From an optimization exercise on the open Yosys and OpenROAD flow, aimed at small area and a short achievable clock period; shortcuts taken in it are not production practice.
In this exercise RTL edits were held to simulation tests only and were not proved equivalent to the original.
Not every run is shown, and edits may drop behaviour that the tests do not exercise.
Power figures rest on the tool's default switching activity, not on a simulated workload.

==> design/flow/design.v <==
module configurable_cache #(
    parameter CACHE_SIZE = 8192,     
    parameter LINE_SIZE = 32,        
    parameter ASSOCIATIVITY = 4,     
    parameter NUM_LINES = CACHE_SIZE/LINE_SIZE,
    parameter NUM_SETS = NUM_LINES/ASSOCIATIVITY,
    parameter OFFSET_BITS = $clog2(LINE_SIZE),
    parameter SET_BITS = $clog2(NUM_SETS),
    parameter TAG_BITS = 32 - SET_BITS - OFFSET_BITS
)(
    input wire clk,
    input wire rst,
    input wire [32-1:0] addr,
    output reg hit,
    output reg miss,
    output reg [31:0] total_hits,
    output reg [31:0] total_misses,
    output wire [31:0] num_sets,
    output wire [31:0] tag_bits
);
    reg [TAG_BITS-1:0] tag_array [0:NUM_LINES-1];
    reg valid_array [0:NUM_LINES-1];
    reg [$clog2(ASSOCIATIVITY)-1:0] lru_counter [0:NUM_LINES-1];
    wire [TAG_BITS-1:0] addr_tag;
    wire [SET_BITS-1:0] set_index;
    wire [OFFSET_BITS-1:0] offset;
    assign num_sets = NUM_SETS;
    assign tag_bits = TAG_BITS;
    assign addr_tag = addr[32-1:32-TAG_BITS];
    assign set_index = addr[32-TAG_BITS-1:32-TAG_BITS-SET_BITS];
    assign offset = addr[OFFSET_BITS-1:0];
    reg [31:0] current_set_base;
    reg found_hit;
    reg [31:0] hit_way;
    reg [31:0] lru_way;
    reg [$clog2(ASSOCIATIVITY)-1:0] min_counter;
    integer i;
    always @(posedge clk or posedge rst) begin
        if (rst) begin
            for (i = 0; i < NUM_LINES; i = i + 1) begin
                valid_array[i] <= 0;
                tag_array[i] <= 0;
                lru_counter[i] <= i % ASSOCIATIVITY;
            end
            total_hits <= 0;
            total_misses <= 0;
            hit <= 0;
            miss <= 0;
        end else begin
            current_set_base = set_index * ASSOCIATIVITY;
            found_hit = 0;
            hit_way = 0;
            hit <= 0;
            miss <= 0;
            for (i = 0; i < ASSOCIATIVITY; i = i + 1) begin
                if (valid_array[current_set_base + i] && 
                    tag_array[current_set_base + i] == addr_tag) begin
                    found_hit = 1;
                    hit_way = i;
                end
            end
            if (found_hit) begin
                hit <= 1;
                total_hits <= total_hits + 1;
                for (i = 0; i < ASSOCIATIVITY; i = i + 1) begin
                    if (lru_counter[current_set_base + i] > 
                        lru_counter[current_set_base + hit_way]) begin
                        lru_counter[current_set_base + i] <= 
                            lru_counter[current_set_base + i] - 1;
                    end
                end
                lru_counter[current_set_base + hit_way] <= ASSOCIATIVITY - 1;
            end else begin
                miss <= 1;
                total_misses <= total_misses + 1;
                min_counter = ASSOCIATIVITY - 1;
                lru_way = 0;
                for (i = 0; i < ASSOCIATIVITY; i = i + 1) begin
                    if (lru_counter[current_set_base + i] < min_counter) begin
                        min_counter = lru_counter[current_set_base + i];
                        lru_way = i;
                    end
                end
                valid_array[current_set_base + lru_way] <= 1;
                tag_array[current_set_base + lru_way] <= addr_tag;
                for (i = 0; i < ASSOCIATIVITY; i = i + 1) begin
                    if (lru_counter[current_set_base + i] > 
                        lru_counter[current_set_base + lru_way]) begin
                        lru_counter[current_set_base + i] <= 
                            lru_counter[current_set_base + i] - 1;
                    end
                end
                lru_counter[current_set_base + lru_way] <= ASSOCIATIVITY - 1;
            end
        end
    end
endmodule
==> design/flow/run.sh <==
#!/bin/bash
# synth_recipe.tcl (not shown) runs the flow's synth.tcl, then flattens the netlist and writes it again
# the make line also repeats each setting of config.mk as NAME=value (left out here)
make -C /OpenROAD-flow-scripts/flow DESIGN_CONFIG=/design/flow/config.mk WORK_HOME=/design/flow/orfs CLKGATE_MAP_FILE= SYNTH_SCRIPT=/design/flow/synth_recipe.tcl finish
==> design/flow/config.mk <==
export PLATFORM = sky130hd
export DESIGN_NAME = configurable_cache
export DESIGN_NICKNAME = configurable_cache
export VERILOG_FILES = /design/flow/design.v
export SDC_FILE = /design/flow/constraint.sdc
export NUM_CORES = 8
export LEC_CHECK = 0
export CAP_MARGIN = 20
export CORE_MARGIN = 2
export CORE_UTILIZATION = 40
export SLEW_MARGIN = 20
==> design/flow/constraint.sdc <==
create_clock -name core_clock -period 12.0 [get_ports {clk}]
set_input_delay 2.4000 -clock core_clock [delete_from_list [all_inputs] [get_ports {clk}]]
set_output_delay 2.4000 -clock core_clock [all_outputs]
set_load 0.01 [all_outputs]
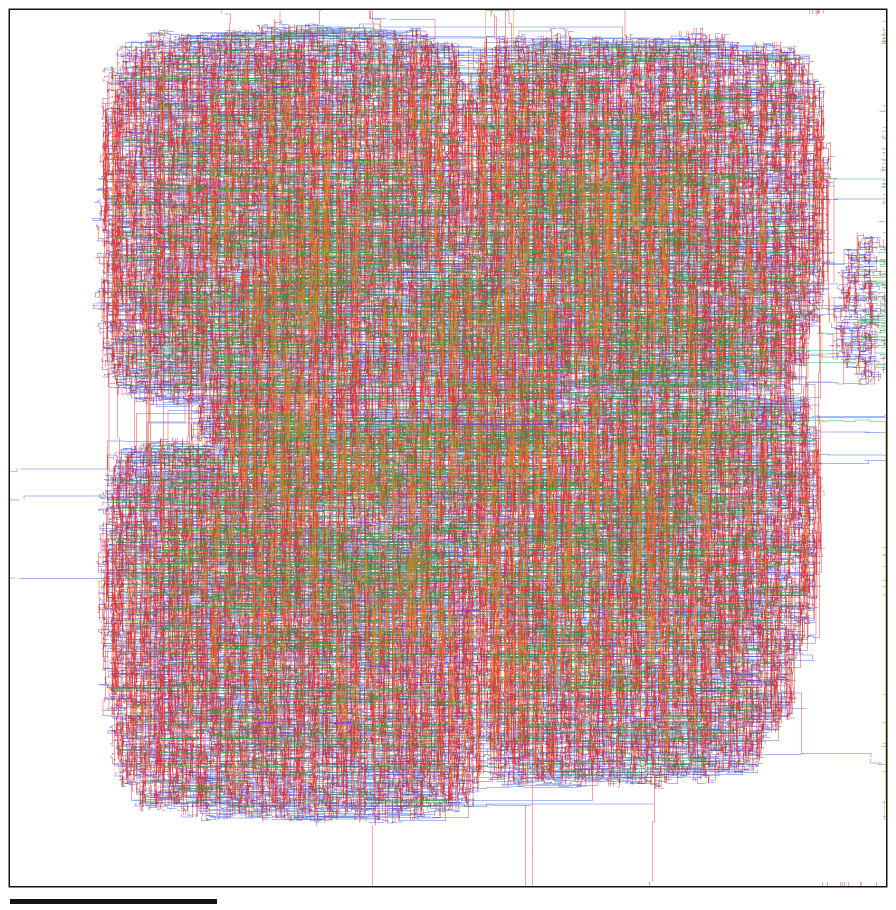
run_1/layers.png
Bar = 200 µm.
red -> M2  # wire length 558 mm
purple -> M5  # wire length 256 µm
blue -> M1  # wire length 495 mm
green -> M3  # wire length 190 mm
orange -> M4  # wire length 96.9 mm
Tot GR Track Use: 36.0%
via count: 227000
post-DR wirelength/cell: 41.7 µm
DRT Wirelength: 1340000 µm

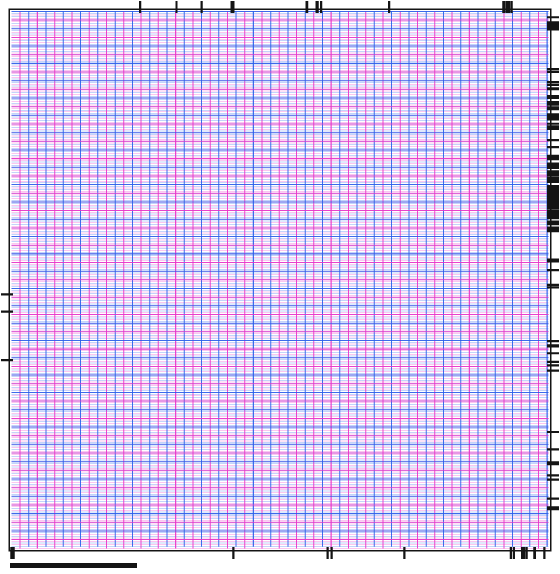
run_1/floorplan.png
Bar = 200 µm. Pins as bars on the die edge.
blue -> VDD
magenta -> VSS
met4 straps = 62
met5 straps = 62
signal pins = 164
Core ar.: 711000 µm²
Die X-Extent: 848 µm

==> impl_metrics.tcl, run 1 <==
set metrics [dict create \
    muxShareOfSynthArea_pct 22.6 \
    drt-initial-drc-count 40200 \
    finalCritPeriodShare_pct 87.1 \
    nNonClkInverters 42 \
    ctsRootBufferMaster "clkbuf_16" \
    cts_buffers 668 \
    antenna_left 0 \
    synth-adder-area-share_pct 0.0983 \
    cts_setup_buffers 0 \
    yosysMostFrequentCell "dfrtp_1" \
    dp_cells 30700 \
    post-route-min-period_ns 10.45 \
    routed.top_layer "met5" \
    syn-instance-count 22600 \
    fin_area_um2 322000 \
    synth_top_family_by_area "multiplexers" \
    holdBufCountCts 0 \
    clock_path_buffers 4 \
    htreeDepth 6 \
    crit_top_cell "ha_1" \
    grt-busiest-layer "met2" \
    multi_input_area_share_pct 37.6 \
    crit_buf_inv 6 \
    drv_slew 0 \
    required_ns 13.05 \
    max_slew_margin_pct 10.5 \
    drc 0 \
    timing.fmax_mhz 95.7 \
    grt_antenna_before_repair 184 \
    worst_pin_slew_ns 1.33 \
    yosys_warnings 4 \
    ios 164 \
    hold_slack_ns 0.459 \
    dp_hpwl_um 717000 \
    synth.distinct_cells 101 \
    synth-async-reset-ratio_pct 100 \
    synth_common_cells "5954 x dfrtp_1, 4015 x mux2_2, 2005 x and3_1" \
    grtUsageMet1_pct 47.3 \
    dominant_cells "registers" \
    viasPerCell 7.06 \
    grt_setup_unrepaired "no" \
    grt_pass1_wl_um 1810000 \
    outcome "timing/DRC/antenna clean" \
]
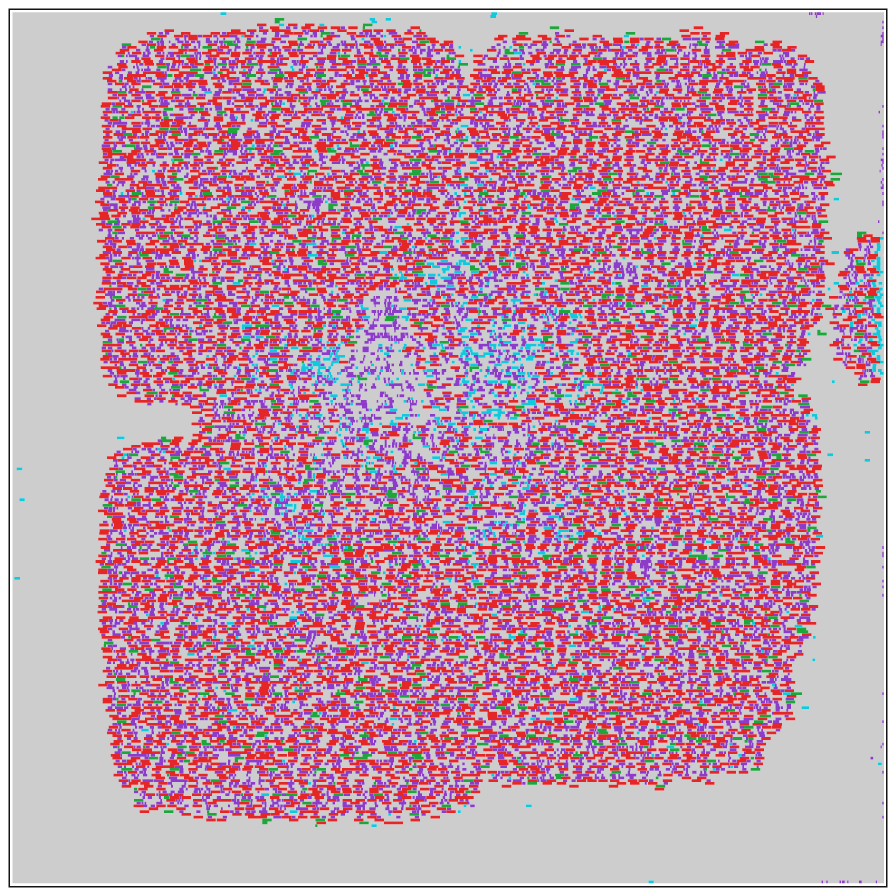
run_1/class_map.png
Fill, decap, tap and diode cells in grey.
red -> registers  # cells 6210, share of their area 50%
purple -> remaining logic cells  # cells 13920, share of their area 39%
cyan -> remaining buffers and delay cells  # cells 1060, share of their area 3.5%
green -> clock drivers and dummy loads  # cells 1198, share of their area 7.1%
Final Util: 45.2%
sequential cell area share: 48.4%

## run 1: power by group
group	switching (W)	leakage [nW]	internal (W)
clock network	0.00910	10.7	0.0119
logic	0.00954	61.7	0.00690
registers	0.00358	83.4	0.0281
total	0.0222	156	0.0469
## run 1: flip-flops by register name (all words and copies together) (netlist names)
signal and flops:
total_hits 32, total_misses 32, valid_array 256, miss 1, tag_array 5376, hit 1
lru_counter 512
## run 1: cells by family after synthesis
| family | Yosys count |
|---|---|
| flip-flops | 6210 |
| buffers and inverters | 2527 |
| XOR/XNOR | 142 |
| other | 2 |
| AO/OA/AOI/OAI | 2620 |
| multiplexers | 5724 |
| adder cells (fa/ha/maj) | 23 |
| AND/OR/NAND/NOR | 5305 |
## run 1: final timing paths
path,startpoint,end,slack [ns],depth (start not counted)
max,addr[8],lru_counter[244][0],1.55,31
min,total_misses[31],total_misses[31],0.46,1
max reg2reg,lru_counter[216][1],lru_counter[244][0],3.91,27
min reg2reg,total_misses[31],total_misses[31],0.46,1
max in group asynchronous,rst,tag_array[74][16],7.32,5
min in group asynchronous,rst,tag_array[150][12],2.25,3
==> run 1 -> run 2 <==
==> design/flow/design.v (replaced) <==
module configurable_cache #(
    parameter CACHE_SIZE = 8192,     
    parameter LINE_SIZE = 32,        
    parameter ASSOCIATIVITY = 4,     
    parameter NUM_LINES = CACHE_SIZE/LINE_SIZE,
    parameter NUM_SETS = NUM_LINES/ASSOCIATIVITY,
    parameter OFFSET_BITS = $clog2(LINE_SIZE),
    parameter SET_BITS = $clog2(NUM_SETS),
    parameter TAG_BITS = 32 - SET_BITS - OFFSET_BITS
)(
    input wire clk,
    input wire rst,
    input wire [31:0] addr,
    output reg hit,
    output reg miss,
    output reg [31:0] total_hits,
    output reg [31:0] total_misses,
    output wire [31:0] num_sets,
    output wire [31:0] tag_bits
);
    localparam TB = TAG_BITS;
    assign num_sets = NUM_SETS;
    assign tag_bits = TAG_BITS;
    wire [TB-1:0]       a_tag = addr[31:32-TB];
    wire [SET_BITS-1:0] a_set = addr[32-TB-1:OFFSET_BITS];
    reg                p_v;      
    reg [SET_BITS-1:0] p_set;
    reg [TB-1:0]       p_tag;
    reg [3:1]          p_sh;     
    wire [3:0] rows [0:NUM_SETS-1];
    wire [NUM_SETS-1:0] anys;    
    wire [NUM_SETS-1:0] sel = {{(NUM_SETS-1){1'b0}}, 1'b1} << a_set;
    reg  [3:0] raw;
    integer k;
    always @* begin
        raw = 4'b0;
        for (k = 0; k < NUM_SETS; k = k + 1)
            raw = raw | ({4{sel[k]}} & rows[k]);
    end
    genvar s;
    generate
        for (s = 0; s < NUM_SETS; s = s + 1) begin : S
            reg [TB-1:0] t0, t1, t2, t3;
            reg [3:0]    v;
            wire we = p_v && (p_set == s);
            always @(posedge clk) begin
                if (we) begin
                    t0 <= p_tag;
                    if (p_sh[1]) t1 <= t0;
                    if (p_sh[2]) t2 <= t1;
                    if (p_sh[3]) t3 <= t2;
                end
            end
            always @(posedge clk or posedge rst) begin
                if (rst)
                    v <= 4'b0;
                else if (we) begin
                    v[0] <= 1'b1;
                    if (p_sh[1]) v[1] <= v[0];
                    if (p_sh[2]) v[2] <= v[1];
                    if (p_sh[3]) v[3] <= v[2];
                end
            end
            assign rows[s] = {v[3] && (t3 == a_tag), v[2] && (t2 == a_tag),
                              v[1] && (t1 == a_tag), v[0] && (t0 == a_tag)};
            wire evict3 = we && p_sh[3];
            assign anys[s] = rows[s][0] || rows[s][1] || rows[s][2] ||
                             (rows[s][3] && !evict3);
        end
    endgenerate
    wire same = p_v && (p_set == a_set);
    wire [3:0] em;
    assign em[0] = same ? (p_tag == a_tag) : raw[0];
    assign em[1] = (same && p_sh[1]) ? raw[0] : raw[1];
    assign em[2] = (same && p_sh[2]) ? raw[1] : raw[2];
    assign em[3] = (same && p_sh[3]) ? raw[2] : raw[3];
    wire found = (same && (p_tag == a_tag)) || |(sel & anys);
    always @(posedge clk) begin
        p_set <= a_set;
        p_tag <= a_tag;
        p_sh[1] <= !em[0];
        p_sh[2] <= !(em[0] || em[1]);
        p_sh[3] <= !(em[0] || em[1] || em[2]);
    end
    always @(posedge clk or posedge rst) begin
        if (rst) begin
            p_v <= 1'b0;
            hit <= 1'b0;
            miss <= 1'b0;
            total_hits <= 32'd0;
            total_misses <= 32'd0;
        end else begin
            p_v <= 1'b1;
            hit <= found;
            miss <= !found;
            if (found)
                total_hits <= total_hits + 32'd1;
            else
                total_misses <= total_misses + 32'd1;
        end
    end
endmodule
--- a/design/flow/config.mk
+++ b/design/flow/config.mk
@@ -9,3 +9,5 @@
 export CORE_MARGIN = 2
-export CORE_UTILIZATION = 40
+export CORE_UTILIZATION = 65
+export PLACE_DENSITY = 0.75
+export SETUP_SLACK_MARGIN = 5
 export SLEW_MARGIN = 20
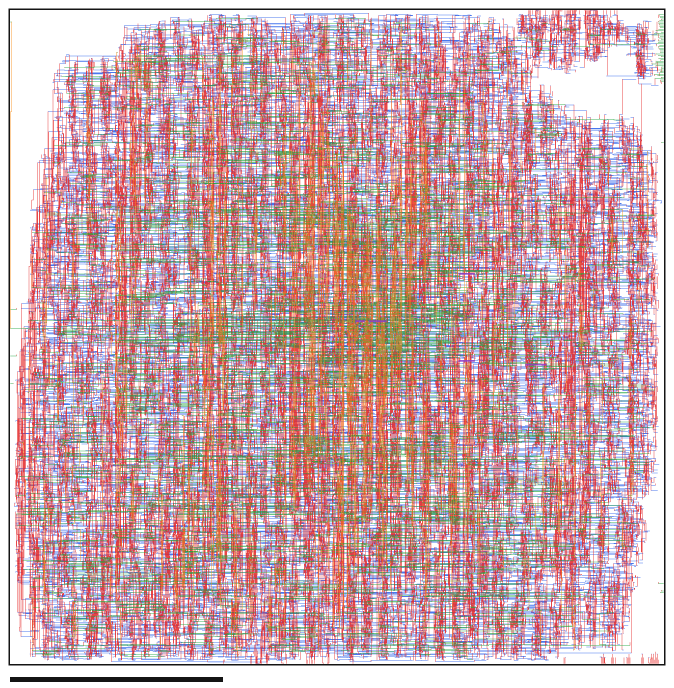
run_2/layers.png
Bar = 200 µm.
green -> M3  # wire length 86.9 mm
purple -> M5  # wire length 68.1 µm
red -> M2  # wire length 297 mm
blue -> M1  # wire length 247 mm
orange -> M4  # wire length 36.2 mm
DRT Wirelength: 668000 µm
post-DR wirelength/cell: 32.2 µm
Tot GR Track Use: 35.6%
via count: 134000

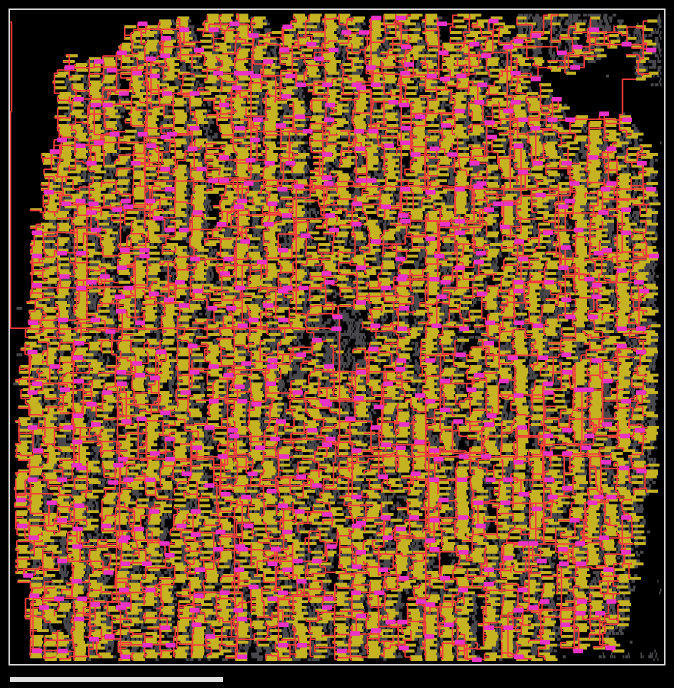
run_2/clock_wires.png
Bar = 200 µm.
red -> clock wires  # length 59.7 mm
yellow -> flip-flops  # count 5729
magenta -> clock-net drivers  # count 576
flops lie = all over the die
routed clock nets = 577
Skew-Pair Late Insertion Delay: 1.08 ns
clock group total power: 0.0178 W
Clock Skew: 0.0543 ns
Clk pwr share: 42.5%

==> run 2 against run 1 <==
Compared with the run above: still clean on timing, DRC and antenna; die area down 48%; setup slack better by 3.3 ns; clock-buffer cell count down 241; via count down 41%; largest cell class unchanged.
==> impl_metrics.tcl, run 2 <==
set metrics [dict create \
    outcome "timing/DRC/antenna clean" \
    multi_input_area_share_pct 25.3 \
    cts_buffers 576 \
    synth-adder-area-share_pct 0.0104 \
    required_ns 12.94 \
    finalCritPeriodShare_pct 59.9 \
    p_comb_w 0.00220 \
    muxShareOfSynthArea_pct 0.920 \
    post-route-min-period_ns 7.19 \
    worst_pin_slew_ns 1.26 \
    drv_slew 0 \
    pwr-share-comb_pct 5.3 \
    viasPerCell 6.45 \
    synth_common_cells "5376 x edfxtp_1, 4367 x xnor2_1, 1233 x nand4_1" \
    utilization_pct 72.3 \
    fin_area_um2 267000 \
    hold_slack_ns 0.435 \
    yosys_warnings 1 \
    htreeDepth 6 \
    drt-initial-drc-count 21000 \
    holdBufCountCts 0 \
    timing.fmax_mhz 139 \
    top_power_group "sequential cells" \
    nNonClkInverters 14 \
    synth-async-reset-ratio_pct 5.64 \
    synth.distinct_cells 62 \
    swShare_pct 21.9 \
    dp_cells 19600 \
    syn-instance-count 14900 \
    max_slew_margin_pct 16.0 \
    ctsRootBufferMaster "clkbuf_16" \
    grt_pass1_wl_um 942000 \
]
[run 2: worst paths after layout]
path,slack (ns),endpoint,depth (start not counted),startpoint
worst max-delay path,4.81,total_misses[7],12,addr[9]
worst min-delay path,0.43,S[52].t1[20],0,S[52].t0[20]
worst max register to register,5.13,total_misses[7],13,p_set[1]
worst min register to register,0.43,S[52].t1[20],0,S[52].t0[20]
max in group asynchronous,8.14,S[44].v[1],4,rst
min in group asynchronous,1.75,S[23].v[1],2,rst
[run 2: timing repair]
action,CTS,global route
endpoints found under the setup margin,66,48
hold endpoints to repair,0,0
pin swaps,0,3
resized for setup,8,6
buffers inserted,0,4
[run 2: worst max-delay path, stage by stage]
cell and delay (ns):
dlygate4sd2_1 0.93, nor4bb_2 0.18, nand2_1 0.47, nor4_1 0.21
a22oi_1 0.35, nand4_1 0.63, nor4_2 0.83, nand4_1 0.63
nor4_4 0.42, buf_6 0.42, nand4_1 0.21, xnor2_1 0.25
[run 2: per-layer routing]
layer  global-route usage [%]  wire length (µm)  up-vias  part of all wire [%]
li1                         -                 -    55300                     -
met1                     50.1            247000    67300                    37
met2                     52.9            297000     9368                    44
met3                     8.31             86900     1749                    13
met4                     17.0             36200       10                   5.4
met5                        0                68        -                 0.010
run_2/routed.png
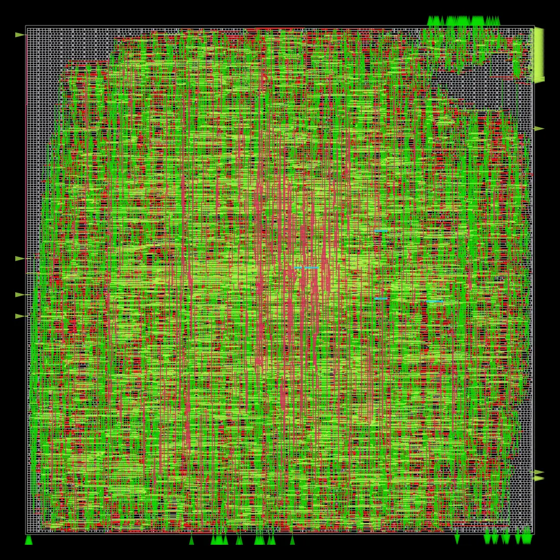

==> run 2 -> run 3 <==
--- a/design/flow/design.v
+++ b/design/flow/design.v
@@ -31,10 +31,3 @@
     wire [NUM_SETS-1:0] anys;    
-    wire [NUM_SETS-1:0] sel = {{(NUM_SETS-1){1'b0}}, 1'b1} << a_set;
-    reg  [3:0] raw;
-    integer k;
-    always @* begin
-        raw = 4'b0;
-        for (k = 0; k < NUM_SETS; k = k + 1)
-            raw = raw | ({4{sel[k]}} & rows[k]);
-    end
+    wire [3:0] raw = rows[a_set];
     genvar s;
@@ -71,3 +64,3 @@
     wire same = p_v && (p_set == a_set);
-    wire [3:0] em;
+    wire [2:0] em;
     assign em[0] = same ? (p_tag == a_tag) : raw[0];
@@ -75,4 +68,3 @@
     assign em[2] = (same && p_sh[2]) ? raw[1] : raw[2];
-    assign em[3] = (same && p_sh[3]) ? raw[2] : raw[3];
-    wire found = (same && (p_tag == a_tag)) || |(sel & anys);
+    wire found = (same && (p_tag == a_tag)) || anys[a_set];
     always @(posedge clk) begin
@@ -84,2 +76,4 @@
     end
+    wire [31:0] hits_inc = total_hits + 32'd1;
+    wire [31:0] misses_inc = total_misses + 32'd1;
     always @(posedge clk or posedge rst) begin
@@ -95,6 +89,4 @@
             miss <= !found;
-            if (found)
-                total_hits <= total_hits + 32'd1;
-            else
-                total_misses <= total_misses + 32'd1;
+            total_hits <= found ? hits_inc : total_hits;
+            total_misses <= found ? total_misses : misses_inc;
         end
==> design/flow/flow/run.sh (new file) <==
#!/bin/bash
# Layout flow: the standard ORFS flow (standard.sh, with config.mk's settings), except
# that repair_timing aims for 9 ns of setup slack rather than config.mk's 5 ns, repairs only
# the worst path each time, and may resize across cell footprints, so that the clock period
# the layout achieves keeps shrinking past the 7 ns point. The constraints
# (constraint.sdc) are the standard flow's, unchanged. Each ORFS step writes its full log under
# orfs/logs/; make's own output goes to standard_flow.log here.
set -euo pipefail
cd "$(dirname "$0")/.."
bash standard.sh SETUP_SLACK_MARGIN=9 TNS_END_PERCENT=0 MATCH_CELL_FOOTPRINT=0 finish > standard_flow.log 2>&1
==> design/flow/standard.sh (new file) <==
#!/bin/bash
# synth_recipe.tcl (not shown) runs the flow's synth.tcl, then flattens the netlist and writes it again
# the make line also repeats each setting of config.mk as NAME=value (left out here)
make -C /OpenROAD-flow-scripts/flow DESIGN_CONFIG=/design/flow/config.mk WORK_HOME=/design/flow/orfs CLKGATE_MAP_FILE= SYNTH_SCRIPT=/design/flow/synth_recipe.tcl "${@:-finish}"
--- a/design/flow/config.mk
+++ b/design/flow/config.mk
@@ -9,4 +9,6 @@
 export CORE_MARGIN = 2
-export CORE_UTILIZATION = 65
-export PLACE_DENSITY = 0.75
+export CORE_UTILIZATION = 70
+export CTS_CLUSTER_DIAMETER = 60
+export CTS_CLUSTER_SIZE = 25
+export PLACE_DENSITY = 0.8
 export SETUP_SLACK_MARGIN = 5
removed: design/flow/run.sh
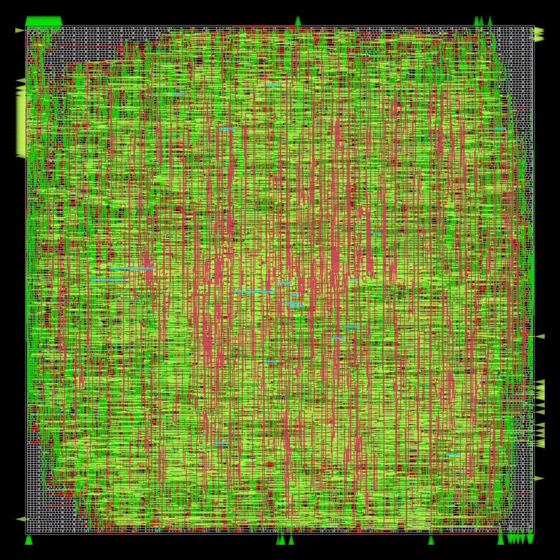
run_3/routed.png
post-DR wirelength/cell: 38.2 µm
via count: 147000

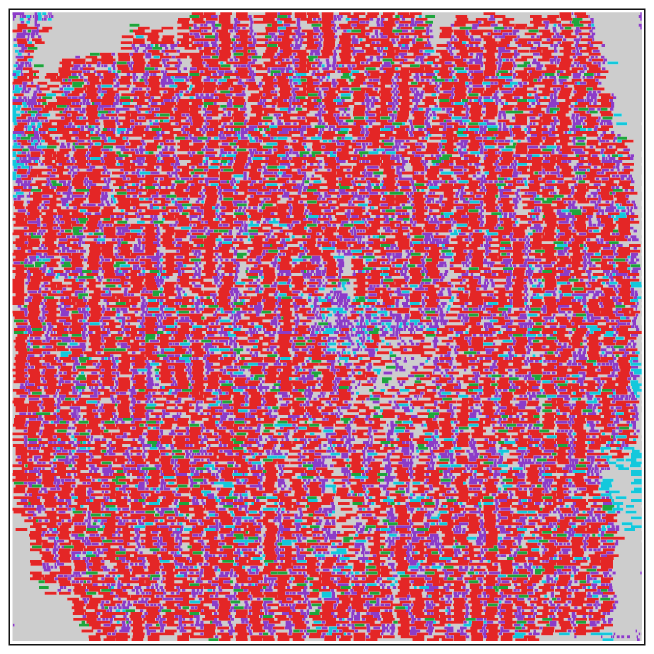
run_3/class_map.png
Fill, decap, tap and diode cells in grey.
green -> clock drivers and dummy loads  # cells 686, share of their area 4.9%
red -> registers  # cells 5729, share of their area 64%
cyan -> remaining buffers and delay cells  # cells 1027, share of their area 5.1%
purple -> remaining logic cells  # cells 8847, share of their area 26%
Final Util: 78.6%
sequential cell area share: 62.1%
Design Area, Final: 274000 µm²

==> run 3 against run 2 <==
Compared with the run above: now fails the layout checks on antenna violations; sequential cell count is the same; power shrank 6.2%; critical path depth grew 1; synthesized cell count grew 2.5%; critical path type unchanged; critical endpoint is now p_sh[3]; largest power group unchanged; highest routed layer unchanged.
==> impl_metrics.tcl, run 3 <==
set metrics [dict create \
    outcome "finished with violations" \
    so.violations "antenna violations" \
    reg2reg_from "p_set[3]" \
    crit_chain "buf_2, clkbuf_8, clkinvlp_4, buf_4, nor2_2, nand2_2, buf_4, o21ai_0, nor2_1, o21ai_2, o21ai_0, a222oi_1, nor4_1" \
    hold_slack_ns 0.436 \
    grt_antenna_before_repair 76 \
    rrSetupSlack_ns 6.40 \
    whs_endpoint "S[5].t3[0]" \
    clkLatencyLatePin_ns 1.05 \
    max_stage_delay_ns 0.73 \
    p_comb_w 0.00319 \
    grt_setup_unrepaired "yes" \
    grt_pass1_wl_um 1100000 \
    multi_input_area_share_pct 25.8 \
    nNonClkInverters 31 \
    required_ns 12.86 \
    crit_buf_inv 5 \
    p_seq_share_pct 55.9 \
    synth_common_cells "5376 x edfxtp_1, 3941 x xnor2_1, 1522 x xor2_1" \
    dieWidth_um 595 \
    wl_um 802000 \
    clock_path_buffers 4 \
    p_clk_w 0.0141 \
    pwr-share-comb_pct 8.1 \
    timing.fmax_mhz 175 \
    ctsRootBufferMaster "clkbuf_16" \
    pg_seq_w 0.0219 \
    track_usage_pct 45.2 \
    whs_path_depth 0 \
    p_int_w 0.0294 \
    post-route-min-period_ns 5.70 \
    hold_start "S[5].t2[0]" \
    synth_top_family_by_area "XOR/XNOR gates" \
    synth.distinct_cells 85 \
    yosysMostFrequentCell "edfxtp_1" \
    synth-async-reset-ratio_pct 5.64 \
    clock_power_share_pct 36.0 \
    cts_buffers 368 \
    swShare_pct 25.2 \
    drc 0 \
    slowest_stage "o21ai_0" \
    r2r_cells 11 \
    antenna_left 2 \
    syn-instance-count 15300 \
    synth-adder-area-share_pct 0.0102 \
    ios 164 \
    worst_pin_slew_ns 1.36 \
    fp.coreArea_um2 349000 \
    dominant_cells "registers" \
    muxShareOfSynthArea_pct 0.883 \
    crit_start "addr[7]" \
    worst-path-stages 13 \
    max_slew_margin_pct 9.47 \
]
run 3: changes by cell type after synthesis, sizes merged, moves of 32 or more:
cell / delta
and2: -65
nand2: +66
nand3: +98
nand4: -65
nor2: +108
nor4: +61
o21ai: +47
o22ai: -32
xnor2: -426
xor2: +425
run 3: cell families (layout without fill, tap and decap cells):
family | count (synthesis) | after routing
and+or+nand+nor | 2862 | 2862
buffers and inverters | 795 | 1744
muxes | 187 | 187
adders and majority gates | 2 | 2
xor gates and xnor gates | 5463 | 5463
other | 2 | 198
AOI/OAI and AO/OA | 237 | 237
DFF | 5729 | 5729
run 3: metal layers:
layer | part of all wire, % | track usage, % | vias to the layer above | routed length [µm]
li1 | - | - | 57500 | -
met3 | 18 | 17.4 | 2858 | 147000
met5 | 0.039 | 0 | - | 315
met4 | 8.4 | 30.4 | 36 | 67700
met1 | 32 | 59.1 | 72400 | 254000
met2 | 42 | 63.2 | 14100 | 334000
run 3: repair_timing:
item                        CTS  global route
pin swaps                   145            16
resized for setup           668            20
cloned                      127             1
hold buffers                  0             0
setup buffers               333            33
setup endpoints to repair  2370          2196
==> run 3 -> run 4 <==
--- a/design/flow/design.v
+++ b/design/flow/design.v
@@ -30,4 +30,3 @@
     wire [3:0] rows [0:NUM_SETS-1];
-    wire [NUM_SETS-1:0] anys;    
-    wire [3:0] raw = rows[a_set];
+    wire [NUM_SETS-1:0] c1, c2, c3, c4;
     genvar s;
@@ -58,5 +57,7 @@
                               v[1] && (t1 == a_tag), v[0] && (t0 == a_tag)};
-            wire evict3 = we && p_sh[3];
-            assign anys[s] = rows[s][0] || rows[s][1] || rows[s][2] ||
-                             (rows[s][3] && !evict3);
+            wire [3:0] m = rows[s];
+            assign c1[s] = m[0] && !we;
+            assign c2[s] = m[0] || (m[1] && !(we && p_sh[2]));
+            assign c3[s] = m[0] || m[1] || (m[2] && !(we && p_sh[3]));
+            assign c4[s] = m[0] || m[1] || m[2] || (m[3] && !(we && p_sh[3]));
         end
@@ -64,7 +65,4 @@
     wire same = p_v && (p_set == a_set);
-    wire [2:0] em;
-    assign em[0] = same ? (p_tag == a_tag) : raw[0];
-    assign em[1] = (same && p_sh[1]) ? raw[0] : raw[1];
-    assign em[2] = (same && p_sh[2]) ? raw[1] : raw[2];
-    wire found = (same && (p_tag == a_tag)) || anys[a_set];
+    wire pend_hit = same && (p_tag == a_tag);
+    wire found = pend_hit || c4[a_set];
     always @(posedge clk) begin
@@ -72,5 +70,5 @@
         p_tag <= a_tag;
-        p_sh[1] <= !em[0];
-        p_sh[2] <= !(em[0] || em[1]);
-        p_sh[3] <= !(em[0] || em[1] || em[2]);
+        p_sh[1] <= !(pend_hit || c1[a_set]);
+        p_sh[2] <= !(pend_hit || c2[a_set]);
+        p_sh[3] <= !(pend_hit || c3[a_set]);
     end
==> design/flow/flow/run.sh (replaced) <==
#!/bin/bash
# Layout flow: the standard ORFS flow (standard.sh, with config.mk's settings), except
# that repair_timing aims for 9 ns of setup slack rather than config.mk's 5 ns, repairs only
# the worst path each time and may resize across cell footprints, so that the clock period
# the layout achieves keeps shrinking past the 7 ns point; and antennas left after detailed
# routing get up to 20 rounds of repair instead of 5. The constraints
# (constraint.sdc) are the standard flow's, unchanged. Each ORFS step writes its full log under
# orfs/logs/; make's own output goes to standard_flow.log here.
set -euo pipefail
cd "$(dirname "$0")/.."
bash standard.sh SETUP_SLACK_MARGIN=9 TNS_END_PERCENT=0 MATCH_CELL_FOOTPRINT=0 MAX_REPAIR_ANTENNAS_ITER_DRT=20 finish > standard_flow.log 2>&1
==> run 4 against run 3 <==
Compared with the run above: sequential power barely moved; maximum frequency rose by 2.6%; clock power barely moved; critical endpoint is now p_sh[2]; power fell by 0.34%; via count fell by 0.46%; setup slack improved by 0.15 ns; die area fell by 0.71%; now clean on timing, DRC and antenna.
==> impl_metrics.tcl, run 4 <==
set metrics [dict create \
    outcome "timing/DRC/antenna clean" \
    wl_met3_um 142000 \
    hold_start "S[55].t2[9]" \
    routed.top_layer "met5" \
    grt_use_met3_pct 15.4 \
    finalCritPeriodShare_pct 46.3 \
    whs_endpoint "S[55].t3[9]" \
    synth-async-reset-ratio_pct 5.64 \
    grt_antenna_before_repair 51 \
    crit_buf_inv 4 \
    met1_length_um 250000 \
    r2r_cells 12 \
    ctsRootBufferMaster "clkbuf_16" \
    clock_path_buffers 4 \
    antenna_left 0 \
    dp_hpwl_um 391000 \
    grt_setup_unrepaired "yes" \
    required_ns 12.89 \
    drv_slew 0 \
    yosys_warnings 1 \
    path_delay_family "multiplexers" \
    worst_pin_slew_ns 1.37 \
    timing.fmax_mhz 180 \
    crit_top_cell "nand4_1" \
    synth-adder-area-share_pct 0.0103 \
    slowest_stage "mux4_2" \
    synth.distinct_cells 76 \
    muxShareOfSynthArea_pct 0.848 \
    worst-path-stages 15 \
    crit_chain "buf_16, buf_4, clkbuf_16, buf_12, xnor2_1, nand4_1, nor4_1, nand4_1, o211ai_1, o21ai_1, mux4_2, nor2_4, a31oi_1, mux2_2, o211a_1" \
    drt-initial-drc-count 28800 \
]
run 4: cell count changes after synthesis, sizes merged, moves of 12 or more:
| cell | change |
|---|---|
| a21oi | +22 |
| a31oi | +18 |
| and2 | +36 |
| inv | +27 |
| mux2 | -25 |
| nand4 | -88 |
| nor2 | -12 |
| nor3 | -20 |
| o211ai | +41 |
| o21ai | +40 |
| o22ai | -17 |
| or4 | -13 |
| xnor2 | -155 |
| xor2 | +151 |
run 4: timing repair:
item,4_1_cts,5_1_grt
resized for setup,556,9
cloned,188,0
endpoints found under the setup margin,3104,3272
pin swaps,73,11
setup buffers,250,16
run 4: final cells by class:
cell class	instances	area, µm²
Antenna cell	134	335
Clock buffer	400	9120
Clock inverter	254	3510
Fill cell	17800	73300
Inverter	56	235
Multi-Input combinational cell	8800	69800
Sequential cell	5729	170000
Tap cell	4578	5730
Timing Repair Buffer	875	13400
run 4: power by group:
| group | total, W | internal, W | switching [W] |
|---|---|---|---|
| clock | 0.0138 | 0.00643 | 0.00742 |
| combinational | 0.00333 | 0.00116 | 0.00217 |
| sequential | 0.0220 | 0.0217 | 0.000216 |
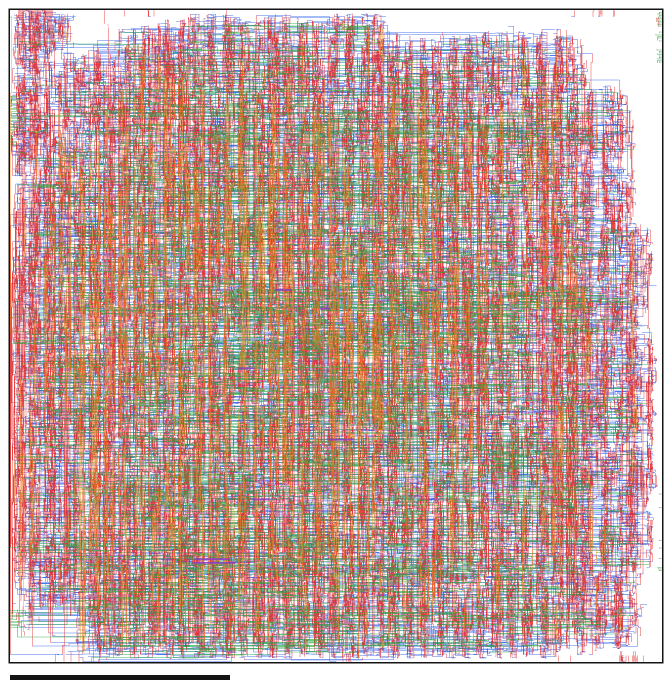
run_4/layers.png
Bar = 200 µm.
red -> M2  # wire length 335 mm
green -> M3  # wire length 142 mm
purple -> M5  # wire length 150 µm
blue -> M1  # wire length 250 mm
orange -> M4  # wire length 63.9 mm
Tot GR Track Use: 45.1%
post-DR wirelength/cell: 37.9 µm
via count: 146000
DRT Wirelength: 790000 µm

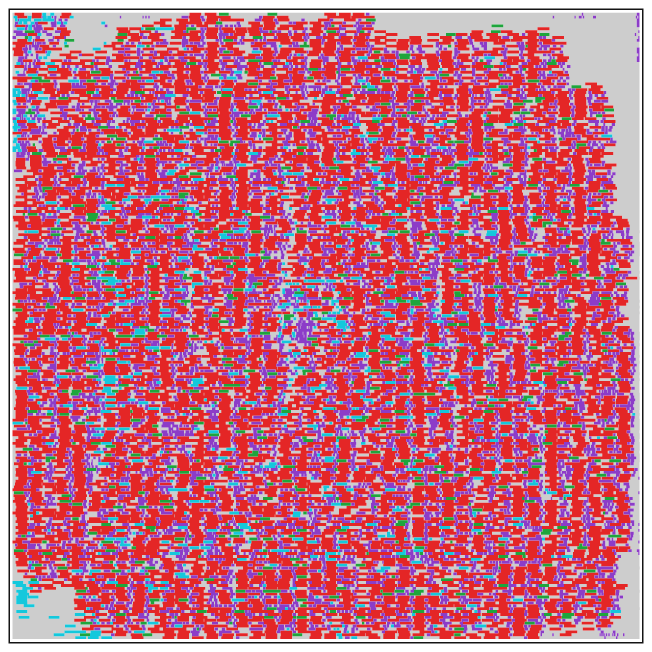
run_4/class_map.png
Fill, decap, tap and diode cells in grey.
purple -> remaining logic cells  # cells 8856, share of their area 26%
green -> clock drivers and dummy loads  # cells 654, share of their area 4.7%
cyan -> remaining buffers and delay cells  # cells 875, share of their area 5.0%
red -> registers  # cells 5729, share of their area 64%
sequential cell area share: 62.5%
Design Area, Final: 272000 µm²
# rows: 216
Final Util: 78.8%
Core ar.: 346000 µm²

==> run 4 -> run 5 <==
--- a/design/flow/config.mk
+++ b/design/flow/config.mk
@@ -7,2 +7,3 @@
 export LEC_CHECK = 0
+export ABC_AREA = 1
 export CAP_MARGIN = 20
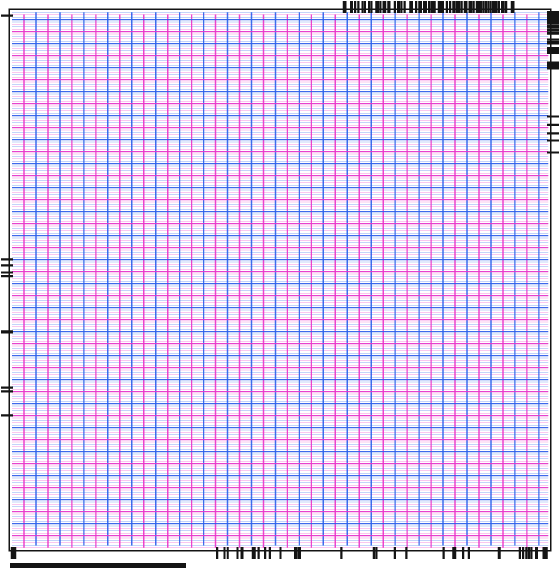
run_5/floorplan.png
Bar = 200 µm. Pins as bars on the die edge.
blue -> VDD
magenta -> VSS
signal pins = 164
met5 straps = 44
met1 rails = 224
met4 straps = 44
Die H: 612 µm
Core ar.: 369000 µm²
Max IR drop VDD: 0.156 mV
Die X-Extent: 612 µm

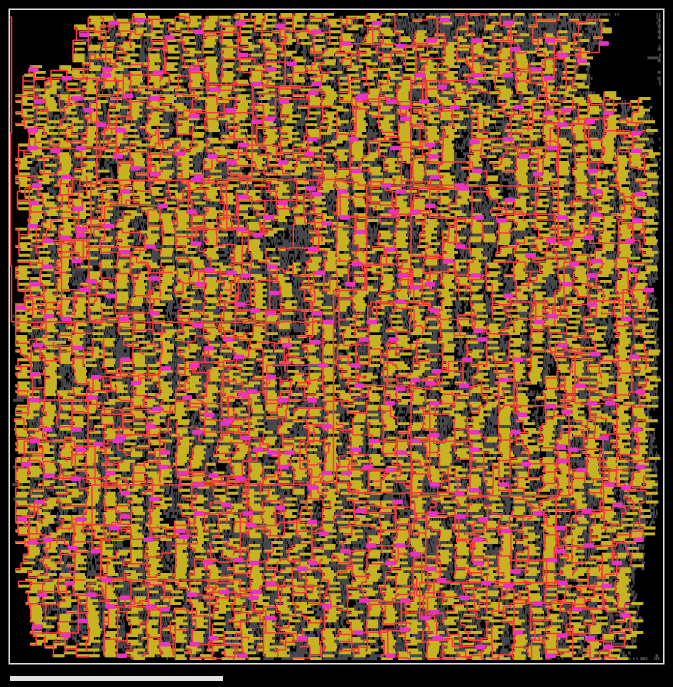
run_5/clock_wires.png
Bar = 200 µm.
yellow -> flip-flops  # count 5729
magenta -> clock-net drivers  # count 393
red -> clock wires  # length 57.8 mm
flops lie = all over the die
clock group total power: 0.0153 W
Skew-Pair Late Insertion Delay: 1.10 ns
Clock Skew: 0.109 ns

==> run 5 against run 4 <==
Compared with the run above: still clean on timing, DRC and antenna; global-route usage grew 9.9 points; register-to-register slack better by 0.50 ns; final cell count up 50%; critical path type unchanged; largest power group unchanged.
==> impl_metrics.tcl, run 5 <==
set metrics [dict create \
    outcome "timing/DRC/antenna clean" \
    synth-async-reset-ratio_pct 5.64 \
    hold_slack_ns 0.428 \
    synth_top_family_by_area "simple AND/OR/NAND/NOR gates" \
    post-route-min-period_ns 5.13 \
    ios 164 \
    pg_seq_w 0.0219 \
    wl_um 1050000 \
    timing.rr.end "p_sh[2]" \
    final-nonclk-buf-share_pct 4.61 \
    required_ns 12.96 \
    muxShareOfSynthArea_pct 0 \
    register_area_um2 170000 \
    crit_start "addr[26]" \
    synth.distinct_cells 52 \
    track_usage_pct 55.0 \
    crit_chain "buf_16, clkinv_16, buf_4, buf_16, nand2_1, nand2_1, nor2_1, nand2_1, nor2_1, nand3_1, o221ai_1, nand3_1, nand3_1, nand3_1, nand3_1, a21boi_0" \
    max_slew_margin_pct 9.91 \
    p_int_w 0.0299 \
    yosys_warnings 1 \
    utilization_pct 79.0 \
    syn-instance-count 25300 \
    timing.fmax_mhz 195 \
    ctsRootBufferMaster "clkbuf_16" \
    reg2reg_from "p_set[0]" \
    via_count 217000 \
    dp_cells 29500 \
    antenna_left 0 \
    p_comb_w 0.00398 \
    switchingPower_w 0.0113 \
    slowest_stage "nand3_1" \
    viasPerCell 6.95 \
    grt_antenna_before_repair 137 \
    drv_slew 0 \
    clock_path_buffers 4 \
    drc 0 \
    dp_hpwl_um 499000 \
    swShare_pct 27.5 \
    top_power_group "sequential cells" \
    holdBufCountCts 0 \
    fin_area_um2 291000 \
    nNonClkInverters 1747 \
    rrSetupSlack_ns 7.05 \
    cts-resized-gates 815 \
    nWellTaps 4950 \
    crit_buf_inv 4 \
    yosysMostFrequentCell "nand2_1" \
    dominant_cells "registers" \
    cts_setup_buffers 209 \
    fill_cells 21400 \
    r2r_cells 19 \
    worst_pin_slew_ns 1.35 \
    multi_input_area_share_pct 26.8 \
]
run 5: cell count changes in the layout (fill, tap and decap cells not counted), sizes merged, moves of 568 or more:
cell / delta
nor4: -568
inv: +1722
nand2: +7026
xnor2: -3209
o21ai: +2708
xor2: -897
nand4: -977
nor2: +3260
run 5: worst min-delay path by stage:
| stage | end | slack, ns | cells after the start |
|---|---|---|---|
| 6_report | S[2].t1[20] | 0.43 | 0 |
| 3_5_place_dp | S[60].t3[2] | 0.43 | 0 |
| 4_1_cts | S[2].t1[20] | 0.43 | 0 |
| 3_3_place_gp | S[32].t1[1] | 0.43 | 0 |
| 5_1_grt | S[2].t1[20] | 0.45 | 0 |
| 2_1_floorplan | S[0].t1[19] | 0.43 | 0 |
run 5: routing by layer:
| metal | up-vias | part of all wire, % | global-route usage [%] |
|---|---|---|---|
| li1 | 85400 | - | - |
| met1 | 97800 | 28 | 65.6 |
| met2 | 26500 | 39 | 72.1 |
| met3 | 7495 | 21 | 27.9 |
| met4 | 49 | 12 | 49.5 |
| met5 | - | 0.11 | 1.74 |
run_5/routed.png
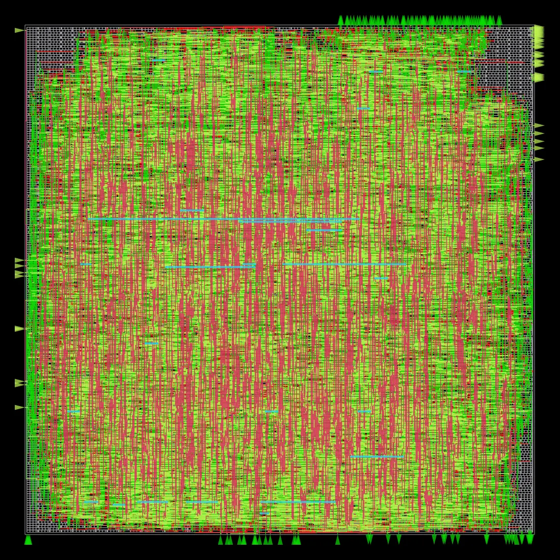

==> run 5 -> run 6 <==
--- a/design/flow/config.mk
+++ b/design/flow/config.mk
@@ -7,9 +7,8 @@
 export LEC_CHECK = 0
-export ABC_AREA = 1
 export CAP_MARGIN = 20
 export CORE_MARGIN = 2
-export CORE_UTILIZATION = 70
+export CORE_UTILIZATION = 65
 export CTS_CLUSTER_DIAMETER = 60
 export CTS_CLUSTER_SIZE = 25
-export PLACE_DENSITY = 0.8
+export PLACE_DENSITY = 0.75
 export SETUP_SLACK_MARGIN = 5
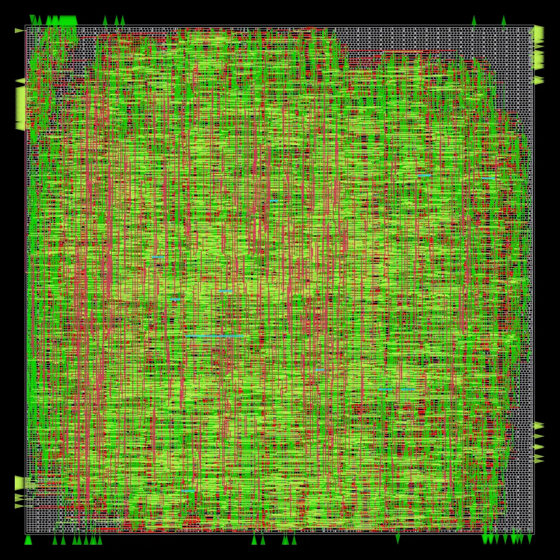
run_6/routed.png
Tot GR Track Use: 37.1%
post-DR wirelength/cell: 35.5 µm
top sig layer: met5
DRT Wirelength: 749000 µm
via count: 141000

==> run 6 against run 5 <==
Compared with the run above: still clean on timing, DRC and antenna; clock skew decreased by 0.040 ns; critical path depth decreased by 1; hold slack improved by 0.015 ns; clock-buffer cell count decreased by 13; final cell count decreased by 32%; utilization decreased by 6.0 points; sequential share of layout area increased by 4.3 points; wire length decreased by 29%; sequential cell count unchanged; largest power group unchanged.
==> impl_metrics.tcl, run 6 <==
set metrics [dict create \
    end_kind "flop" \
    grt_use_met3_pct 8.77 \
    yosys_warnings 1 \
    yosysMostFrequentCell "edfxtp_1" \
    slowest_stage "a311o_2" \
    synth_edf_count 5376 \
    fill_cells 22300 \
    wl_met2_um 327000 \
    crit_buf_inv 4 \
    required_ns 12.89 \
    dp_cells 20000 \
    path_delay_family "compound AO/OA/AOI/OAI gates" \
    cts_buffers 378 \
    drt-initial-drc-count 27200 \
    finalCritPeriodShare_pct 47.0 \
    whs_path_depth 0 \
    syn-instance-count 15300 \
    grt_pass1_wl_um 988000 \
    use_met2_pct 55.5 \
    r2r_cells 15 \
    dieWidth_um 615 \
    timing.fmax_mhz 177 \
    viasPerCell 6.70 \
    fin_area_um2 271000 \
    drc 0 \
    synth.distinct_cells 76 \
    clkLatencyLatePin_ns 1.04 \
    met1_length_um 256000 \
    synth_common_cells "5376 x edfxtp_1, 3786 x xnor2_1, 1673 x xor2_1" \
    post-route-min-period_ns 5.64 \
    max_slew_margin_pct 9.70 \
    crit_chain "buf_16, buf_16, xor2_1, nor4_1, nand4_1, o22ai_2, nor3b_1, a311o_2, a22oi_2, a21oi_4, o41ai_4, buf_6, clkbuf_16, and4b_1, xor2_1" \
    worst-path-stages 15 \
    outcome "timing/DRC/antenna clean" \
    htreeDepth 5 \
    worst_pin_slew_ns 1.34 \
    timing.rr.end "total_misses[25]" \
    hold_start "S[23].t0[13]" \
    grtUsageMet1_pct 51.9 \
    hold_slack_ns 0.443 \
    synth_top_family_by_area "XOR/XNOR gates" \
    cp-endpoint "total_misses[22]" \
    clock_path_buffers 4 \
    die_h_um 615 \
    muxShareOfSynthArea_pct 0.848 \
    max_stage_delay_ns 0.53 \
    whs_endpoint "S[23].t1[13]" \
    crit_start "addr[12]" \
    grt_antenna_before_repair 66 \
    drv_slew 0 \
    grt-busiest-layer "met2" \
    reg2reg_from "p_sh[3]" \
]
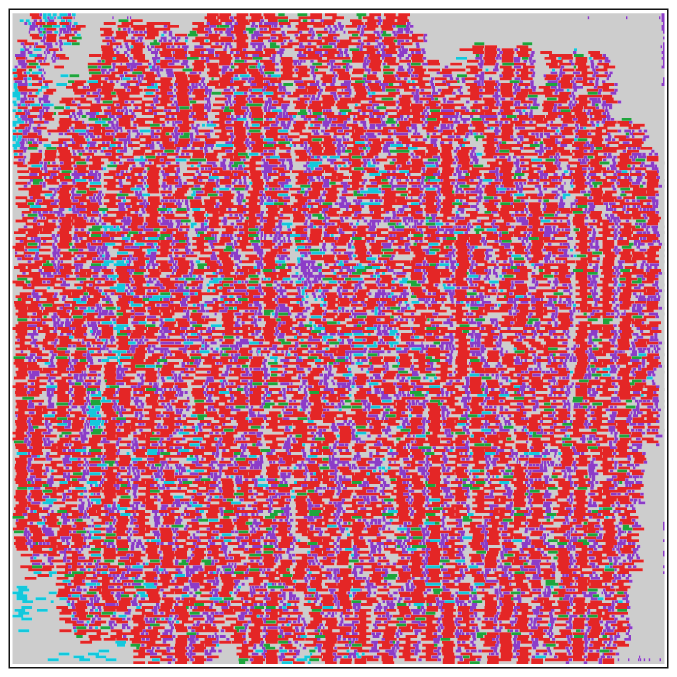
run_6/class_map.png
Fill, decap, tap and diode cells in grey.
cyan -> remaining buffers and delay cells  # cells 746, share of their area 4.1%
purple -> remaining logic cells  # cells 8856, share of their area 26%
red -> registers  # cells 5729, share of their area 64%
green -> clock drivers and dummy loads  # cells 708, share of their area 5.2%
Final Util: 73.0%
Core ar.: 372000 µm²
sequential cell area share: 62.7%
# rows: 224

==> run 6: changes by cell type in the layout (fill, tap and decap cells not counted), sizes merged, moves of 117 or more <==
cell / change
buf: -117
diode: -398
inv: -1690
mux2: +154
nand2: -7026
nand3: -490
nand4: +977
nor2: -3260
nor4: +568
o21ai: -2708
o22ai: -337
xnor2: +3209
xor2: +897
==> run 6: report_power, final <==
group,switching (W),internal (W)
clock,0.00768,0.00688
combinational,0.00203,0.00108
sequential,0.000208,0.0217
total,0.00992,0.0297
==> run 6: area by class of cell <==
cell class | instances | area (µm²) | share of cell area [%]
sequential | 5729 | 170000 | 62.7
multi-input combinational | 8800 | 69700 | 25.7
timing repair buffer | 746 | 11000 | 4.04
clock buffer | 422 | 9980 | 3.68
tap | 4972 | 6220 | 2.29
clock inverter | 286 | 3830 | 1.41
inverter | 56 | 228 | 0.0839
antenna | 84 | 210 | 0.0775
==> run 6: timing repair <==
item | in CTS | in global routing
resized for setup | 257 | 281
buffers inserted | 58 | 106
gates cloned | 59 | 63
pin swaps | 12 | 42
hold buffers | 0 | 0
setup endpoints to repair | 3859 | 3999
==> run 6 -> run 7 <==
--- a/design/flow/config.mk
+++ b/design/flow/config.mk
@@ -7,8 +7,9 @@
 export LEC_CHECK = 0
+export ABC_AREA = 1
 export CAP_MARGIN = 20
 export CORE_MARGIN = 2
-export CORE_UTILIZATION = 65
+export CORE_UTILIZATION = 55
 export CTS_CLUSTER_DIAMETER = 60
 export CTS_CLUSTER_SIZE = 25
-export PLACE_DENSITY = 0.75
+export PLACE_DENSITY = 0.7
 export SETUP_SLACK_MARGIN = 5
==> run 7 against run 6 <==
Compared with the run above: final cell count rose by 55%; non-clock buffer count increased by 402; hold slack got worse by 0.012 ns; critical path type unchanged.
==> impl_metrics.tcl, run 7 <==
set metrics [dict create \
    synth_top_family_by_area "simple AND/OR/NAND/NOR gates" \
    synth_common_cells "7251 x nand2_1, 5376 x edfxtp_1, 3524 x nor2_1" \
    finalCritPeriodShare_pct 41.4 \
    cts_setup_buffers 10 \
    reg2reg_from "p_sh[3]" \
    viasPerCell 6.58 \
    wl_um 1110000 \
    outcome "timing/DRC/antenna clean" \
    crit_start "addr[16]" \
    via_count 215000 \
    holdBufCountCts 0 \
    muxShareOfSynthArea_pct 0 \
    wl_per_cell_um 34.0 \
    crit_buf_inv 5 \
    syn-instance-count 25300 \
    grt-busiest-layer "met2" \
    yosys_warnings 1 \
    required_ns 12.99 \
    final_cells 32700 \
    grt_setup_unrepaired "yes" \
    drv_slew 0 \
    timing.fmax_mhz 201 \
    die_h_um 690 \
    crit_chain "buf_16, clkinv_16, buf_16, buf_16, buf_12, nand2_1, o21ai_0, nor2_1, nand2_1, nor2_1, nand3_2, o211ai_1, nand3_1, a21oi_2, o21ai_0, nand2_2, nand2_1, nand3_2, a21boi_2" \
    synth_edf_count 5376 \
    grt_antenna_before_repair 158 \
    place_ws_ns 3.31 \
    clock_path_buffers 4 \
    dp_cells 30800 \
    antenna_left 0 \
    wl_met3_um 229000 \
    track_usage_pct 38.0 \
    worst_pin_slew_ns 1.39 \
    path_delay_family "simple AND/OR/NAND/NOR gates" \
    cts_buffers 418 \
    met1_length_um 335000 \
    dp_hpwl_um 514000 \
    max_stage_delay_ns 0.58 \
    drt-initial-drc-count 52200 \
    vdd_drop_max_mv 0.161 \
    grt_use_met3_pct 10.1 \
    synth.distinct_cells 52 \
    wl_met2_um 439000 \
    slowest_stage "o211ai_1" \
    synth-async-reset-ratio_pct 5.64 \
    use_met2_pct 55.4 \
    hold_start "S[40].t1[11]" \
    ctsRootBufferMaster "clkbuf_16" \
    ios 164 \
]
run 7: cell types whose count changed after synthesis, sizes merged, moves of 170 or more:
cell    before   now
xor2      1673   776
nand3      142   626
nand2      225  7251
nor2       265  3524
o21ai       91  2799
inv         56  1689
buf        691   948
nor4       583    15
o22ai       13   350
xnor2     3786   577
clkbuf      81   251
nand4     1080   103
run 7: power by group:
part / total [W] / switching, W / internal [W]
Sequential: 0.0219 / 0.000209 / 0.0217
Combinational: 0.00426 / 0.00313 / 0.00113
Clock: 0.0159 / 0.00849 / 0.00742
run 7: area by class of cell:
cell class	count	area, µm²
clock buffers	443	10700
repair inverters	55	805
fillers	34900	169000
repair buffers	1148	17300
well taps	6198	7750
multi-input cells	16700	79100
inverters	1691	6990
diodes	363	908
flip-flops and latches	5729	170000
clock inverters	349	4740
run 7: worst paths after layout:
check | endpoint | cells after the start | slack (ns)
setup / recovery | p_sh[2] | 19 | 7.03
max in group asynchronous | S[41].v[2] | 6 | 7.76
setup reg to reg | total_hits[20] | 21 | 7.07
min in group asynchronous | S[3].v[1] | 2 | 1.70
hold / removal | S[40].t2[11] | 0 | 0.43
hold reg to reg | S[40].t2[11] | 0 | 0.43
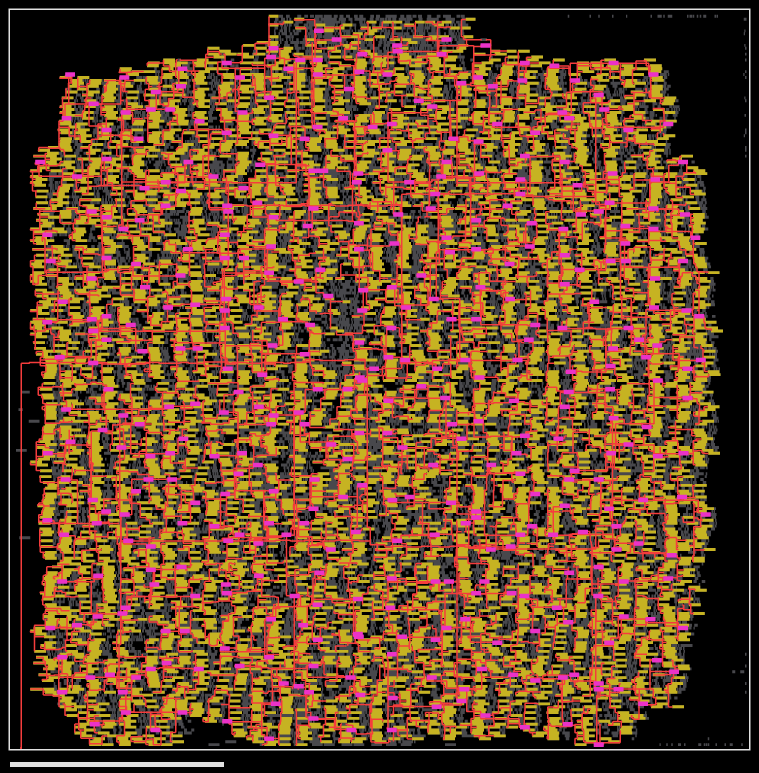
run_7/clock_wires.png
Bar = 200 µm.
red -> clock wires  # length 60.5 mm
magenta -> clock-net drivers  # count 418
yellow -> flip-flops  # count 5729
flops lie = all over the die
routed clock nets = 419
Clk pwr share: 37.8%
clock group total power: 0.0159 W
Clock Skew: 0.0687 ns
Skew-Pair Late Insertion Delay: 1.12 ns

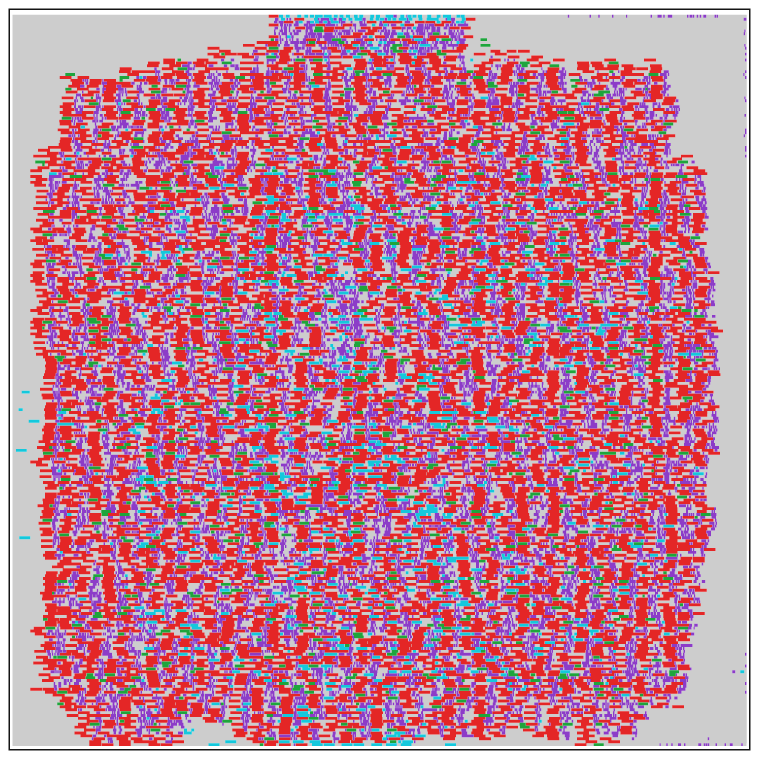
run_7/class_map.png
Fill, decap, tap and diode cells in grey.
cyan -> remaining buffers and delay cells  # cells 1148, share of their area 6.0%
red -> registers  # cells 5729, share of their area 59%
purple -> remaining logic cells  # cells 18472, share of their area 30%
green -> clock drivers and dummy loads  # cells 792, share of their area 5.3%
# rows: 251
Core ar.: 468000 µm²
Design Area, Final: 299000 µm²
Final Util: 63.8%

==> run 7 -> run 8 <==
==> design/flow/flow/run.sh (replaced) <==
#!/bin/bash
# Layout flow: the standard ORFS flow (standard.sh, with config.mk's settings), except
# that repair_timing aims for 7.6 ns of setup slack rather than config.mk's 5 ns on every path below it,
# and may resize across cell footprints, so that the clock period
# the layout achieves keeps shrinking past the 7 ns point; and antennas left after detailed
# routing get up to 20 rounds of repair instead of 5. The constraints
# (constraint.sdc) are the standard flow's, unchanged. Each ORFS step writes its full log under
# orfs/logs/; make's own output goes to standard_flow.log here.
set -euo pipefail
cd "$(dirname "$0")/.."
bash standard.sh SETUP_SLACK_MARGIN=7.6 TNS_END_PERCENT=100 MATCH_CELL_FOOTPRINT=0 MAX_REPAIR_ANTENNAS_ITER_DRT=20 finish > standard_flow.log 2>&1
--- a/design/flow/config.mk
+++ b/design/flow/config.mk
@@ -7,9 +7,8 @@
 export LEC_CHECK = 0
-export ABC_AREA = 1
 export CAP_MARGIN = 20
 export CORE_MARGIN = 2
-export CORE_UTILIZATION = 55
+export CORE_UTILIZATION = 70
 export CTS_CLUSTER_DIAMETER = 60
 export CTS_CLUSTER_SIZE = 25
-export PLACE_DENSITY = 0.7
+export PLACE_DENSITY = 0.8
 export SETUP_SLACK_MARGIN = 5
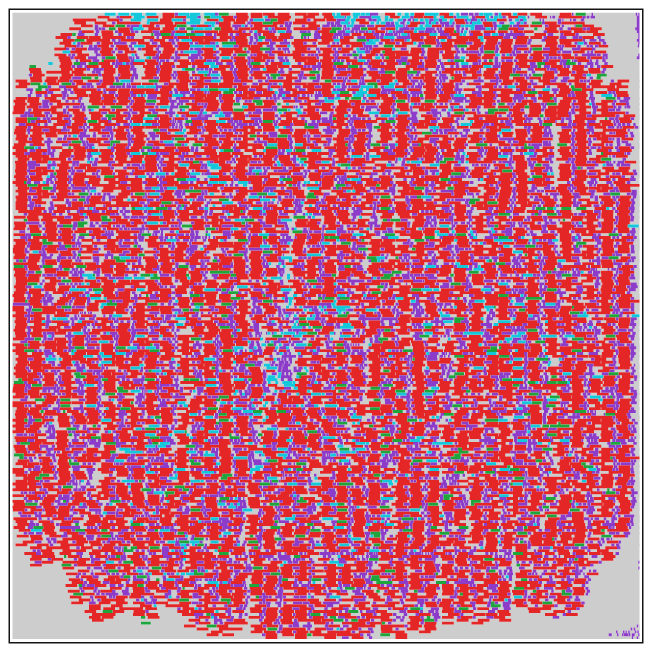
run_8/class_map.png
Fill, decap, tap and diode cells in grey.
green -> clock drivers and dummy loads  # cells 660, share of their area 4.6%
purple -> remaining logic cells  # cells 8857, share of their area 27%
cyan -> remaining buffers and delay cells  # cells 922, share of their area 4.9%
red -> registers  # cells 5729, share of their area 64%
# rows: 216
Final Util: 78.8%
Core ar.: 346000 µm²
sequential cell area share: 62.5%

==> run 8 against run 7 <==
Compared with the run above: the layout now fails its checks (max-slew violations); wire length down 30%; die area shrank 26%; sequential share of layout area up 5.5 points; critical path type unchanged; critical endpoint is now total_hits[8]; largest power group unchanged.
==> impl_metrics.tcl, run 8 <==
set metrics [dict create \
    end_kind "flop" \
    place_ws_ns 3.37 \
    yosysMostFrequentCell "edfxtp_1" \
    finalCritPeriodShare_pct 46.9 \
    htreeDepth 5 \
    clock_power_share_pct 35.0 \
    fin_area_um2 273000 \
    yosys_warnings 1 \
    crit_start "addr[27]" \
    synth-async-reset-ratio_pct 5.64 \
    r2r_cells 11 \
    worst_pin_slew_ns 1.65 \
    grt_pass1_wl_um 1050000 \
    grt_use_met3_pct 12.3 \
    drv_slew 52 \
    syn-instance-count 15300 \
    wl_per_cell_um 37.1 \
    register_area_um2 170000 \
    drt-initial-drc-count 29100 \
    via_count 145000 \
    cp-endpoint "total_hits[8]" \
    synth_common_cells "5376 x edfxtp_1, 3786 x xnor2_1, 1673 x xor2_1" \
    hold_start "S[22].t0[5]" \
    timing.rr.end "p_sh[2]" \
    dieWidth_um 593 \
    slowest_stage "a22oi_2" \
    cts_buffers 353 \
    p_seq_share_pct 56.4 \
    p_comb_w 0.00334 \
    grt_antenna_before_repair 68 \
    whs_path_depth 0 \
    crit_chain "buf_16, buf_16, buf_4, xnor2_1, nand4_1, nor4_1, a21oi_1, nand4_1, o211ai_1, a22oi_2, o31ai_4, o41ai_4, buf_6, clkbuf_16, clkbuf_16, nand4_1, xnor2_1" \
    pwr-share-comb_pct 8.6 \
    crit_top_cell "nand4_1" \
    synth_edf_count 5376 \
    so.violations "max-slew violations" \
    hold_slack_ns 0.453 \
    reg2reg_from "p_set[1]" \
    clock_path_buffers 4 \
    dp_cells 19600 \
    p_clk_w 0.0136 \
    viasPerCell 6.95 \
    outcome "finished with violations" \
    muxShareOfSynthArea_pct 0.848 \
    max_slew_margin_pct -9.88 \
    post-route-min-period_ns 5.63 \
    clock_skew_ns 0.0806 \
    max_stage_delay_ns 0.58 \
    die_h_um 593 \
    grtUsageMet1_pct 57.2 \
    synth.distinct_cells 76 \
]
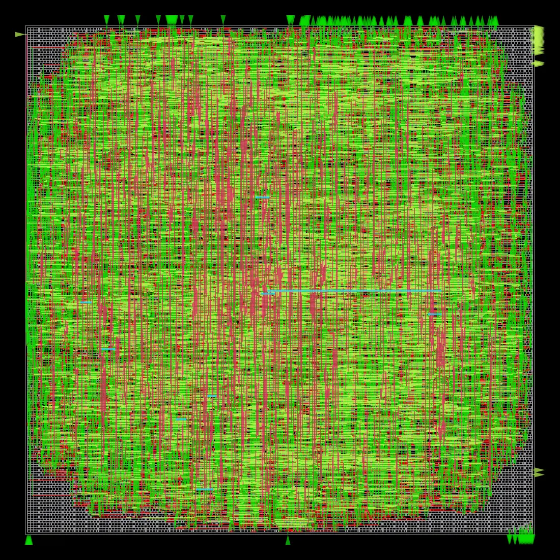
run_8/routed.png
DRT met1 WL: 243000 µm
routed wl met3: 131000 µm
DRT Wirelength: 774000 µm
met2 WL: 336000 µm
Tot GR Track Use: 43.3%

## run 8: changes by cell type after synthesis, sizes merged, moves of 154 or more
| cell | change |
|---|---|
| buf | -257 |
| nor4 | +568 |
| o22ai | -337 |
| clkbuf | -170 |
| mux2 | +154 |
| nor2 | -3259 |
| nand2 | -7026 |
| nand3 | -484 |
| xnor2 | +3209 |
| inv | -1633 |
| nand4 | +977 |
| xor2 | +897 |
| o21ai | -2708 |
## run 8: timing repair
item | CTS | global route
setup endpoints to repair | 133 | 70
setup buffers | 177 | 123
cloned | 148 | 20
resized for setup | 451 | 142
pin swaps | 74 | 63
## run 8: layout make-up
type                       count  area share [%]
antenna                      131           0.120
clock buffer                 411            3.38
clock inverter               249            1.16
inverter                      56          0.0849
multi-input combinational   8801            25.9
sequential                  5729            62.5
tap                         4578            2.10
timing repair buffer         922            4.79
## run 8: worst max-delay path: cells and delay by family
kind	cells	cell delay [ns]
simple gates	4	0.88
compound gates	5	1.53
buf+inv	6	1.27
xor+xnor	2	0.31

==> screenshots <==
Wires after detailed routing.
Plate I
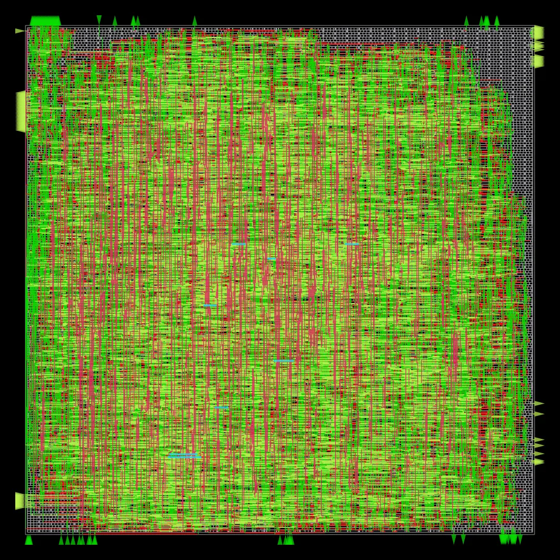
Plate II
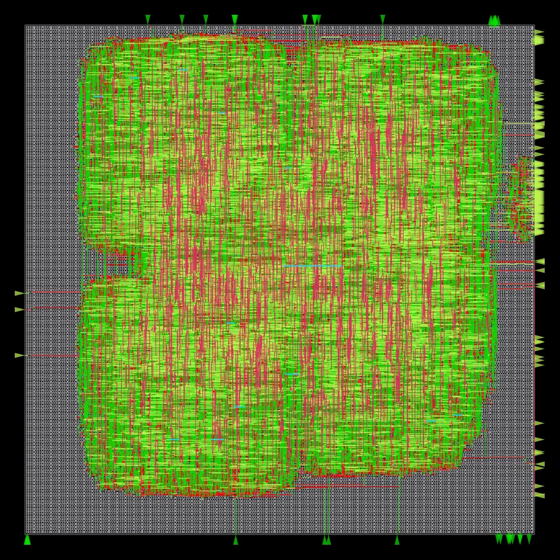
- run 1 = Plate II
- run 4 = Plate I
The one with the highest track usage is Plate I.


==> gallery <==
Supply network.
Bar = 200 µm. Pins as bars on the die edge.
shot_01.png
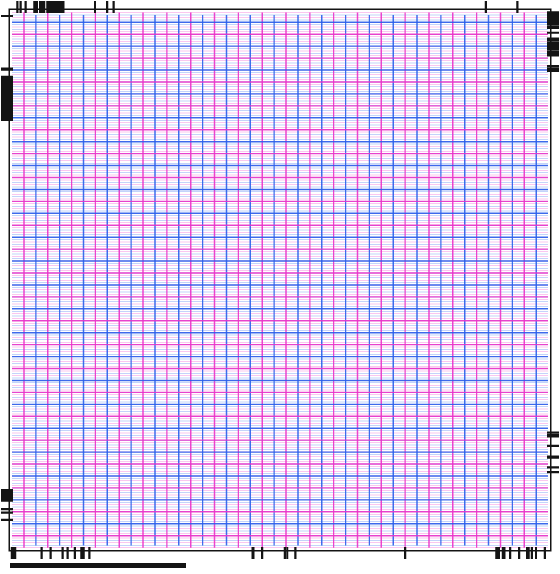
shot_02.png
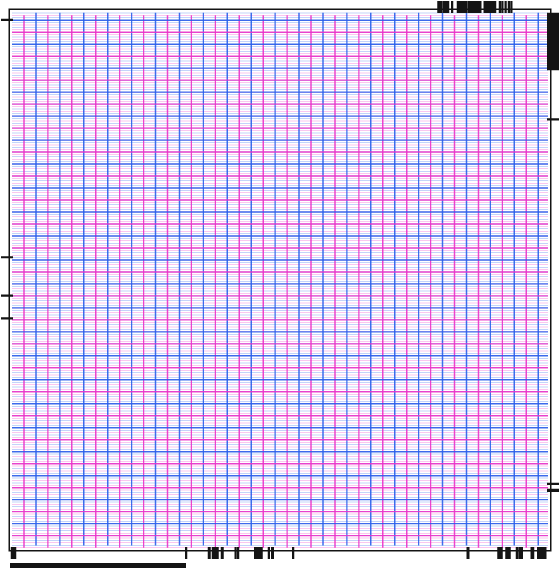
shot_03.png
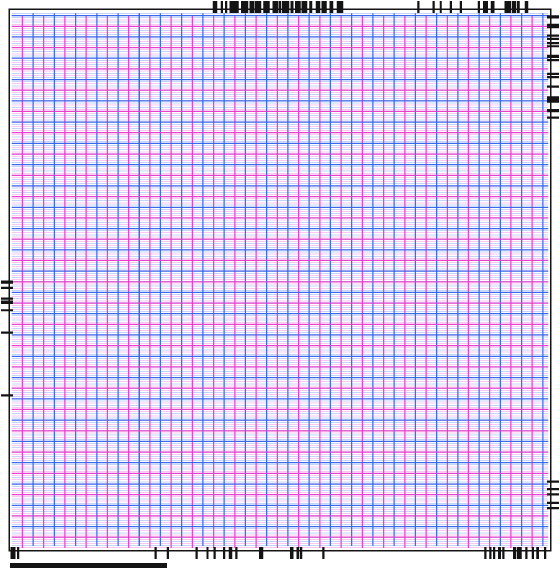
shot_04.png
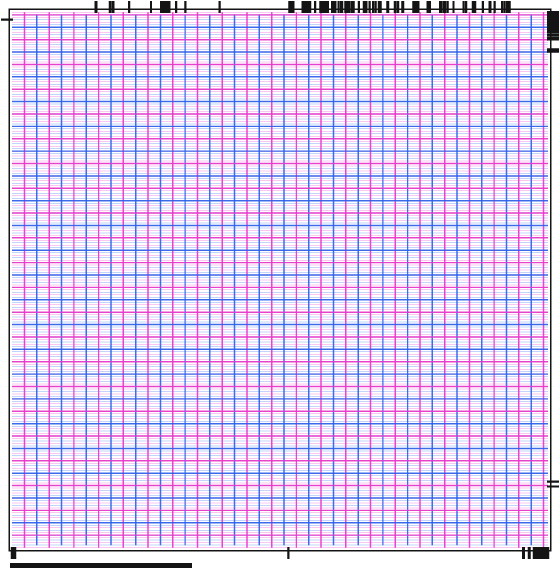
Of these, largest die: shot_03.png
shot_01.png comes from run 6.
shot_04.png comes from run 8.
shot_03.png comes from run 7.
shot_02.png comes from run 2.

[re-timing with driven ports]
The results above use ideal ports. As a check the final layouts listed here were re-extracted and re-timed, cells and wires unchanged. Step 1, drivers: a clkbuf_16 drives clk and a buf_2 each remaining input, both assumed. Step 2, shift: input delay + t, output delay - t, t = (earliest + latest rising clock arrival at the registers) / 2. This alone moves slack from input paths to output paths. Slacks: ideal ports / drivers / drivers and shift; pairs: ideal ports / drivers.
run | shift t [ns] | slack for setup (ns) | worst setup path after step 2 | worst data-port slew with drivers (ns)
run 1 | 1.308 | 1.552 / 1.452 / 0.143 | input to register | 0.25
run 2 | 1.157 | 4.809 / 4.815 / 3.658 | input to register | 0.12
run 3 | 1.127 | 6.295 / 6.029 / 4.902 | input to register | 0.68
run 4 | 1.137 | 6.441 / 6.049 / 4.912 | input to register | 0.65
run 5 | 1.163 | 6.869 / 6.468 / 5.304 | input to register | 0.67
run 6 | 1.119 | 6.360 / 6.021 / 4.902 | input to register | 0.64
run 7 | 1.219 | 7.027 / 6.780 / 5.562 | input to register | 0.76
run 8 | 1.136 | 6.375 / 5.976 / 4.840 | input to register | 0.72
For run 5, which loses most, drivers alone change the setup slack by -0.401 ns; drivers and shift together by -1.565 ns.
